This design comes from an exercise in tuning for small area, a short achievable clock period and few clock cycles per item on the open sky130 flow, not from production work.
Only simulation tests tie the RTL to the original design; equivalence was not proved.
Not every run is shown, and edits may drop behaviour that the tests do not exercise.

==> config.mk <==
export PLATFORM = sky130hd
export DESIGN_NAME = msdap
export DESIGN_NICKNAME = msdap
export VERILOG_FILES = /design/flow/design.v
export SDC_FILE = /design/flow/constraint.sdc
export NUM_CORES = 4
export LEC_CHECK = 0
export CAP_MARGIN = 20
export CORE_MARGIN = 2
export CORE_UTILIZATION = 40
export PLACE_DENSITY = 0.6
export SLEW_MARGIN = 20
==> constraint.sdc <==
create_clock -name core_clock -period 10.0 [get_ports {clk}]
set_input_delay 2.0000 -clock core_clock [delete_from_list [all_inputs] [get_ports {clk}]]
set_output_delay 2.0000 -clock core_clock [all_outputs]
set_load 0.01 [all_outputs]
==> design.v <==
`timescale 1ns / 1ps
module msdap (
	input         clk,
	input         rst_n,
	input         in_valid,
	output        in_ready,
	input  [15:0] in_l,
	input  [15:0] in_r,
	input         flush,
	output        out_valid,
	output [39:0] out_l,
	output [39:0] out_r
);
wire        rj_write_en, h_write_en, x_write_en;
wire [3:0]  rj_write_val;
wire [6:0]  h_write_val;
wire [6:0]  x_newest;
wire [7:0]  x_count;
wire        alu_start, alu_abort;
wire        doneL, doneR;
wire [39:0] yL, yR;
wire [3:0]  rjL_rd_addr, rjR_rd_addr;
wire [7:0]  rjL_data, rjR_data;
wire [6:0]  hL_rd_addr, hR_rd_addr;
wire [7:0]  hL_data, hR_data;
wire [6:0]  xL_rd_addr, xR_rd_addr;
wire [15:0] xL_data, xR_data;
main_controller msdap_main (
	.clk(clk), .rst_n(rst_n), .in_valid(in_valid), .in_ready(in_ready), .flush(flush),
	.rj_write_en(rj_write_en), .rj_write_val(rj_write_val),
	.h_write_en(h_write_en), .h_write_val(h_write_val),
	.x_write_en(x_write_en), .x_newest(x_newest), .x_count(x_count),
	.alu_start(alu_start), .alu_abort(alu_abort),
	.doneL(doneL), .doneR(doneR), .yL(yL), .yR(yR),
	.out_valid(out_valid), .out_l(out_l), .out_r(out_r));
rj_memory rjL (.clk(clk), .write_en(rj_write_en), .write(rj_write_val), .data_in(in_l[7:0]),
	.read(rjL_rd_addr), .rj_data(rjL_data));
rj_memory rjR (.clk(clk), .write_en(rj_write_en), .write(rj_write_val), .data_in(in_r[7:0]),
	.read(rjR_rd_addr), .rj_data(rjR_data));
hcoeff_memory hL (.clk(clk), .write_en(h_write_en), .write(h_write_val), .data_in({in_l[8], in_l[6:0]}),
	.read(hL_rd_addr), .h_data(hL_data));
hcoeff_memory hR (.clk(clk), .write_en(h_write_en), .write(h_write_val), .data_in({in_r[8], in_r[6:0]}),
	.read(hR_rd_addr), .h_data(hR_data));
x_memory xL (.clk(clk), .write_en(x_write_en), .write(x_newest + 7'd1), .data_in(in_l),
	.read(xL_rd_addr), .x_data(xL_data));
x_memory xR (.clk(clk), .write_en(x_write_en), .write(x_newest + 7'd1), .data_in(in_r),
	.read(xR_rd_addr), .x_data(xR_data));
alu_channel aluL (.clk(clk), .rst_n(rst_n), .start(alu_start), .abort(alu_abort),
	.x_newest(x_newest), .x_count(x_count),
	.rj_addr(rjL_rd_addr), .rj_in(rjL_data), .h_addr(hL_rd_addr), .h_in(hL_data),
	.x_addr(xL_rd_addr), .x_in(xL_data), .done(doneL), .y(yL));
alu_channel aluR (.clk(clk), .rst_n(rst_n), .start(alu_start), .abort(alu_abort),
	.x_newest(x_newest), .x_count(x_count),
	.rj_addr(rjR_rd_addr), .rj_in(rjR_data), .h_addr(hR_rd_addr), .h_in(hR_data),
	.x_addr(xR_rd_addr), .x_in(xR_data), .done(doneR), .y(yR));
endmodule
module rj_memory (clk, write_en, write, data_in, read, rj_data);
input        clk, write_en;
input  [3:0] write, read;
input  [7:0] data_in;
output [7:0] rj_data;
reg [7:0] rj_mem [15:0];
always @(posedge clk)
	if (write_en)
		rj_mem[write] <= data_in;
assign rj_data = rj_mem[read];
endmodule
module hcoeff_memory (clk, write_en, write, data_in, read, h_data);
input        clk, write_en;
input  [6:0] write, read;
input  [7:0] data_in;
output [7:0] h_data;
reg [7:0] h_mem [127:0];
always @(posedge clk)
	if (write_en)
		h_mem[write] <= data_in;
assign h_data = h_mem[read];
endmodule
module x_memory (clk, write_en, write, data_in, read, x_data);
input         clk, write_en;
input  [6:0]  write, read;
input  [15:0] data_in;
output [15:0] x_data;
reg [15:0] x_mem [127:0];
always @(posedge clk)
	if (write_en)
		x_mem[write] <= data_in;
assign x_data = x_mem[read];
endmodule
module sign_extender (xin_data, xout_data);
input  [15:0] xin_data;
output [39:0] xout_data;
assign xout_data = {{8{xin_data[15]}}, xin_data, 16'h0000};
endmodule
module adder (clk, clr, add_sub_flag, self_add, shifted_add, x1, x2, y);
input             clk, clr, add_sub_flag, self_add, shifted_add;
input      [39:0] x1, x2;
output reg [39:0] y;
reg [39:0] temp;
always @(posedge clk)
begin
	if (clr)
	begin
		temp <= 40'b0;
		y    <= 40'b0;
	end
	else if (self_add && !add_sub_flag)
		temp <= temp + x1;
	else if (self_add && add_sub_flag)
		temp <= temp + (~x1 + 40'd1);
	else if (shifted_add)
	begin
		y    <= temp + x2;
		temp <= 40'b0;
	end
end
endmodule
module shifter (clk, clr, shift_en, shift_in, shift_out);
input             clk, clr, shift_en;
input      [39:0] shift_in;
output reg [39:0] shift_out;
always @(posedge clk)
begin
	if (clr)
		shift_out <= 40'b0;
	else if (shift_en)
		shift_out <= {shift_in[39], shift_in[39:1]};
end
endmodule
module alu_channel (clk, rst_n, start, abort, x_newest, x_count,
	rj_addr, rj_in, h_addr, h_in, x_addr, x_in, done, y);
input             clk, rst_n, start, abort;
input      [6:0]  x_newest;
input      [7:0]  x_count;
output reg [3:0]  rj_addr;
input      [7:0]  rj_in;
output reg [6:0]  h_addr;
input      [7:0]  h_in;
output     [6:0]  x_addr;
input      [15:0] x_in;
output reg        done;
output     [39:0] y;
localparam S_IDLE  = 3'b111;
localparam S_WAIT  = 3'b000;
localparam S_RJ    = 3'b001;
localparam S_H     = 3'b010;
localparam S_ADD   = 3'b011;
localparam S_SHIFT = 3'b100;
reg [2:0] compState;
reg [1:0] cnt;
reg [4:0] k;
reg [7:0] i, j;
reg       clr, self_add, add_sub_flag, shifted_add, shift_en;
reg [15:0] x_term;
wire [39:0] x_ext, sum, shifted;
wire term_ok = ({1'b0, h_in[6:0]} < x_count);
assign x_addr = x_newest - h_in[6:0];
sign_extender s_ext (.xin_data(x_term), .xout_data(x_ext));
adder add (.clk(clk), .clr(clr), .add_sub_flag(add_sub_flag), .self_add(self_add),
	.shifted_add(shifted_add), .x1(x_ext), .x2(shifted), .y(sum));
shifter shift (.clk(clk), .clr(clr), .shift_en(shift_en), .shift_in(sum), .shift_out(shifted));
assign y = shifted;
always @(*)
begin
	h_addr = i[6:0];
	rj_addr = k[3:0];
end
always @(posedge clk)
begin
	if (!rst_n || abort)
	begin
		compState    <= S_IDLE;
		cnt          <= 2'd0;
		k            <= 5'd0;
		i            <= 8'd0;
		j            <= 8'd0;
		clr          <= 1'b1;
		self_add     <= 1'b0;
		add_sub_flag <= 1'b0;
		shifted_add  <= 1'b0;
		shift_en     <= 1'b0;
		done         <= 1'b0;
	end
	else
	begin
		self_add    <= 1'b0;
		shifted_add <= 1'b0;
		shift_en    <= 1'b0;
		done        <= 1'b0;
		case (compState)
		S_IDLE:
		begin
			if (start)
			begin
				cnt       <= 2'd0;
				compState <= S_WAIT;
			end
		end
		S_WAIT:
		begin
			clr <= 1'b1;
			i   <= 8'd0;
			j   <= 8'd0;
			k   <= 5'd0;
			cnt <= cnt + 2'd1;
			if (cnt == 2'd3)
				compState <= S_RJ;
		end
		S_RJ:
		begin
			clr <= 1'b0;
			if (k < 5'd16)
			begin
				j         <= j + rj_in;
				compState <= S_H;
			end
			else
			begin
				done      <= 1'b1;
				compState <= S_IDLE;
			end
		end
		S_H:
		begin
			if (i < j)
			begin
				if (term_ok)
				begin
					self_add     <= 1'b1;
					add_sub_flag <= h_in[7];
					x_term       <= x_in;
				end
				i <= i + 8'd1;
			end
			else
				compState <= S_ADD;
		end
		S_ADD:
		begin
			shifted_add <= 1'b1;
			compState   <= S_SHIFT;
		end
		S_SHIFT:
		begin
			shift_en  <= 1'b1;
			k         <= k + 5'd1;
			compState <= S_RJ;
		end
		default:
			compState <= S_IDLE;
		endcase
	end
end
endmodule
module main_controller (clk, rst_n, in_valid, in_ready, flush,
	rj_write_en, rj_write_val, h_write_en, h_write_val,
	x_write_en, x_newest, x_count, alu_start, alu_abort,
	doneL, doneR, yL, yR, out_valid, out_l, out_r);
input             clk, rst_n, in_valid, flush;
output            in_ready;
output            rj_write_en;
output     [3:0]  rj_write_val;
output            h_write_en;
output     [6:0]  h_write_val;
output            x_write_en;
output reg [6:0]  x_newest;
output reg [7:0]  x_count;
output            alu_start;
output            alu_abort;
input             doneL, doneR;
input      [39:0] yL, yR;
output reg        out_valid;
output reg [39:0] out_l, out_r;
localparam ST_RJ   = 2'd0;
localparam ST_H    = 2'd1;
localparam ST_WAIT = 2'd2;
localparam ST_CALC = 2'd3;
reg [1:0] state;
reg [6:0] load_count;
reg       yReadyL, yReadyR;
wire load_phase = (state == ST_RJ) || (state == ST_H);
wire accept     = in_valid && in_ready && !(flush && !load_phase);
assign in_ready     = (state != ST_CALC);
assign rj_write_en  = accept && (state == ST_RJ);
assign rj_write_val = load_count[3:0];
assign h_write_en   = accept && (state == ST_H);
assign h_write_val  = load_count;
assign x_write_en   = accept && (state == ST_WAIT);
assign alu_start    = x_write_en;
assign alu_abort    = flush && !load_phase;
wire doneL_all = yReadyL || doneL;
wire doneR_all = yReadyR || doneR;
always @(posedge clk)
begin
	if (!rst_n)
	begin
		state      <= ST_RJ;
		load_count <= 7'd0;
		x_newest   <= 7'd0;
		x_count    <= 8'd0;
		yReadyL    <= 1'b0;
		yReadyR    <= 1'b0;
		out_valid  <= 1'b0;
	end
	else
	begin
		out_valid <= 1'b0;
		case (state)
		ST_RJ:
		begin
			if (accept)
			begin
				load_count <= load_count + 7'd1;
				if (load_count == 7'd15)
				begin
					load_count <= 7'd0;
					state      <= ST_H;
				end
			end
		end
		ST_H:
		begin
			if (accept)
			begin
				load_count <= load_count + 7'd1;
				if (load_count == 7'd127)
					state <= ST_WAIT;
			end
		end
		ST_WAIT:
		begin
			if (flush)
				x_count <= 8'd0;
			else if (accept)
			begin
				x_newest <= x_newest + 7'd1;
				if (x_count != 8'd128)
					x_count <= x_count + 8'd1;
				yReadyL <= 1'b0;
				yReadyR <= 1'b0;
				state   <= ST_CALC;
			end
		end
		ST_CALC:
		begin
			if (flush)
			begin
				x_count <= 8'd0;
				yReadyL <= 1'b0;
				yReadyR <= 1'b0;
				state   <= ST_WAIT;
			end
			else
			begin
				if (doneL)
				begin
					yReadyL <= 1'b1;
					out_l   <= yL;
				end
				if (doneR)
				begin
					yReadyR <= 1'b1;
					out_r   <= yR;
				end
				if (doneL_all && doneR_all)
				begin
					out_valid <= 1'b1;
					state     <= ST_WAIT;
				end
			end
		end
		endcase
	end
end
endmodule
==> run.sh <==
#!/bin/bash
# synth_recipe.tcl (not shown) runs the flow's synth.tcl, then flattens the netlist and writes it again
# the make line also repeats each setting of config.mk as NAME=value (left out here)
make -C /OpenROAD-flow-scripts/flow DESIGN_CONFIG=/design/flow/config.mk WORK_HOME=/design/flow/orfs CLKGATE_MAP_FILE= SYNTH_SCRIPT=/design/flow/synth_recipe.tcl finish
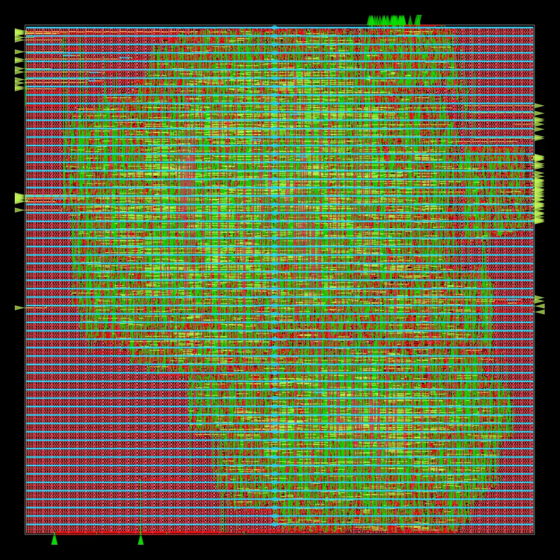
(run_1/top_view.png)
DIE AREA: 0.677 mm^2
top-level I/O count: 118
Final Cell Area: 0.306 mm^2

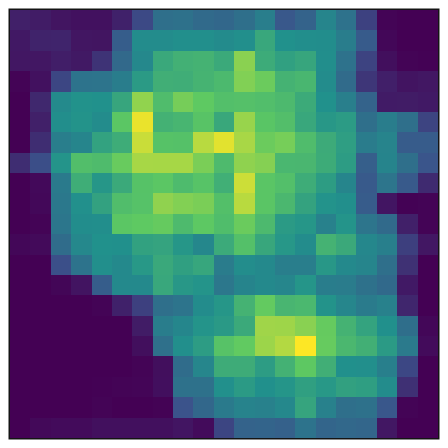
(run_1/route_heat.png)
The die is cut into 21 by 21 equal tiles; dark purple is low, yellow is high, scaled to the fullest tile. Values are wire area over tile area, all layers added.
17% of the tiles are nearly empty. The fullest tile reaches 0.46. 37% of the tiles are over half the peak. The emptiest ninth of the die: lower left.

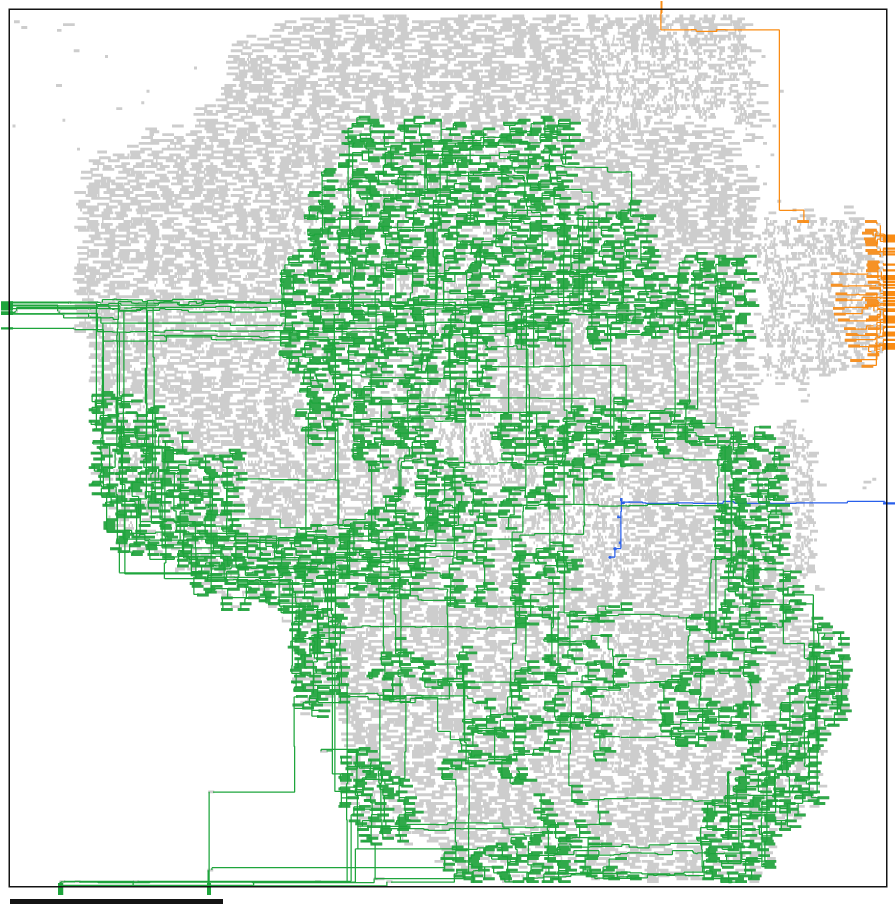
(run_1/port_trees.png)
Bar = 200 um.
Green is `in_r`, bits 16, direction input, edge 9 left, 7 bottom, end cells 3200, buffers 42, wire 55.3 mm. Orange is `out_r`, bits 40, direction output, edge 39 right, 1 top, end cells 39, buffers 40, wire 1100 um. Blue is `in_valid`, bits 1, direction input, edge right, end cells 5, buffers 1, wire 334 um.

==> run summary, run 1 <==
Status -> complete, no violations
First-pass GRT wire length -> 1030000 um
Post-synth ARST share -> 0
Synthesized instance count -> 12.7k
Initial Util -> 0.402
Min cycle time layout -> 8.50 ns
Post-DP HPWL -> 430000 um
Largest net degree at the start of global routing -> 164
DRC Markers -> 0
Share of cells above drive strength 1 -> 0.267
Worst Path Required -> 10.90 ns
Synth-to-layout area growth -> 13.9%
Worst hold path type -> register to register
Post-synthesis sequential area ratio -> 0.752
CP max FO -> 56
Finish-stage setup viols -> 0
Fmax -> 118 MHz
Post CTS Setup Buffer Count -> 0
Setup CP Type -> register to register
Die Y -> 823 um
Largest cells by area after synthesis -> edfxtp_1 (73%), mux4_2 (16%), dfxtp_1 (2.4%)
Routed vias -> 135k
DR WL/cell -> 32.2 um
Fin Clk Skew -> 0.120 ns
Core box area -> 0.668 mm^2
Via-per-instance ratio -> 5.88
ANT nets after route -> 0
DRT iter0 DRCs -> 18.8k
Ratio of final minimum period to clock period -> 0.850
CP max stage delay -> 1.42 ns
Row count -> 300
Testbench counts for the RTL of run 1, summed over its fixed seeds: cycles 192,200, samples 960.
-- run 1: sequential cells by signal (all words and copies together) (netlist names), 16 cells and up, named ones only --
register,count
hL.h_mem,1024
aluR.shift.shift_out,39
aluR.add.temp,24
msdap_main.out_l,39
rjR.rj_mem,128
aluL.shift.shift_out,39
aluR.add.y,39
hR.h_mem,1024
xL.x_mem,2048
msdap_main.out_r,39
aluR.x_term,16
rjL.rj_mem,128
xR.x_mem,2048
aluL.x_term,16
aluL.add.y,39
aluL.add.temp,24
-- run 1: layout make-up --
class                   count  area [um^2]
flip-flops and latches   6827       202000
diodes                     37         92.6
repair buffers            685         6260
clock inverters           388         3400
well taps                8909        11100
inverters                 142          533
fillers                 55300       362000
clock buffers             854        18000
multi-input cells        5063        64300
-- run 1: synth_stat cells, drive strengths merged (101+ instances only) --
library cell and number:
nand3 127, nor2 601, o22ai 201, ha 207, o21ai 167, buf 241
a21oi 220, dfxtp 317, mux4 1962, xnor2 101, nand2 578, mux2i 114
clkbuf 444, inv 142, edfxtp 6510
-- run 1: routing by layer --
metal  GRT usage  up-vias  share of wire
met5           0        -        0.00018
met3      0.0359      996          0.090
li1            -    54500              -
met4      0.0541       20          0.028
met1       0.312    72800           0.42
met2       0.334     6435           0.47
-- run 1: logic make-up after synthesis --
kind of cell               synth area share
DFF                                   0.752
muxes                                 0.169
and+or+nand+nor                      0.0273
AOI/OAI and AO/OA                    0.0235
buffers and inverters                0.0125
adders and majority gates            0.0103
xor gates and xnor gates            0.00493
other                             0.0000140
-- run 1: worst paths after layout --
| kind | startpoint | endpoint | slack, ns | cells after the start |
|---|---|---|---|---|
| worst min register to register | aluL.shift.shift_out[0]$_SDFFE_PP0P_ | msdap_main.out_l[0]$_DFFE_PP_ | 0.43 | 0 |
| worst max-delay path | register | aluL.x_term[5]$_DFFE_PP_ | 1.50 | 15 |
| worst min-delay path | aluL.shift.shift_out[0]$_SDFFE_PP0P_ | msdap_main.out_l[0]$_DFFE_PP_ | 0.43 | 0 |
| worst max register to register | register | aluL.x_term[5]$_DFFE_PP_ | 1.50 | 15 |
-- run 1: through the flow --
step                      setup slack [ns]  hold WS, ns  instance area [um^2]
after floorplan                       3.68        0.408                268000
after global placement               0.797        0.419                284000
after detailed placement              1.44        0.422                284000
after CTS                             1.44        0.438                305000
after global routing                  1.42        0.459                306000
final                                 1.50        0.432                306000
==> run_1/class_map.png <==
Bar = 200 um. Fill, decap, tap and diode cells in gray.
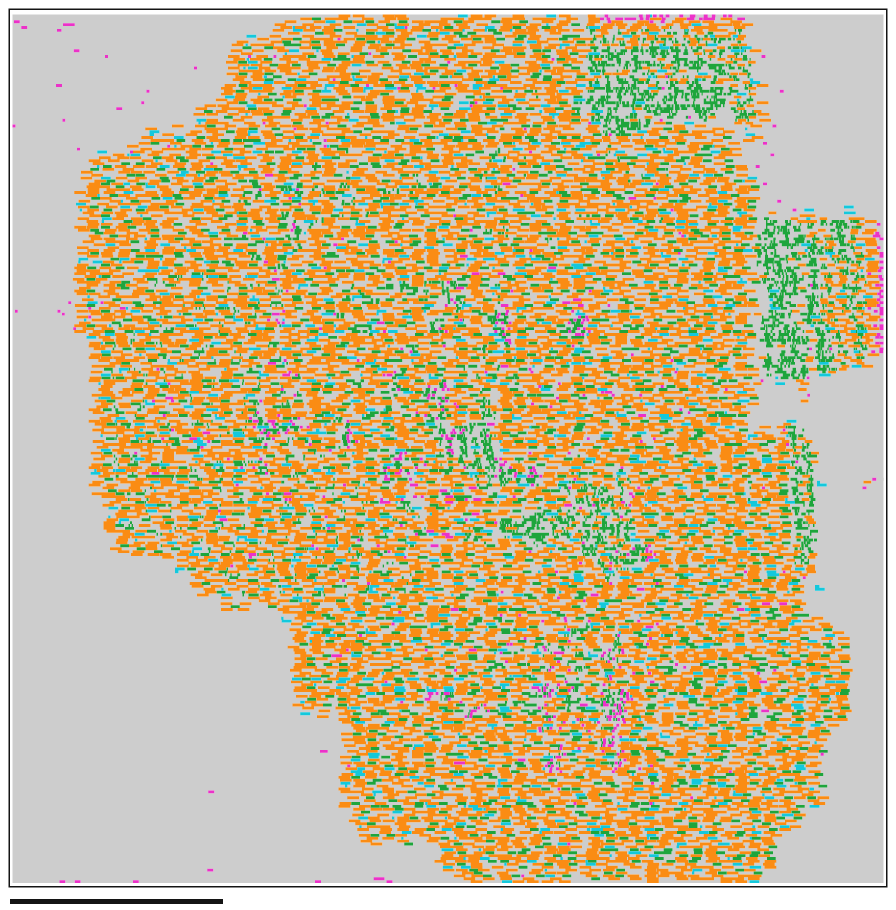

==> run 2: a larger rewrite; changed files in full <==
==> design.v <==
`timescale 1ns / 1ps
module msdap (
	input         clk,
	input         rst_n,
	input         in_valid,
	output        in_ready,
	input  [15:0] in_l,
	input  [15:0] in_r,
	input         flush,
	output        out_valid,
	output [39:0] out_l,
	output [39:0] out_r
);
localparam LT = 4;             
localparam LP = 7 - LT;        
localparam T  = 1 << LT;
localparam PH_RJ = 2'd0;
localparam PH_H  = 2'd1;
localparam PH_X  = 2'd2;
reg  [1:0]  phase;
reg  [6:0]  widx;        
reg  [6:0]  cnt;         
reg  [6:0]  pc;          
reg  [6:0]  p_cur;       
reg  [7:0]  xcount;      
reg  [31:0] hold;        
reg         ready;
reg         rj_wr, h_wr, x_wr;
reg  [6:0]  c_wr;
reg  [LT-1:0] x_wa;
reg         actA, actB, actC, actD, actE;
reg  [LT-1:0] kB, kC, kD;
reg         out_v;
wire flushing = flush && (phase == PH_X);
assign in_ready = ready;
wire accept   = in_valid && ready && !flushing;
wire x_acc    = accept && (phase == PH_X);
wire aligned  = (cnt[LT-1:0] == {LT{1'b0}});
wire [LT-1:0] kA = cnt[LT-1:0] - 1'b1;
wire [6:0] pA1    = aligned ? pc : p_cur;
wire [7:0] xc_inc = (xcount == 8'd128) ? xcount : xcount + 8'd1;
wire [7:0] cA1    = aligned ? xc_inc : xcount;
reg  [1:0] phase_n;
reg  [6:0] widx_n;
wire [6:0] pc_n  = pc + {6'd0, x_acc};
wire [6:0] cnt_n = cnt + 7'd1;
always @(*)
begin
	phase_n = phase;
	widx_n  = widx;
	if (accept && (phase != PH_X))
	begin
		widx_n = widx + 7'd1;
		if (phase == PH_RJ && widx == 7'd15)
		begin
			widx_n  = 7'd0;
			phase_n = PH_H;
		end
		if (phase == PH_H && widx == 7'd127)
			phase_n = PH_X;
	end
end
wire ready_n = (phase_n == PH_RJ) || ((phase_n == PH_H) && (cnt_n == widx_n)) ||
               ((phase_n == PH_X) && (cnt_n == {pc_n[LP-1:0], {LT{1'b0}}}));
always @(posedge clk)
begin
	hold  <= {in_r, in_l};
	c_wr  <= widx;
	x_wa  <= pc[6:LP];
	rj_wr <= 1'b0;
	h_wr  <= 1'b0;
	x_wr  <= 1'b0;
	kB    <= kA;
	kC    <= kB;
	kD    <= kC;
	cnt   <= cnt_n;
	if (!rst_n)
	begin
		phase  <= PH_RJ;
		widx   <= 7'd0;
		cnt    <= 7'd112;
		ready  <= 1'b1;
		pc     <= 7'd0;
		xcount <= 8'd0;
		actA   <= 1'b0;
		actB   <= 1'b0;
		actC   <= 1'b0;
		actD   <= 1'b0;
		actE   <= 1'b0;
		out_v  <= 1'b0;
	end
	else
	begin
		rj_wr <= accept && (phase == PH_RJ);
		h_wr  <= accept && (phase == PH_H);
		x_wr  <= x_acc;
		phase <= phase_n;
		widx  <= widx_n;
		ready <= ready_n;
		pc    <= pc_n;
		if (x_acc)
		begin
			p_cur  <= pc;
			xcount <= xc_inc;
		end
		if (flushing)
			xcount <= 8'd0;
		actA  <= !flushing && (x_acc || (actA && !aligned));
		actB  <= !flushing && actA;
		actC  <= !flushing && actB;
		actD  <= !flushing && actC;
		actE  <= !flushing && actD && (kD == T-1);
		out_v <= !flushing && actE;
	end
end
assign out_valid = out_v;
msdap_channel chL (.clk(clk), .rst_n(rst_n), .rj_wr(rj_wr), .h_wr(h_wr), .x_wr(x_wr),
	.c_wr(c_wr), .x_wa(x_wa), .din(hold[15:0]), .pA1(pA1), .cA1(cA1), .kA(kA),
	.kD(kD), .endD(actD && (kD == T-1)), .endE(actE), .y(out_l));
msdap_channel chR (.clk(clk), .rst_n(rst_n), .rj_wr(rj_wr), .h_wr(h_wr), .x_wr(x_wr),
	.c_wr(c_wr), .x_wa(x_wa), .din(hold[31:16]), .pA1(pA1), .cA1(cA1), .kA(kA),
	.kD(kD), .endD(actD && (kD == T-1)), .endE(actE), .y(out_r));
endmodule
module msdap_channel (
	input             clk,
	input             rst_n,
	input             rj_wr,
	input             h_wr,
	input             x_wr,
	input      [6:0]  c_wr,
	input      [3:0]  x_wa,
	input      [15:0] din,
	input      [6:0]  pA1,
	input      [7:0]  cA1,
	input      [3:0]  kA,
	input      [3:0]  kD,
	input             endD,
	input             endE,
	output reg [39:0] y
);
localparam LT = 4;
localparam LP = 7 - LT;
localparam T  = 1 << LT;
localparam P  = 1 << LP;
reg [7:0]   rsum;
reg [7:0]   nneg;        
reg [127:0] bnd;         
always @(posedge clk)
begin
	if (!rst_n)
		rsum <= 8'd0;
	else if (rj_wr)
	begin
		rsum <= rsum + din[7:0];
		bnd  <= {rsum + din[7:0], bnd[127:8]};
	end
end
wire [14:0] th;
genvar j;
generate
	for (j = 0; j < 15; j = j + 1)
	begin : g_th
		assign th[j] = ({1'b0, c_wr} >= bnd[8*j +: 8]);
	end
endgenerate
wire       g3 = th[7];
wire       g2 = g3 ? th[11] : th[3];
wire       g1 = th[{g3, g2, 2'b01}];
wire       g0 = th[{g3, g2, g1, 1'b0}];
wire       used = ({1'b0, c_wr} < bnd[127:120]);
wire       neg  = used && din[8];
wire [12:0] cword = {used, g3, g2, g1, g0, neg, din[6:0]};
always @(posedge clk)
begin
	if (!rst_n)
		nneg <= 8'd0;
	else if (h_wr && neg)
		nneg <= nneg + 8'd1;
end
reg  [128*13-1:0] cr;
wire [128*13-1:0] cr_rot = {cr[12:0], cr[128*13-1:13]};
always @(posedge clk)
begin
	cr <= cr_rot;
	if (h_wr)
		cr[126*13 +: 13] <= cword;
end
reg  [128*16-1:0] xr;
wire [128*16-1:0] xr_rot = {xr[15:0], xr[128*16-1:16]};
integer a;
always @(posedge clk)
begin
	xr <= xr_rot;
	for (a = 0; a < T; a = a + 1)
		if (x_wr && x_wa == a)
			xr[(126-a)*16 +: 16] <= din;
end
wire [P*40-1:0] terms;
genvar i;
generate
	for (i = 0; i < P; i = i + 1)
	begin : g_tap
		wire [12:0] cw1 = cr[((T*i + 128) % 128)*13 +: 13];
		wire [6:0]  q1  = pA1 - cw1[6:0];
		reg  [LT-1:0] qhA;
		reg         okA;
		always @(posedge clk)
		begin
			qhA <= q1[6:LP];
			okA <= cw1[12] && ({1'b0, cw1[6:0]} < cA1);
		end
		wire [12:0] cw  = cr[((T*i + 127) % 128)*13 +: 13];
		reg  [6:0]  posB;
		reg         okB;
		reg         sB;
		reg  [3:0]  gB;
		always @(posedge clk)
		begin
			posB <= ~({cw[LP-1:0], qhA} + {4'd0, kA} + 7'd1);
			okB  <= okA;
			sB   <= cw[7];
			gB   <= cw[11:8];
		end
		wire [15:0] xv = xr[posB*16 +: 16];
		reg [15:0] xC;
		reg        sC;
		reg [3:0]  gC;
		always @(posedge clk)
		begin
			xC <= (xv & {16{okB}}) ^ {16{sB}};
			sC <= sB;
			gC <= gB;
		end
		wire [45:0] ext = {{15{xC[15]}}, xC, {15{sC}}};
		wire [45:0] sh  = ext >> (4'd15 - gC);
		assign terms[i*40 +: 40] = {9'd0, ~sh[30], sh[29:0]};
	end
endgenerate
wire [39:0] u0 = terms[39:0];
wire [39:0] u1 = terms[79:40];
wire [39:0] u2 = terms[119:80];
wire [39:0] u3 = terms[159:120];
wire [39:0] u4 = terms[199:160];
wire [39:0] u5 = terms[239:200];
wire [39:0] u6 = terms[279:240];
wire [39:0] u7 = terms[319:280];
wire [39:0] cc_s0 = u0 ^ u1 ^ u2;
wire [39:0] cc_m0 = (u0 & u1) | (u0 & u2) | (u1 & u2);
wire [39:0] cc_c0 = {cc_m0[38:0], 1'b0};
wire [39:0] cc_s1 = u3 ^ u4 ^ u5;
wire [39:0] cc_m1 = (u3 & u4) | (u3 & u5) | (u4 & u5);
wire [39:0] cc_c1 = {cc_m1[38:0], 1'b0};
wire [39:0] cc_s2 = cc_s0 ^ cc_c0 ^ cc_s1;
wire [39:0] cc_m2 = (cc_s0 & cc_c0) | (cc_s0 & cc_s1) | (cc_c0 & cc_s1);
wire [39:0] cc_c2 = {cc_m2[38:0], 1'b0};
wire [39:0] cc_s3 = cc_c1 ^ u6 ^ u7;
wire [39:0] cc_m3 = (cc_c1 & u6) | (cc_c1 & u7) | (u6 & u7);
wire [39:0] cc_c3 = {cc_m3[38:0], 1'b0};
reg  [39:0] vD0;
reg  [39:0] vD1;
reg  [39:0] vD2;
reg  [39:0] vD3;
always @(posedge clk)
begin
	vD0 <= cc_s2;
	vD1 <= cc_c2;
	vD2 <= cc_s3;
	vD3 <= cc_c3;
end
reg  [39:0] acc_s, acc_c;
wire        first = (kD == 0);
wire [39:0] acc_s0 = first ? {8'hE0, 24'd0, nneg} : acc_s;
wire [39:0] acc_c0 = first ? 40'd0 : acc_c;
wire [39:0] dd_s0 = vD0 ^ vD1 ^ vD2;
wire [39:0] dd_m0 = (vD0 & vD1) | (vD0 & vD2) | (vD1 & vD2);
wire [39:0] dd_c0 = {dd_m0[38:0], 1'b0};
wire [39:0] dd_s1 = vD3 ^ acc_s0 ^ acc_c0;
wire [39:0] dd_m1 = (vD3 & acc_s0) | (vD3 & acc_c0) | (acc_s0 & acc_c0);
wire [39:0] dd_c1 = {dd_m1[38:0], 1'b0};
wire [39:0] dd_s2 = dd_s0 ^ dd_c0 ^ dd_s1;
wire [39:0] dd_m2 = (dd_s0 & dd_c0) | (dd_s0 & dd_s1) | (dd_c0 & dd_s1);
wire [39:0] dd_c2 = {dd_m2[38:0], 1'b0};
wire [39:0] dd_s3 = dd_s2 ^ dd_c2 ^ dd_c1;
wire [39:0] dd_m3 = (dd_s2 & dd_c2) | (dd_s2 & dd_c1) | (dd_c2 & dd_c1);
wire [39:0] dd_c3 = {dd_m3[38:0], 1'b0};
reg  [39:0] yE_s, yE_c;
always @(posedge clk)
begin
	acc_s <= dd_s3;
	acc_c <= dd_c3;
	if (endD)
	begin
		yE_s <= dd_s3;
		yE_c <= dd_c3;
	end
end
always @(posedge clk)
	if (endE)
		y <= yE_s + yE_c;
endmodule
==> config.mk <==
export PLATFORM = sky130hd
export DESIGN_NAME = msdap
export DESIGN_NICKNAME = msdap
export VERILOG_FILES = /design/flow/design.v
export SDC_FILE = /design/flow/constraint.sdc
export NUM_CORES = 4
export LEC_CHECK = 0
export CAP_MARGIN = 20
export CORE_MARGIN = 2
export CORE_UTILIZATION = 40
export PLACE_DENSITY = 0.5
export SLEW_MARGIN = 20
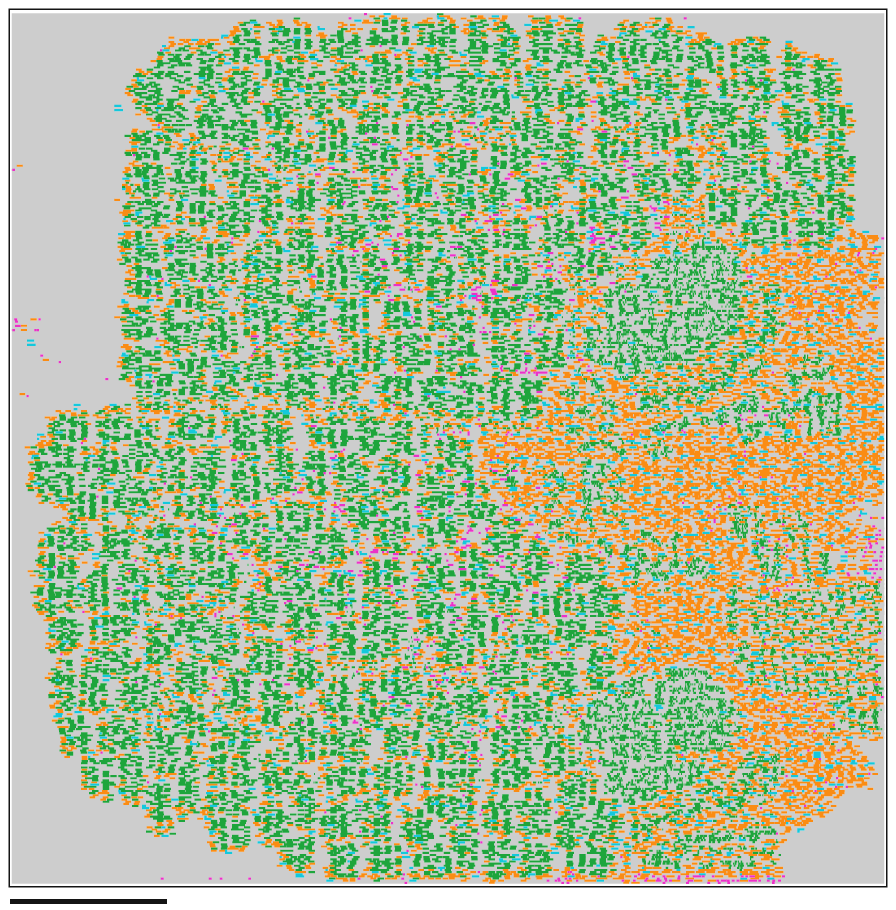
(run_2/class_map.png)
Bar = 200 um. Fill, decap, tap and diode cells in gray.
Cyan is clock drivers and dummy loads, cells 1893. Green is remaining logic cells, cells 17774. Orange is registers, cells 8943. Magenta is remaining buffers and delay cells, cells 890.

==> run 2 against run 1 <==
Worst hold slack got worse by 0.17 ns. Non-clock buffer count is 205 higher. Global-route usage grew 8.9 points. Critical path type unchanged. Sequential share of layout area decreased by 33 points. Synthesized area up 85%. Flip-flop and latch count increased by 2116. Synthesized cell count grew 130%. Wire length increased to 2.6 times the previous value.
==> run summary, run 2 <==
Status -> complete, no violations (unchanged)
Min cycle time layout -> 4.98 ns (was 8.50 ns)
Synth Area in Adders -> 0.0358 (was 0.0103)
Total congestion overflow -> 0 (unchanged)
CP max FO -> 53 (was 56)
Largest registers -> chL.xr (2048), chR.xr (2048) (was xL.x_mem (2048), xR.x_mem (2048))
Yosys cell types -> 68 (was 81)
Worst hold path type -> register to register (unchanged)
Initial antenna violation count -> 194 (was 52)
WP data arrival -> 6.08 ns (was 9.40 ns)
Fmax -> 201 MHz (was 118 MHz)
Pre-CTS setup slack -> 4.60 ns (was 1.44 ns)
Post CTS Setup Buffer Count -> 0 (unchanged)
Share of cells above drive strength 1 -> 0.487 (was 0.267)
Setup ws final -> 5.02 ns (was 1.50 ns)
First-pass GRT wire length -> 2650000 um (was 1030000 um)
Finish-stage setup viols -> 0 (unchanged)
Largest net degree at the start of global routing -> 117 (was 164)
Setup CP Type -> register to register (unchanged)
Ratio of final minimum period to clock period -> 0.498 (was 0.850)
DIE AREA -> 1.25 mm^2 (was 0.677 mm^2)
Slew Viols, Final -> 0 (unchanged)
Via-per-instance ratio -> 6.90 (was 5.88)
Largest cells by area after synthesis -> mux4_2 (49%), dfxtp_1 (34%), edfxtp_1 (3.0%) (was edfxtp_1 (73%), mux4_2 (16%), dfxtp_1 (2.4%))
Post-Syn Area -> 0.495 mm^2 (was 0.268 mm^2)
Synth Area in XOR/XNOR -> 0.00872 (was 0.00493)
Worst Path Required -> 11.09 ns (was 10.90 ns)
Initial Util -> 0.401 (was 0.402)
Simple-Gate Fraction of Synth Area -> 0.0162 (was 0.0273)
Post-synthesis sequential area ratio -> 0.372 (was 0.752)
Setup crit start kind -> register (unchanged)
Routability Congestion -> 0.922 (was 0.837)
CP max stage delay -> 0.92 ns (was 1.42 ns)
ANT nets after route -> 0 (unchanged)
Core box area -> 1.23 mm^2 (was 0.668 mm^2)
Worst skew pair latency -> 1.31 ns (was 1.16 ns)
Main combinational cell family by area after synthesis -> multiplexers (unchanged)
DR WL/cell -> 41.3 um (was 32.2 um)
Row count -> 408 (was 300)
DRC Markers -> 0 (unchanged)
Synth-to-layout area growth -> 11.2% (was 13.9%)
Synthesized instance count -> 29.5k (was 12.7k)
Top cells by count, synth -> mux4_2 (10.8k), dfxtp_1 (8444), clkbuf_1 (1601) (was edfxtp_1 (6510), mux4_2 (1962), nor2_1 (601))
Compound-Gate Fraction of Synth Area -> 0.0183 (was 0.0235)
Most frequent cell after synthesis -> mux4_2 (was edfxtp_1)
Top-level I/O count -> 118 (unchanged)
Post-DP HPWL -> 1230000 um (was 430000 um)
Fin Clk Skew -> 0.0976 ns (was 0.120 ns)
Testbench counts for the RTL of run 2, summed over its fixed seeds: cycles 16,560, samples 960.
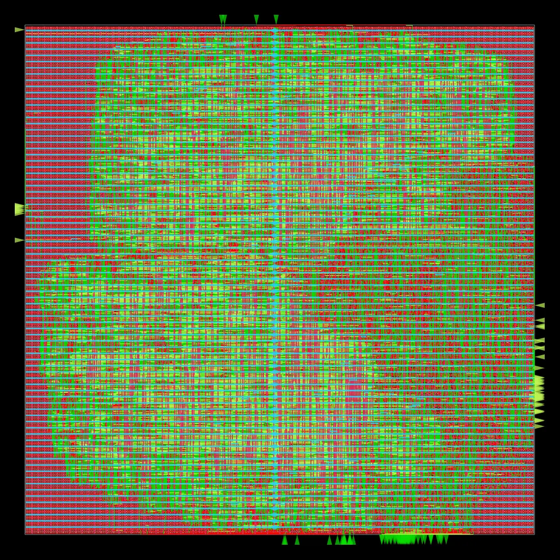
(run_2/top_view.png)
Final Cell Area: 0.551 mm^2
width of the die: 1120 um

==> run 2: metrics by stage <==
stage	cell area (um^2)	hold slack (ns)
after floorplan	495000	0.310
after global routing	550000	0.259
after global placement	513000	0.310
final	551000	0.261
after CTS	550000	0.249
after detailed placement	513000	0.312
==> run 2: logic make-up after synthesis <==
group | Yosys count
muxes | 12100
DFF | 8943
adders and majority gates | 1111
AOI/OAI and AO/OA | 1492
buffers and inverters | 3581
xor gates and xnor gates | 493
and+or+nand+nor | 1805
==> run 2: cell type report <==
type / instances / area [um^2]
fill: 106000 / 683000
multi-input combinational: 17000 / 297000
sequential: 8943 / 185000
clock buffer: 1553 / 32400
tap: 16400 / 20500
timing repair buffer: 890 / 8960
clock inverter: 340 / 4000
inverter: 753 / 2830
antenna: 252 / 631
==> run 2: worst paths after layout <==
kind                           startpoint                          end  slack [ns]  cells past startpoint
max          chR.g_tap[1].posB[1]$_DFF_P_  chR.g_tap[1].xC[13]$_DFF_P_        5.02                      8
min                  chR.cr[1485]$_DFF_P_         chR.cr[1472]$_DFF_P_        0.26                      0
max reg2reg  chR.g_tap[1].posB[1]$_DFF_P_  chR.g_tap[1].xC[13]$_DFF_P_        5.02                      8
min reg2reg          chR.cr[1485]$_DFF_P_         chR.cr[1472]$_DFF_P_        0.26                      0
==> run 2: routing by layer <==
layer	part of all wire	wire (um)	global-route usage
met1	0.39	736000	0.411
met2	0.43	811000	0.424
met3	0.14	262000	0.129
met4	0.050	94400	0.129
met5	0.00046	868	0.000953
==> run_2/route_heat.png <==
The die is cut into 28 by 28 equal tiles; dark purple is low, yellow is high, scaled to the fullest tile. Values are wire area over tile area, all layers added.
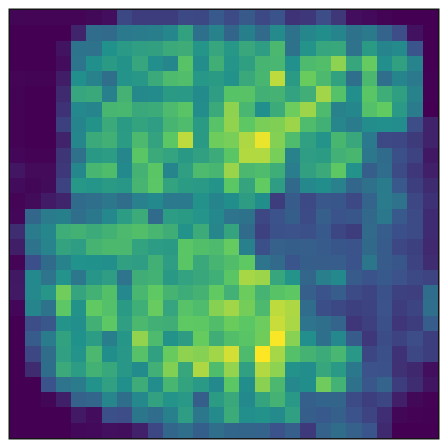

==> run 3, diff against run 2 <==
--- a/design.v
+++ b/design.v
@@ -23,6 +23,7 @@
 reg  [6:0]  pc;          
 reg  [6:0]  p_cur;       
 reg  [7:0]  xcount;      
+reg  [7:0]  xcp1;        
 reg  [31:0] hold;        
 reg         ready;
 reg         rj_wr, h_wr, x_wr;
@@ -37,9 +38,8 @@
 wire x_acc    = accept && (phase == PH_X);
 wire aligned  = (cnt[LT-1:0] == {LT{1'b0}});
 wire [LT-1:0] kA = cnt[LT-1:0] - 1'b1;
-wire [6:0] pA1    = aligned ? pc : p_cur;
-wire [7:0] xc_inc = (xcount == 8'd128) ? xcount : xcount + 8'd1;
-wire [7:0] cA1    = aligned ? xc_inc : xcount;
+reg  [6:0] pA1;         
+reg  [7:0] cA1;         
 reg  [1:0] phase_n;
 reg  [6:0] widx_n;
 wire [6:0] pc_n  = pc + {6'd0, x_acc};
@@ -60,6 +60,10 @@
 			phase_n = PH_X;
 	end
 end
+wire       aligned_n = (cnt_n[LT-1:0] == {LT{1'b0}});
+wire [6:0] p_cur_n   = x_acc ? pc : p_cur;
+wire [7:0] xcount_n  = flushing ? 8'd0 : x_acc ? xcp1 : xcount;
+wire [7:0] xcp1_n    = flushing ? 8'd1 : (x_acc && xcp1 != 8'd128) ? xcp1 + 8'd1 : xcp1;
 wire ready_n = (phase_n == PH_RJ) || ((phase_n == PH_H) && (cnt_n == widx_n)) ||
                ((phase_n == PH_X) && (cnt_n == {pc_n[LP-1:0], {LT{1'b0}}}));
 always @(posedge clk)
@@ -82,6 +86,9 @@
 		ready  <= 1'b1;
 		pc     <= 7'd0;
 		xcount <= 8'd0;
+		xcp1   <= 8'd1;
+		pA1    <= 7'd0;
+		cA1    <= 8'd1;
 		actA   <= 1'b0;
 		actB   <= 1'b0;
 		actC   <= 1'b0;
@@ -98,13 +105,20 @@
 		widx  <= widx_n;
 		ready <= ready_n;
 		pc    <= pc_n;
+		pA1   <= aligned_n ? pc_n : p_cur_n;
+		cA1   <= aligned_n ? xcp1_n : xcount_n;
 		if (x_acc)
 		begin
 			p_cur  <= pc;
-			xcount <= xc_inc;
+			xcount <= xcp1;
+			if (xcp1 != 8'd128)
+				xcp1 <= xcp1 + 8'd1;
 		end
 		if (flushing)
+		begin
 			xcount <= 8'd0;
+			xcp1   <= 8'd1;
+		end
 		actA  <= !flushing && (x_acc || (actA && !aligned));
 		actB  <= !flushing && actA;
 		actC  <= !flushing && actB;
@@ -210,18 +224,31 @@
 			okA <= cw1[12] && ({1'b0, cw1[6:0]} < cA1);
 		end
 		wire [12:0] cw  = cr[((T*i + 127) % 128)*13 +: 13];
-		reg  [6:0]  posB;
+		reg  [6:2]  posB;
+		reg  [7:0]  posBq;
 		reg         okB;
 		reg         sB;
 		reg  [3:0]  gB;
+		wire [6:0]  posA = ~({cw[LP-1:0], qhA} + {4'd0, kA} + 7'd1);
 		always @(posedge clk)
 		begin
-			posB <= ~({cw[LP-1:0], qhA} + {4'd0, kA} + 7'd1);
-			okB  <= okA;
-			sB   <= cw[7];
-			gB   <= cw[11:8];
+			posB  <= posA[6:2];
+			posBq <= {posA[1:0] ^ 2'd3, posA[1:0] ^ 2'd2, posA[1:0] ^ 2'd1, posA[1:0]};
+			okB   <= okA;
+			sB    <= cw[7];
+			gB    <= cw[11:8];
+		end
+		wire [15:0] xv;
+		genvar q, e;
+		for (q = 0; q < 4; q = q + 1)
+		begin : g_q
+			wire [128*4-1:0] xq;
+			for (e = 0; e < 128; e = e + 1)
+			begin : g_e
+				assign xq[e*4 +: 4] = xr[(e ^ q)*16 + 4*q +: 4];
+			end
+			assign xv[4*q +: 4] = xq[{posB, posBq[2*q +: 2]}*4 +: 4];
 		end
-		wire [15:0] xv = xr[posB*16 +: 16];
 		reg [15:0] xC;
 		reg        sC;
 		reg [3:0]  gC;
--- a/config.mk
+++ b/config.mk
@@ -7,6 +7,6 @@
 export LEC_CHECK = 0
 export CAP_MARGIN = 20
 export CORE_MARGIN = 2
-export CORE_UTILIZATION = 40
-export PLACE_DENSITY = 0.5
+export CORE_UTILIZATION = 35
+export PLACE_DENSITY = 0.38
 export SLEW_MARGIN = 20
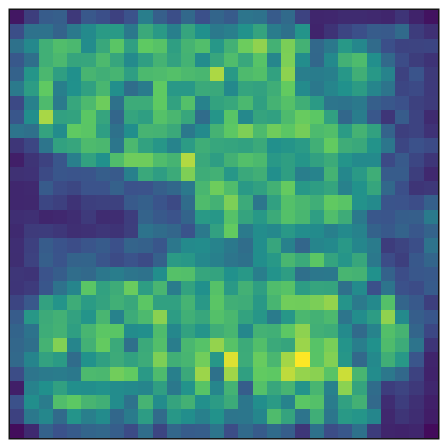
(run_3/route_heat.png)
The die is cut into 30 by 30 equal tiles; dark purple is low, yellow is high, scaled to the fullest tile. Values are wire area over tile area, all layers added.
The emptiest ninth of the die: middle left. The fullest tile reaches 0.53. 47% of the tiles are over half the peak.

==> run 3 against run 2 <==
Worst setup slack got worse by 0.053 ns. Count of clock-buffer cells in the layout grew 88. Die area increased by 15%. Fmax fell by 1.1%. First-iteration DRC count decreased by 12%. Critical endpoint is now chL.g_tap[4].xC[9]$_DFF_P_. Highest routed layer unchanged.
==> run summary, run 3 <==
Status -> complete, no violations (unchanged)
Simple-Gate Fraction of Synth Area -> 0.0174 (was 0.0162)
Synthesized instance count -> 29.7k (was 29.5k)
Fmax -> 199 MHz (was 201 MHz)
Worst-Margin Slew -> 1.36 ns (was 1.31 ns)
Post-Syn Area -> 0.497 mm^2 (was 0.495 mm^2)
Dpl cell area -> 0.517 mm^2 (was 0.513 mm^2)
Row count -> 437 (was 408)
Ratio of final minimum period to clock period -> 0.504 (was 0.498)
Post CTS Setup Buffer Count -> 0 (unchanged)
Final hold slack -> 0.249 ns (was 0.261 ns)
Finish-stage setup viols -> 0 (unchanged)
DRT iter0 DRCs -> 35.8k (was 40.7k)
Most frequent cell after synthesis -> mux4_2 (unchanged)
Synth Area in XOR/XNOR -> 0.00854 (was 0.00872)
Setup CP Type -> register to register (unchanged)
Worst hold path type -> register to register (unchanged)
Fin Clk Skew -> 0.102 ns (was 0.0976 ns)
Routability Congestion -> 0.853 (was 0.922)
Share of cells above drive strength 1 -> 0.485 (was 0.487)
DR WL/cell -> 43.0 um (was 41.3 um)
Post-synthesis sequential area ratio -> 0.372 (about the same)
Yosys cell types -> 66 (was 68)
Post-DP HPWL -> 1350000 um (was 1230000 um)
Setup crit start kind -> register (unchanged)
Routed vias -> 317k (was 319k)
Min cycle time layout -> 5.04 ns (was 4.98 ns)
Mux cell area share after synthesis -> 0.517 (was 0.520)
Worst Path Required -> 11.11 ns (was 11.09 ns)
Initial antenna violation count -> 204 (was 194)
Synth-to-layout area growth -> 11.8% (was 11.2%)
Compound-Gate Fraction of Synth Area -> 0.0180 (was 0.0183)
WP data arrival -> 6.14 ns (was 6.08 ns)
Top cells by count, synth -> mux4_2 (10.8k), dfxtp_1 (8499), clkbuf_1 (1391) (was mux4_2 (10.8k), dfxtp_1 (8444), clkbuf_1 (1601))
First-pass GRT wire length -> 2870000 um (was 2650000 um)
DIE AREA -> 1.43 mm^2 (was 1.25 mm^2)
Total congestion overflow -> 0 (unchanged)
Worst skew pair latency -> 1.32 ns (was 1.31 ns)
EDFF count, synth -> 499 (unchanged)
Core box area -> 1.42 mm^2 (was 1.23 mm^2)
Post-synth ARST share -> 0 (unchanged)
Initial Util -> 0.351 (was 0.401)
Largest registers -> chL.xr (2048), chR.xr (2048) (unchanged)
ANT nets after route -> 0 (unchanged)
Top-level I/O count -> 118 (unchanged)
Largest net degree at the start of global routing -> 135 (was 117)
Via-per-instance ratio -> 6.51 (was 6.90)
DRC Markers -> 0 (unchanged)
Testbench counts for the RTL of run 3, summed over its fixed seeds: cycles 16,560, samples 960.
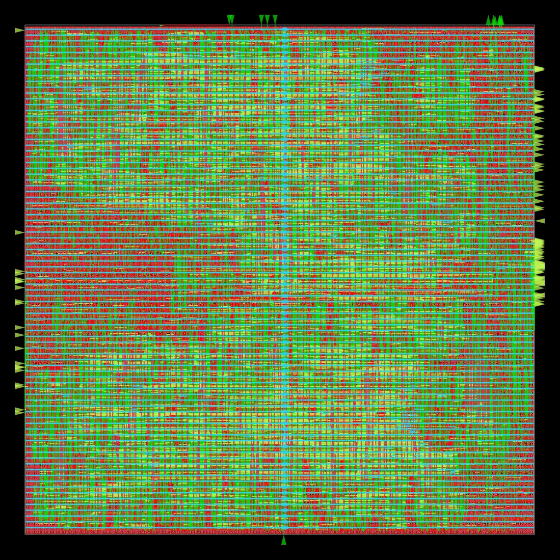
(run_3/top_view.png)
Util after Layout: 0.393
width of the die: 1200 um
Final Cell Area: 0.556 mm^2

run 3: per-stage QoR:
stage | worst slack (ns)
after global routing | 4.70
after global placement | 3.96
after detailed placement | 4.16
after floorplan | 0.735
final | 4.96
after CTS | 4.88
run 3: final timing paths:
kind,startpoint,end,slack (ns),depth (start not counted)
setup / recovery,chL.g_tap[4].posBq[4]$_DFF_P_,chL.g_tap[4].xC[9]$_DFF_P_,4.96,8
hold / removal,chL.cr[348]$_DFF_P_,chL.cr[335]$_DFF_P_,0.25,0
setup reg to reg,chL.g_tap[4].posBq[4]$_DFF_P_,chL.g_tap[4].xC[9]$_DFF_P_,4.96,8
hold reg to reg,chL.cr[348]$_DFF_P_,chL.cr[335]$_DFF_P_,0.25,0
run 3: kinds of logic (layout without fill, tap and decap cells):
kind of cell,Yosys count,count (layout)
simple gates,1905,1905
mux,12100,12100
other cells,0,125
fa+ha+maj,1110,1110
buf+inv,3600,3619
compound gates,1485,1485
xor+xnor,485,485
flops,8998,8998
run 3: worst max-delay path, stage by stage, from the launching register on:
cell and delay [ns]:
dfxtp_4 0.89, buf_4 0.79, buf_4 0.54, mux4_2 0.56, mux4_2 0.54, mux4_2 0.51
mux2_2 0.58, nand2_1 0.24, xnor2_1 0.10
run 3: cell type report:
class | instances | area, um^2
Clock buffer | 1641 | 34000
Antenna cell | 125 | 313
Sequential cell | 8998 | 186000
Tap cell | 18900 | 23600
Inverter | 760 | 2850
Timing Repair Buffer | 851 | 8340
Fill cell | 128000 | 860000
Clock inverter | 367 | 4480
Multi-Input combinational cell | 17100 | 297000
run 3: layer usage:
metal / global-route usage / vias to the layer above / routed length [um]
met1: 0.409 / 174000 / 896000
met2: 0.414 / 17400 / 902000
met4: 0.0859 / 152 / 70600
met5: 0 / - / 1010
met3: 0.103 / 3344 / 225000
li1: - / 123000 / -
==> run_3/clock_wires.png <==
Bar = 200 um.
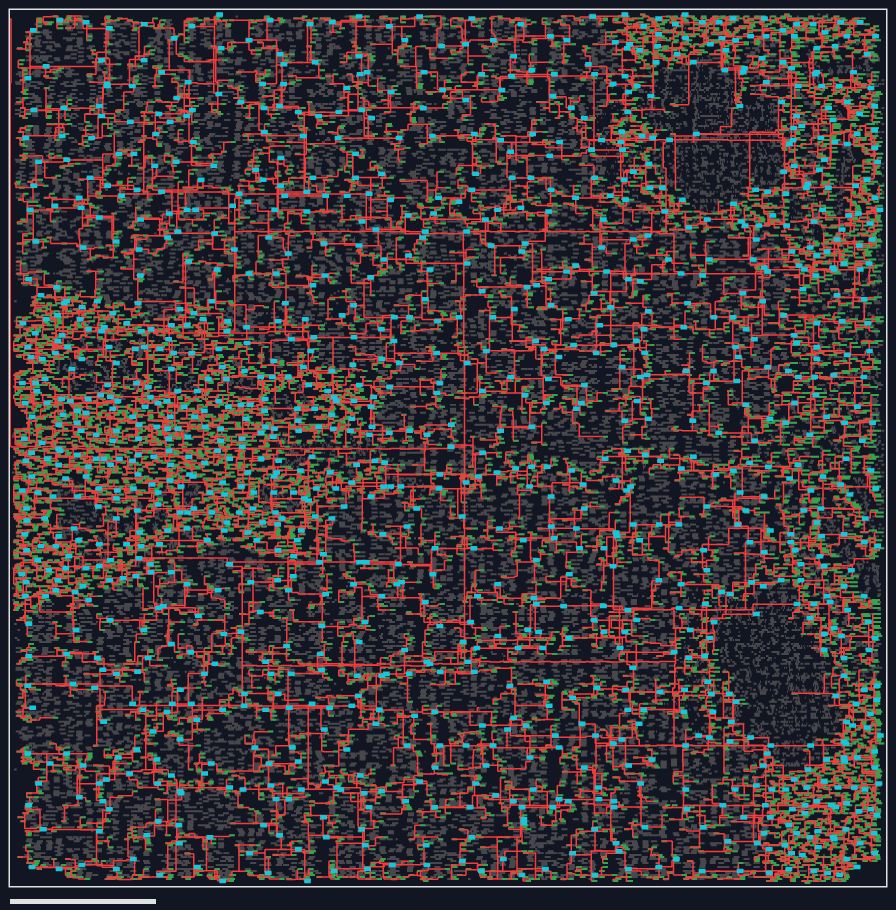

==> run 4, diff against run 3 <==
--- a/design.v
+++ b/design.v
@@ -11,7 +11,7 @@
 	output [39:0] out_l,
 	output [39:0] out_r
 );
-localparam LT = 4;             
+localparam LT = 5;             
 localparam LP = 7 - LT;        
 localparam T  = 1 << LT;
 localparam PH_RJ = 2'd0;
@@ -142,17 +142,17 @@
 	input             h_wr,
 	input             x_wr,
 	input      [6:0]  c_wr,
-	input      [3:0]  x_wa,
+	input      [4:0]  x_wa,
 	input      [15:0] din,
 	input      [6:0]  pA1,
 	input      [7:0]  cA1,
-	input      [3:0]  kA,
-	input      [3:0]  kD,
+	input      [4:0]  kA,
+	input      [4:0]  kD,
 	input             endD,
 	input             endE,
 	output reg [39:0] y
 );
-localparam LT = 4;
+localparam LT = 5;
 localparam LP = 7 - LT;
 localparam T  = 1 << LT;
 localparam P  = 1 << LP;
@@ -267,58 +267,38 @@
 wire [39:0] u1 = terms[79:40];
 wire [39:0] u2 = terms[119:80];
 wire [39:0] u3 = terms[159:120];
-wire [39:0] u4 = terms[199:160];
-wire [39:0] u5 = terms[239:200];
-wire [39:0] u6 = terms[279:240];
-wire [39:0] u7 = terms[319:280];
 wire [39:0] cc_s0 = u0 ^ u1 ^ u2;
 wire [39:0] cc_m0 = (u0 & u1) | (u0 & u2) | (u1 & u2);
 wire [39:0] cc_c0 = {cc_m0[38:0], 1'b0};
-wire [39:0] cc_s1 = u3 ^ u4 ^ u5;
-wire [39:0] cc_m1 = (u3 & u4) | (u3 & u5) | (u4 & u5);
+wire [39:0] cc_s1 = cc_s0 ^ cc_c0 ^ u3;
+wire [39:0] cc_m1 = (cc_s0 & cc_c0) | (cc_s0 & u3) | (cc_c0 & u3);
 wire [39:0] cc_c1 = {cc_m1[38:0], 1'b0};
-wire [39:0] cc_s2 = cc_s0 ^ cc_c0 ^ cc_s1;
-wire [39:0] cc_m2 = (cc_s0 & cc_c0) | (cc_s0 & cc_s1) | (cc_c0 & cc_s1);
-wire [39:0] cc_c2 = {cc_m2[38:0], 1'b0};
-wire [39:0] cc_s3 = cc_c1 ^ u6 ^ u7;
-wire [39:0] cc_m3 = (cc_c1 & u6) | (cc_c1 & u7) | (u6 & u7);
-wire [39:0] cc_c3 = {cc_m3[38:0], 1'b0};
 reg  [39:0] vD0;
 reg  [39:0] vD1;
-reg  [39:0] vD2;
-reg  [39:0] vD3;
 always @(posedge clk)
 begin
-	vD0 <= cc_s2;
-	vD1 <= cc_c2;
-	vD2 <= cc_s3;
-	vD3 <= cc_c3;
+	vD0 <= cc_s1;
+	vD1 <= cc_c1;
 end
 reg  [39:0] acc_s, acc_c;
 wire        first = (kD == 0);
 wire [39:0] acc_s0 = first ? {8'hE0, 24'd0, nneg} : acc_s;
 wire [39:0] acc_c0 = first ? 40'd0 : acc_c;
-wire [39:0] dd_s0 = vD0 ^ vD1 ^ vD2;
-wire [39:0] dd_m0 = (vD0 & vD1) | (vD0 & vD2) | (vD1 & vD2);
+wire [39:0] dd_s0 = vD0 ^ vD1 ^ acc_s0;
+wire [39:0] dd_m0 = (vD0 & vD1) | (vD0 & acc_s0) | (vD1 & acc_s0);
 wire [39:0] dd_c0 = {dd_m0[38:0], 1'b0};
-wire [39:0] dd_s1 = vD3 ^ acc_s0 ^ acc_c0;
-wire [39:0] dd_m1 = (vD3 & acc_s0) | (vD3 & acc_c0) | (acc_s0 & acc_c0);
+wire [39:0] dd_s1 = dd_s0 ^ dd_c0 ^ acc_c0;
+wire [39:0] dd_m1 = (dd_s0 & dd_c0) | (dd_s0 & acc_c0) | (dd_c0 & acc_c0);
 wire [39:0] dd_c1 = {dd_m1[38:0], 1'b0};
-wire [39:0] dd_s2 = dd_s0 ^ dd_c0 ^ dd_s1;
-wire [39:0] dd_m2 = (dd_s0 & dd_c0) | (dd_s0 & dd_s1) | (dd_c0 & dd_s1);
-wire [39:0] dd_c2 = {dd_m2[38:0], 1'b0};
-wire [39:0] dd_s3 = dd_s2 ^ dd_c2 ^ dd_c1;
-wire [39:0] dd_m3 = (dd_s2 & dd_c2) | (dd_s2 & dd_c1) | (dd_c2 & dd_c1);
-wire [39:0] dd_c3 = {dd_m3[38:0], 1'b0};
 reg  [39:0] yE_s, yE_c;
 always @(posedge clk)
 begin
-	acc_s <= dd_s3;
-	acc_c <= dd_c3;
+	acc_s <= dd_s1;
+	acc_c <= dd_c1;
 	if (endD)
 	begin
-		yE_s <= dd_s3;
-		yE_c <= dd_c3;
+		yE_s <= dd_s1;
+		yE_c <= dd_c1;
 	end
 end
 always @(posedge clk)
--- a/config.mk
+++ b/config.mk
@@ -7,6 +7,6 @@
 export LEC_CHECK = 0
 export CAP_MARGIN = 20
 export CORE_MARGIN = 2
-export CORE_UTILIZATION = 35
-export PLACE_DENSITY = 0.38
+export CORE_UTILIZATION = 40
+export PLACE_DENSITY = 0.5
 export SLEW_MARGIN = 20
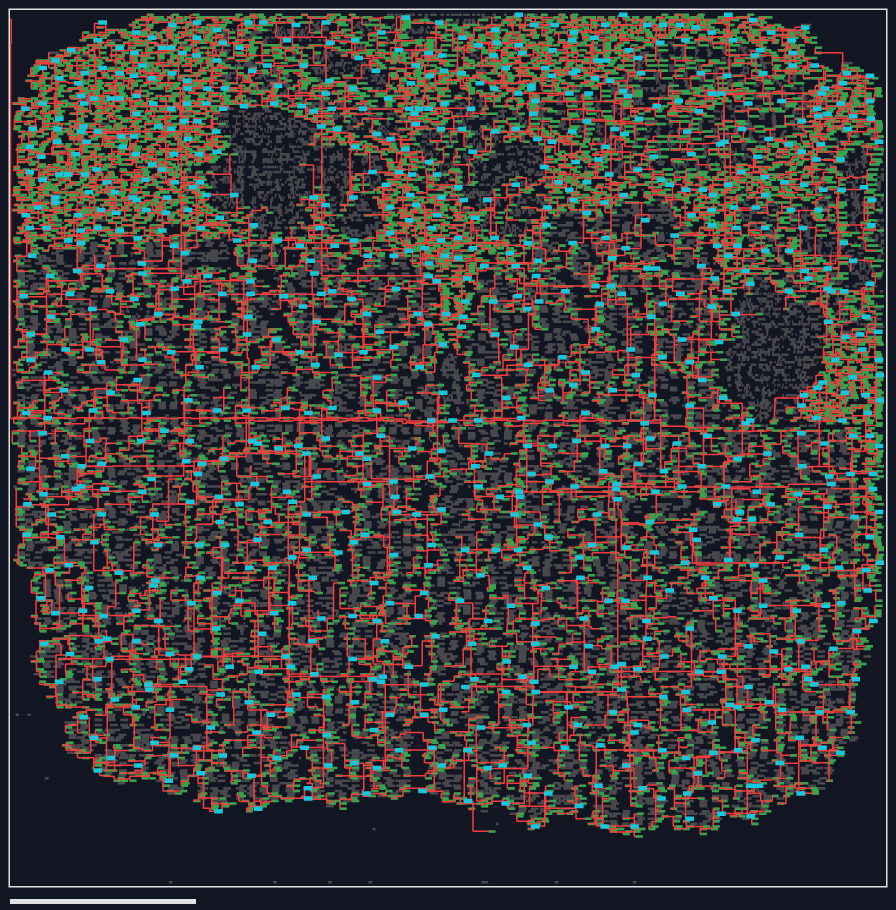
(run_4/clock_wires.png)
Bar = 200 um.
Green is flip-flops, count 8636. Red is clock wires, length 106 mm. Cyan is clock-net drivers, count 880.
There are 881 routed clock nets. Position of the flops: widely spread.

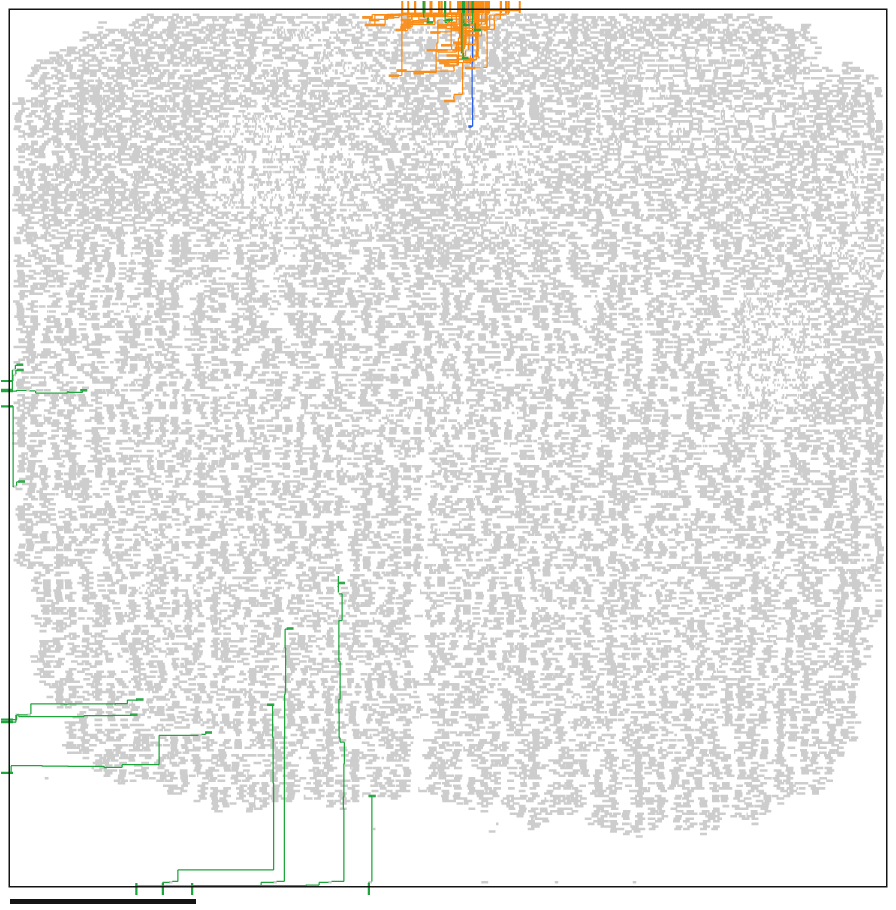
(run_4/port_trees.png)
Bar = 200 um.
Green is `in_r`, bits 16, direction input, edge 7 left, 5 top, 4 bottom, end cells 16, buffers 16, wire 2250 um. Orange is `out_r`, bits 40, direction output, edge top, end cells 40, buffers 40, wire 2400 um. Blue is `in_valid`, bits 1, direction input, edge top, end cells 2, buffers 1, wire 132 um.

==> run 4 against run 3 <==
Critical endpoint is now chL.g_tap[2].xC[4]$_DFF_P_. Largest cell class is now registers. Global-route usage decreased by 5.7 points. Synthesized cell count decreased by 30%. Cell count decreased by 32%. Count of clock-buffer cells in the layout decreased by 421.
==> run summary, run 4 <==
Ratio of final minimum period to clock period -> 0.466 (was 0.504)
Post CTS Setup Buffer Count -> 0 (unchanged)
Routed vias -> 193k (was 317k)
Die Y -> 940 um (was 1200 um)
Slew Viols, Final -> 0 (unchanged)
Worst R2R Start -> chL.g_tap[2].posBq[6]$_DFF_P_ (was chL.g_tap[4].posBq[4]$_DFF_P_)
Crit. Startpoint -> chL.g_tap[2].posBq[6]$_DFF_P_ (was chL.g_tap[4].posBq[4]$_DFF_P_)
Final hold slack -> 0.271 ns (was 0.249 ns)
R2R cell count -> 8 (unchanged)
Yosys cell types -> 65 (was 66)
Post-synthesis sequential area ratio -> 0.508 (was 0.372)
Cell mode on critical path -> mux4_2 (unchanged)
Synthesized instance count -> 20.9k (was 29.7k)
Post-synth ARST share -> 0 (unchanged)
Crit path to -> chL.g_tap[2].xC[4]$_DFF_P_ (was chL.g_tap[4].xC[9]$_DFF_P_)
Routability Congestion -> 0.832 (was 0.853)
Largest cells by area after synthesis -> dfxtp_1 (47%), mux4_2 (35%), edfxtp_1 (4.3%) (was mux4_2 (49%), dfxtp_1 (34%), edfxtp_1 (3.0%))
DIE AREA -> 0.883 mm^2 (was 1.43 mm^2)
First-pass GRT wire length -> 1500000 um (was 2870000 um)
EDFF count, synth -> 499 (unchanged)
Fmax -> 215 MHz (was 199 MHz)
Fin Clk Skew -> 0.146 ns (was 0.102 ns)
Width of the die -> 940 um (was 1200 um)
Status -> complete, no violations (unchanged)
CP max-delay cell -> dfxtp_4 (unchanged)
Initial Util -> 0.401 (was 0.351)
FF-to-FF setup slack -> 5.34 ns (was 4.96 ns)
Initial antenna violation count -> 75 (was 204)
Top-level I/O count -> 118 (unchanged)
Post-Syn Area -> 0.350 mm^2 (was 0.497 mm^2)
DRC Markers -> 0 (unchanged)
Share of cells above drive strength 1 -> 0.401 (was 0.485)
Testbench counts for the RTL of run 4, summed over its fixed seeds: cycles 31,920, samples 960.
-- run 4: logic make-up after synthesis --
kind of cell             count (synthesis)  synth area share
AO/OA/AOI/OAI                         1019            0.0178
XOR/XNOR                               320           0.00801
adder cells (fa/ha/maj)                725            0.0314
buffers and inverters                 2088            0.0252
flip-flops                            8636             0.508
multiplexers                          6835             0.392
AND/OR/NAND/NOR                       1289            0.0171
-- run 4: how the worst min path moves through the flow --
stage,cells after the start,from,to,slack (ns)
finish,0,chR.cr[1171]$_DFF_P_,chR.cr[1158]$_DFF_P_,0.27
global route,0,chR.cr[152]$_DFF_P_,chR.cr[139]$_DFF_P_,0.27
CTS,0,chR.cr[363]$_DFF_P_,chR.cr[350]$_DFF_P_,0.27
detailed placement,0,chL.cr[1344]$_DFF_P_,chL.cr[1331]$_DFF_P_,0.31
global placement,0,chR.cr[1422]$_DFF_P_,chR.cr[1409]$_DFF_P_,0.31
floorplan,0,chL.cr[13]$_DFF_P_,chL.cr[0]$_DFF_P_,0.31
-- run 4: area by class of cell --
class	instances	area, um^2
Inverter	489	1840
Timing Repair Buffer	475	4600
Fill cell	75200	478000
Antenna cell	54	135
Clock buffer	1220	25500
Sequential cell	8636	178000
Clock inverter	435	6090
Tap cell	11600	14500
Multi-Input combinational cell	10200	164000
-- run 4: layer usage --
layer | vias to the layer above | routed length [um] | global-route usage | share of wire
met5 | - | 158 | 0 | 0.00015
met4 | 24 | 45200 | 0.0864 | 0.044
met3 | 1848 | 62500 | 0.0396 | 0.060
met2 | 6749 | 485000 | 0.369 | 0.47
met1 | 103000 | 442000 | 0.319 | 0.43
li1 | 81900 | - | - | -
-- run 4: critical path: cells and delay by family (launching register included) --
family,cells,cell delay (ns)
DFF,1,0.81
and+or+nand+nor,1,0.10
buffers and inverters,2,1.54
muxes,4,1.88
xor gates and xnor gates,1,0.07
-- run 4: metrics by stage --
stage	utilization	std cells	worst slack (ns)	cell area, um^2
floorplan	-	20900	1.02	350000
global placement	0.416	31300	4.62	363000
detailed placement	0.416	31300	4.64	363000
CTS	0.452	33000	5.20	394000
global route	0.452	33000	5.00	394000
finish	0.452	33100	5.34	394000
==> run_4/top_view.png <==
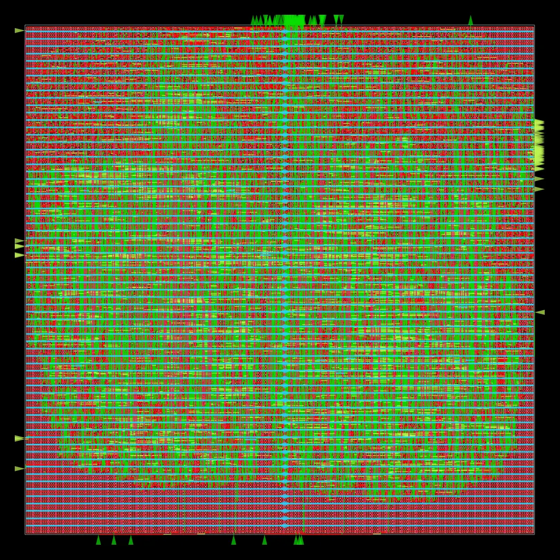

==> run 5, diff against run 4 <==
--- a/design.v
+++ b/design.v
@@ -23,7 +23,6 @@
 reg  [6:0]  pc;          
 reg  [6:0]  p_cur;       
 reg  [7:0]  xcount;      
-reg  [7:0]  xcp1;        
 reg  [31:0] hold;        
 reg         ready;
 reg         rj_wr, h_wr, x_wr;
@@ -38,8 +37,9 @@
 wire x_acc    = accept && (phase == PH_X);
 wire aligned  = (cnt[LT-1:0] == {LT{1'b0}});
 wire [LT-1:0] kA = cnt[LT-1:0] - 1'b1;
-reg  [6:0] pA1;         
-reg  [7:0] cA1;         
+wire [6:0] pA1    = aligned ? pc : p_cur;
+wire [7:0] xc_inc = (xcount == 8'd128) ? xcount : xcount + 8'd1;
+wire [7:0] cA1    = aligned ? xc_inc : xcount;
 reg  [1:0] phase_n;
 reg  [6:0] widx_n;
 wire [6:0] pc_n  = pc + {6'd0, x_acc};
@@ -60,10 +60,6 @@
 			phase_n = PH_X;
 	end
 end
-wire       aligned_n = (cnt_n[LT-1:0] == {LT{1'b0}});
-wire [6:0] p_cur_n   = x_acc ? pc : p_cur;
-wire [7:0] xcount_n  = flushing ? 8'd0 : x_acc ? xcp1 : xcount;
-wire [7:0] xcp1_n    = flushing ? 8'd1 : (x_acc && xcp1 != 8'd128) ? xcp1 + 8'd1 : xcp1;
 wire ready_n = (phase_n == PH_RJ) || ((phase_n == PH_H) && (cnt_n == widx_n)) ||
                ((phase_n == PH_X) && (cnt_n == {pc_n[LP-1:0], {LT{1'b0}}}));
 always @(posedge clk)
@@ -86,9 +82,6 @@
 		ready  <= 1'b1;
 		pc     <= 7'd0;
 		xcount <= 8'd0;
-		xcp1   <= 8'd1;
-		pA1    <= 7'd0;
-		cA1    <= 8'd1;
 		actA   <= 1'b0;
 		actB   <= 1'b0;
 		actC   <= 1'b0;
@@ -105,20 +98,13 @@
 		widx  <= widx_n;
 		ready <= ready_n;
 		pc    <= pc_n;
-		pA1   <= aligned_n ? pc_n : p_cur_n;
-		cA1   <= aligned_n ? xcp1_n : xcount_n;
 		if (x_acc)
 		begin
 			p_cur  <= pc;
-			xcount <= xcp1;
-			if (xcp1 != 8'd128)
-				xcp1 <= xcp1 + 8'd1;
+			xcount <= xc_inc;
 		end
 		if (flushing)
-		begin
 			xcount <= 8'd0;
-			xcp1   <= 8'd1;
-		end
 		actA  <= !flushing && (x_acc || (actA && !aligned));
 		actB  <= !flushing && actA;
 		actC  <= !flushing && actB;
@@ -224,31 +210,18 @@
 			okA <= cw1[12] && ({1'b0, cw1[6:0]} < cA1);
 		end
 		wire [12:0] cw  = cr[((T*i + 127) % 128)*13 +: 13];
-		reg  [6:2]  posB;
-		reg  [7:0]  posBq;
+		reg  [6:0]  posB;
 		reg         okB;
 		reg         sB;
 		reg  [3:0]  gB;
-		wire [6:0]  posA = ~({cw[LP-1:0], qhA} + {4'd0, kA} + 7'd1);
 		always @(posedge clk)
 		begin
-			posB  <= posA[6:2];
-			posBq <= {posA[1:0] ^ 2'd3, posA[1:0] ^ 2'd2, posA[1:0] ^ 2'd1, posA[1:0]};
-			okB   <= okA;
-			sB    <= cw[7];
-			gB    <= cw[11:8];
-		end
-		wire [15:0] xv;
-		genvar q, e;
-		for (q = 0; q < 4; q = q + 1)
-		begin : g_q
-			wire [128*4-1:0] xq;
-			for (e = 0; e < 128; e = e + 1)
-			begin : g_e
-				assign xq[e*4 +: 4] = xr[(e ^ q)*16 + 4*q +: 4];
-			end
-			assign xv[4*q +: 4] = xq[{posB, posBq[2*q +: 2]}*4 +: 4];
-		end
+			posB <= ~({cw[LP-1:0], qhA} + {4'd0, kA} + 7'd1);
+			okB  <= okA;
+			sB   <= cw[7];
+			gB   <= cw[11:8];
+		end
+		wire [15:0] xv = xr[posB*16 +: 16];
 		reg [15:0] xC;
 		reg        sC;
 		reg [3:0]  gC;
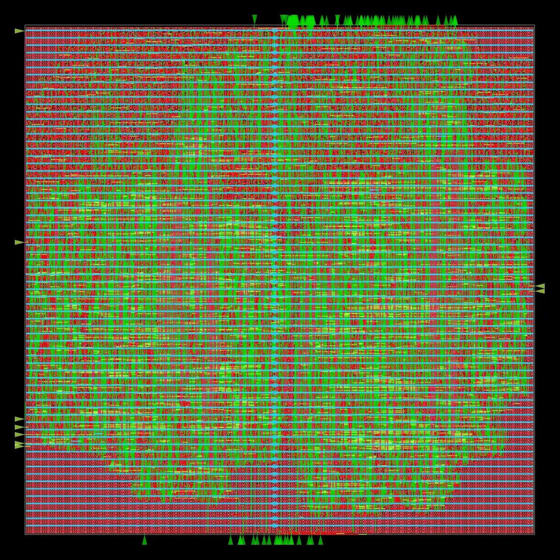
(run_5/top_view.png)
post-route insts no fill: 32.9k
Final Cell Area: 0.393 mm^2

==> run 5 against run 4 <==
Still clean. Clock skew fell by 0.016 ns. Critical path depth unchanged. Critical path type unchanged. Highest routed layer unchanged. Count of clock-buffer cells in the layout increased by 35. Worst setup slack worse by 0.24 ns.
==> run summary, run 5 <==
Status -> complete, no violations (unchanged)
Worst R2R Start -> chL.g_tap[2].posB[0]$_DFF_P_ (was chL.g_tap[2].posBq[6]$_DFF_P_)
First-pass GRT wire length -> 1480000 um (was 1500000 um)
Largest net degree at the start of global routing -> 131 (was 127)
Fmax -> 204 MHz (was 215 MHz)
DRC Markers -> 0 (unchanged)
Final hold slack -> 0.251 ns (was 0.271 ns)
Crit path to -> chL.g_tap[2].xC[7]$_DFF_P_ (was chL.g_tap[2].xC[4]$_DFF_P_)
Setup crit start kind -> register (unchanged)
Total congestion overflow -> 0 (unchanged)
Initial Util -> 0.402 (was 0.401)
Top-level I/O count -> 118 (unchanged)
Layout fillers -> 74.6k (was 75.2k)
Largest cells by area after synthesis -> dfxtp_1 (47%), mux4_2 (35%), edfxtp_1 (4.3%) (unchanged)
Crit path cell chain -> buf_12, buf_4, mux4_2, mux4_2, mux4_2, mux2_2, nand2_1, xnor2_1 (was buf_4, buf_4, mux4_2, mux4_2, mux4_2, mux2_2, nand2_1, xnor2_1)
# placed instances -> 31.2k (was 31.3k)
Width of the die -> 938 um (was 940 um)
ANT nets after route -> 0 (unchanged)
Row count -> 342 (was 343)
Post-synthesis sequential area ratio -> 0.508 (about the same)
DRT iter0 DRCs -> 15.8k (was 15.3k)
Worst skew pair latency -> 1.22 ns (about the same)
Cell mode on critical path -> mux4_2 (unchanged)
Ratio of final minimum period to clock period -> 0.490 (was 0.466)
Post-DP HPWL -> 638000 um (was 639000 um)
Post-synth ARST share -> 0 (unchanged)
EDFF count, synth -> 499 (unchanged)
Setup CP Type -> register to register (unchanged)
Most frequent cell after synthesis -> dfxtp_1 (unchanged)
Worst hold path type -> register to register (unchanged)
Die Y -> 938 um (was 940 um)
Worst-Margin Slew -> 1.14 ns (was 1.26 ns)
Largest registers -> chL.xr (2048), chR.xr (2048) (unchanged)
Core box area -> 0.868 mm^2 (was 0.872 mm^2)
Finish-stage setup viols -> 0 (unchanged)
CP max stage delay -> 0.89 ns (was 0.81 ns)
Routed vias -> 191k (was 193k)
WP data arrival -> 5.89 ns (was 5.63 ns)
Post CTS Setup Buffer Count -> 0 (unchanged)
Top cells by count, synth -> dfxtp_1 (8098), mux4_2 (5382), mux2_2 (1219) (was dfxtp_1 (8137), mux4_2 (5384), mux2_2 (1225))
Share of cells above drive strength 1 -> 0.403 (was 0.401)
Crit. Startpoint -> chL.g_tap[2].posB[0]$_DFF_P_ (was chL.g_tap[2].posBq[6]$_DFF_P_)
Dpl cell area -> 0.362 mm^2 (was 0.363 mm^2)
DIE AREA -> 0.879 mm^2 (was 0.883 mm^2)
Synth-to-layout area growth -> 12.8% (was 12.7%)
DR WL/cell -> 31.2 um (was 31.3 um)
CP max-delay cell -> dfxtp_4 (unchanged)
Post-Syn Area -> 0.349 mm^2 (was 0.350 mm^2)
R2r endpoint -> chL.g_tap[2].xC[7]$_DFF_P_ (was chL.g_tap[2].xC[4]$_DFF_P_)
Testbench counts for the RTL of run 5, summed over its fixed seeds: cycles 31,920, samples 960.
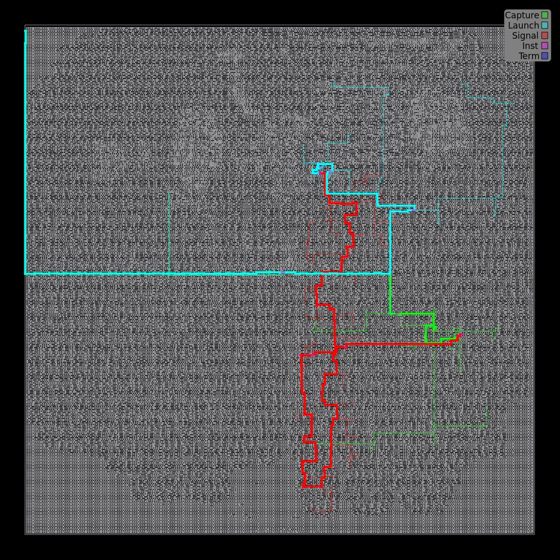
(run_5/critical_path.png)
Util after Layout: 0.453
setup TNS: 0 ns
setup ws final: 5.10 ns
min cycle time layout: 4.90 ns

## run 5: changes by cell type after synthesis, moves of 32 or more
cell / before / now
clkbuf_1: 869 / 1002
nand2_1: 455 / 400
buf_4: 82 / 5
buf_2: 337 / 417
inv_1: 478 / 446
a211oi_1: 55 / 18
dfxtp_1: 8137 / 8098
buf_1: 275 / 161
## run 5: cells by family (layout without fill, tap and decap cells)
family / after synthesis / in the layout / synth area share
buffers and inverters: 2052 / 2599 / 0.0239
other: 0 / 38 / 0
multiplexers: 6843 / 6843 / 0.394
AO/OA/AOI/OAI: 1027 / 1027 / 0.0183
AND/OR/NAND/NOR: 1209 / 1209 / 0.0161
adder cells (fa/ha/maj): 725 / 725 / 0.0316
flip-flops: 8597 / 8597 / 0.508
XOR/XNOR: 319 / 319 / 0.00802
## run 5: layer usage
metal	global-route usage	share of wire
met4	0.0917	0.047
met2	0.368	0.47
met3	0.0374	0.057
met1	0.319	0.43
met5	0	0.000052
## run 5: area by class of cell
| cell class | count | area [um^2] | area share |
|---|---|---|---|
| multi-input combinational | 10100 | 163000 | 0.416 |
| tap | 11500 | 14400 | 0.0367 |
| clock buffer | 1255 | 25900 | 0.0658 |
| antenna | 38 | 95.1 | 0.000242 |
| timing repair buffer | 483 | 4840 | 0.0123 |
| inverter | 456 | 1710 | 0.00435 |
| sequential | 8597 | 177000 | 0.451 |
| clock inverter | 405 | 5590 | 0.0142 |
## run 5: worst min-delay path by stage
| stage | startpoint | endpoint | slack (ns) |
|---|---|---|---|
| 3_5_place_dp | chL.cr[1110]$_DFF_P_ | chL.cr[1097]$_DFF_P_ | 0.31 |
| 5_1_grt | chL.cr[1539]$_DFF_P_ | chL.cr[1526]$_DFF_P_ | 0.25 |
| 6_report | chL.cr[1539]$_DFF_P_ | chL.cr[1526]$_DFF_P_ | 0.25 |
| 4_1_cts | chL.cr[1539]$_DFF_P_ | chL.cr[1526]$_DFF_P_ | 0.23 |
| 2_1_floorplan | chL.cr[13]$_DFF_P_ | chL.cr[0]$_DFF_P_ | 0.31 |
| 3_3_place_gp | chL.cr[662]$_DFF_P_ | chL.cr[649]$_DFF_P_ | 0.31 |
## run 5: stage by stage
| step | setup slack (ns) |
|---|---|
| 2_1_floorplan | 1.25 |
| 3_3_place_gp | 4.48 |
| 3_5_place_dp | 4.56 |
| 4_1_cts | 5.03 |
| 5_1_grt | 4.84 |
| 6_report | 5.10 |
## run 5: worst max-delay path: cells and delay by family, from the launching register on
kind / cells / cell delay, ns
DFF: 1 / 0.89
buffers and inverters: 2 / 1.21
xor gates and xnor gates: 1 / 0.07
muxes: 4 / 2.06
and+or+nand+nor: 1 / 0.08

==> gallery <==
Worst path highlighted.
picture 1
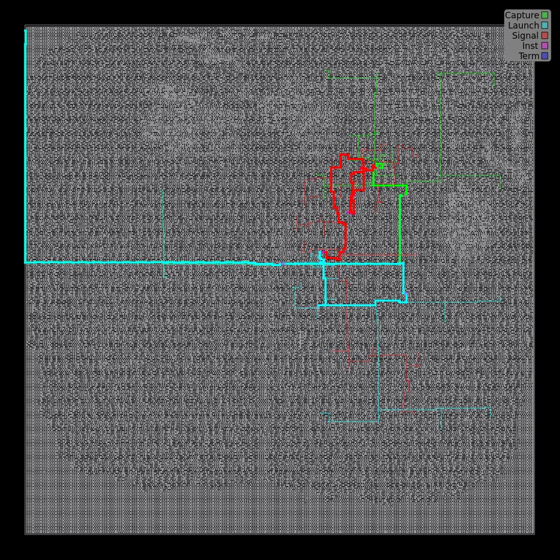
picture 2
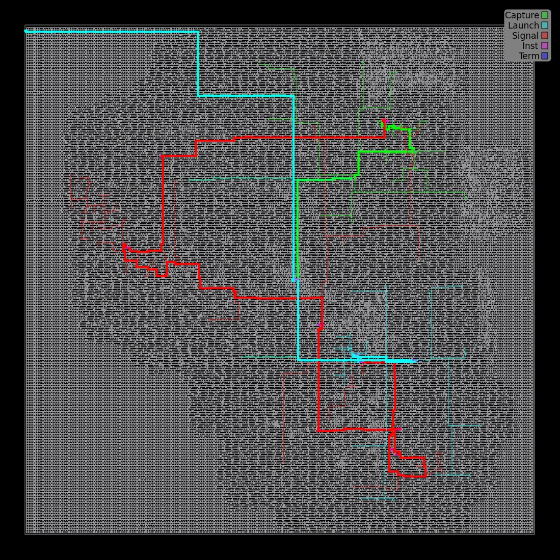
picture 3
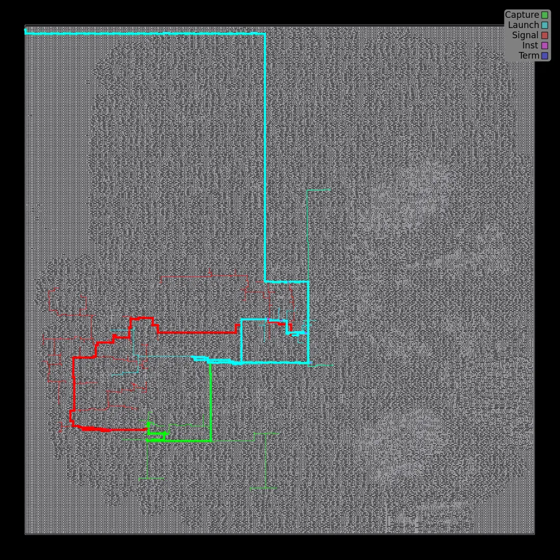
- most cells: picture 3
- fewest cells: picture 2
Run 4 is picture 1.
Run 2 is picture 3.
Run 1 is picture 2.


==> gallery <==
Clock distribution.
Bar = 200 um.
Plate I
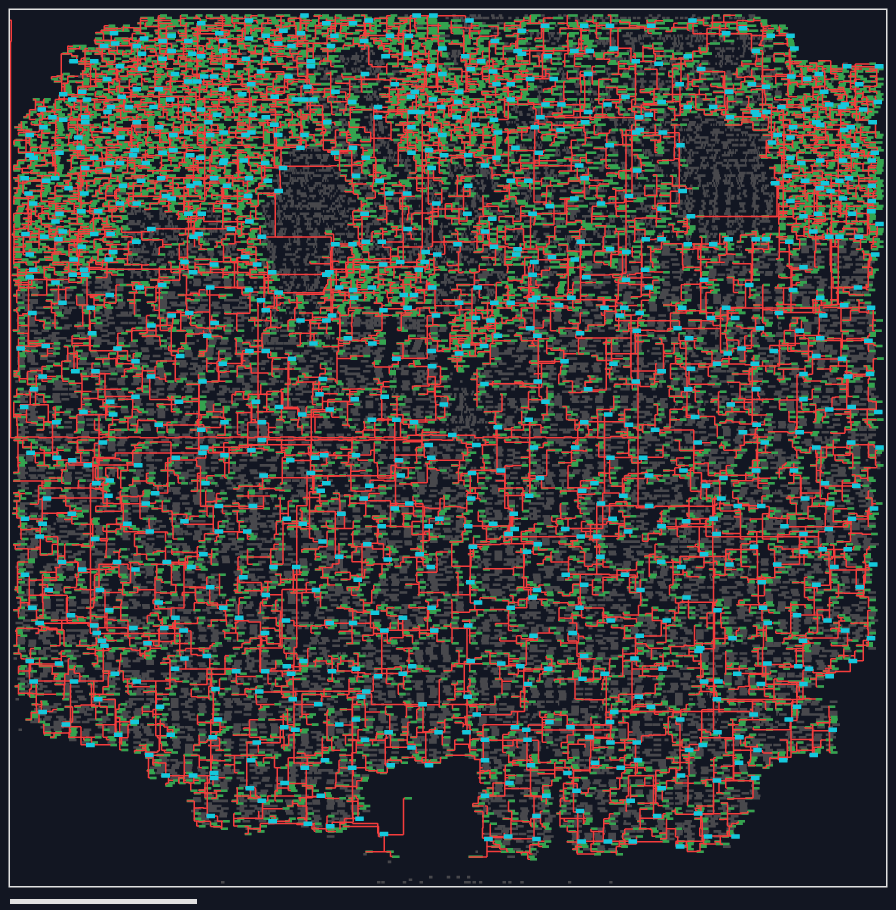
Plate II
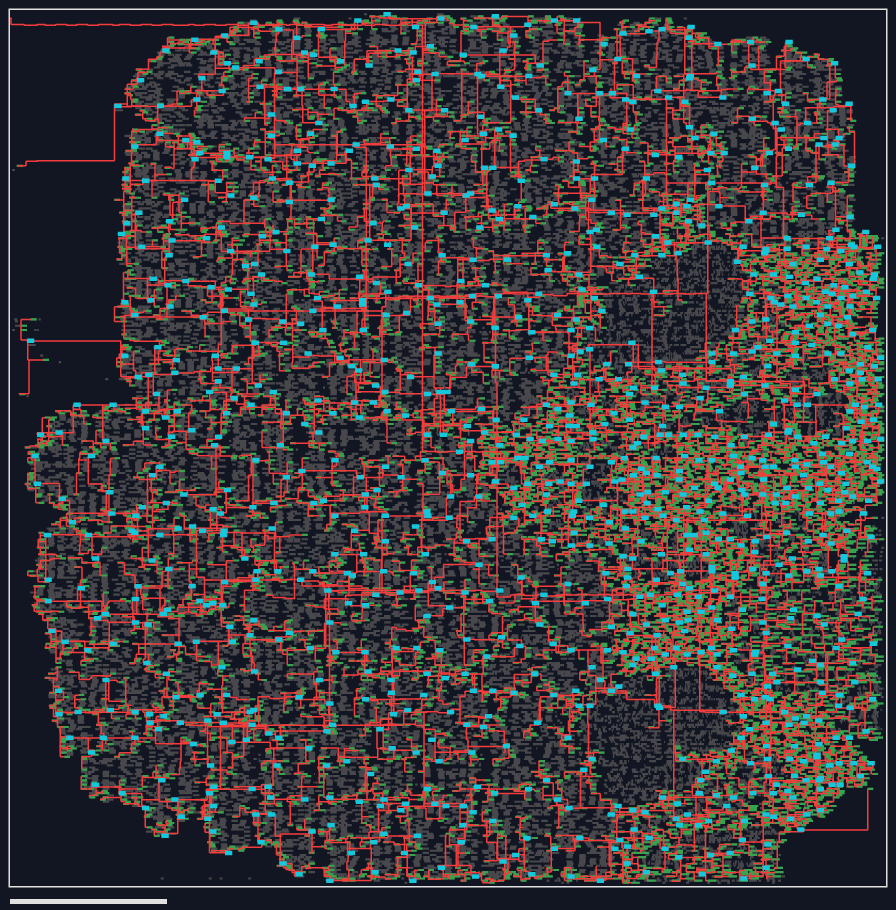
Plate III
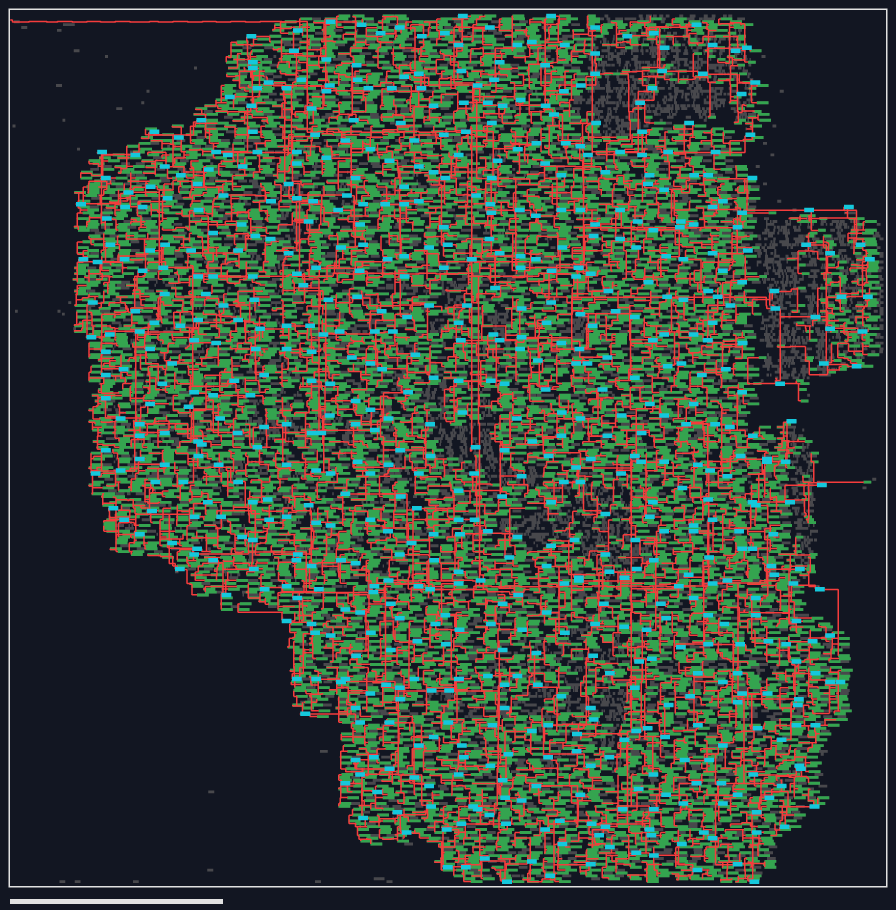
run 2: Plate II
run 5: Plate I
run 1: Plate III

Key to Plate III:
Red is clock wires, length 78.2 mm. Cyan is clock-net drivers, count 679. Green is flip-flops, count 6827.
There are 680 routed clock nets. Position of the flops: widely spread.

## separate check: timing with driven ports
The results above use ideal ports. As a check the final layouts listed here were re-extracted and re-timed, cells and wires unchanged. Step 1 assumes that a clkbuf_16 drives the clock port and a buf_2 every other input. Step 2 moves the port delays by t, midway between the first and last clock arrival at a register: inputs arrive t later, outputs are due t later. That takes back most of the time a late clock gives input paths. Slacks: ideal / step 1 / step 2; pairs: ideal / step 1.
run | t, ns | slack for setup (ns) | latest minus earliest clock arrival (ns) | worst data-port slew with drivers (ns) | cell pins on the clock port's net
run 1 | 1.250 | 1.504 / 1.504 / 1.504 | 0.122 / 0.121 | 0.33 | 1
run 2 | 1.438 | 5.017 / 5.017 / 4.915 | 0.111 / 0.111 | 0.48 | 1
run 3 | 1.438 | 4.964 / 4.964 / 4.146 | 0.110 / 0.110 | 0.23 | 1
run 4 | 1.290 | 5.339 / 5.339 / 4.652 | 0.153 / 0.153 | 0.20 | 1
run 5 | 1.298 | 5.102 / 5.102 / 4.752 | 0.140 / 0.140 | 0.13 | 1
After both steps setup and hold are still met in every run listed. For run 3, which loses most, drivers alone change the setup slack by 0.000 ns; drivers and shift together by -0.818 ns.
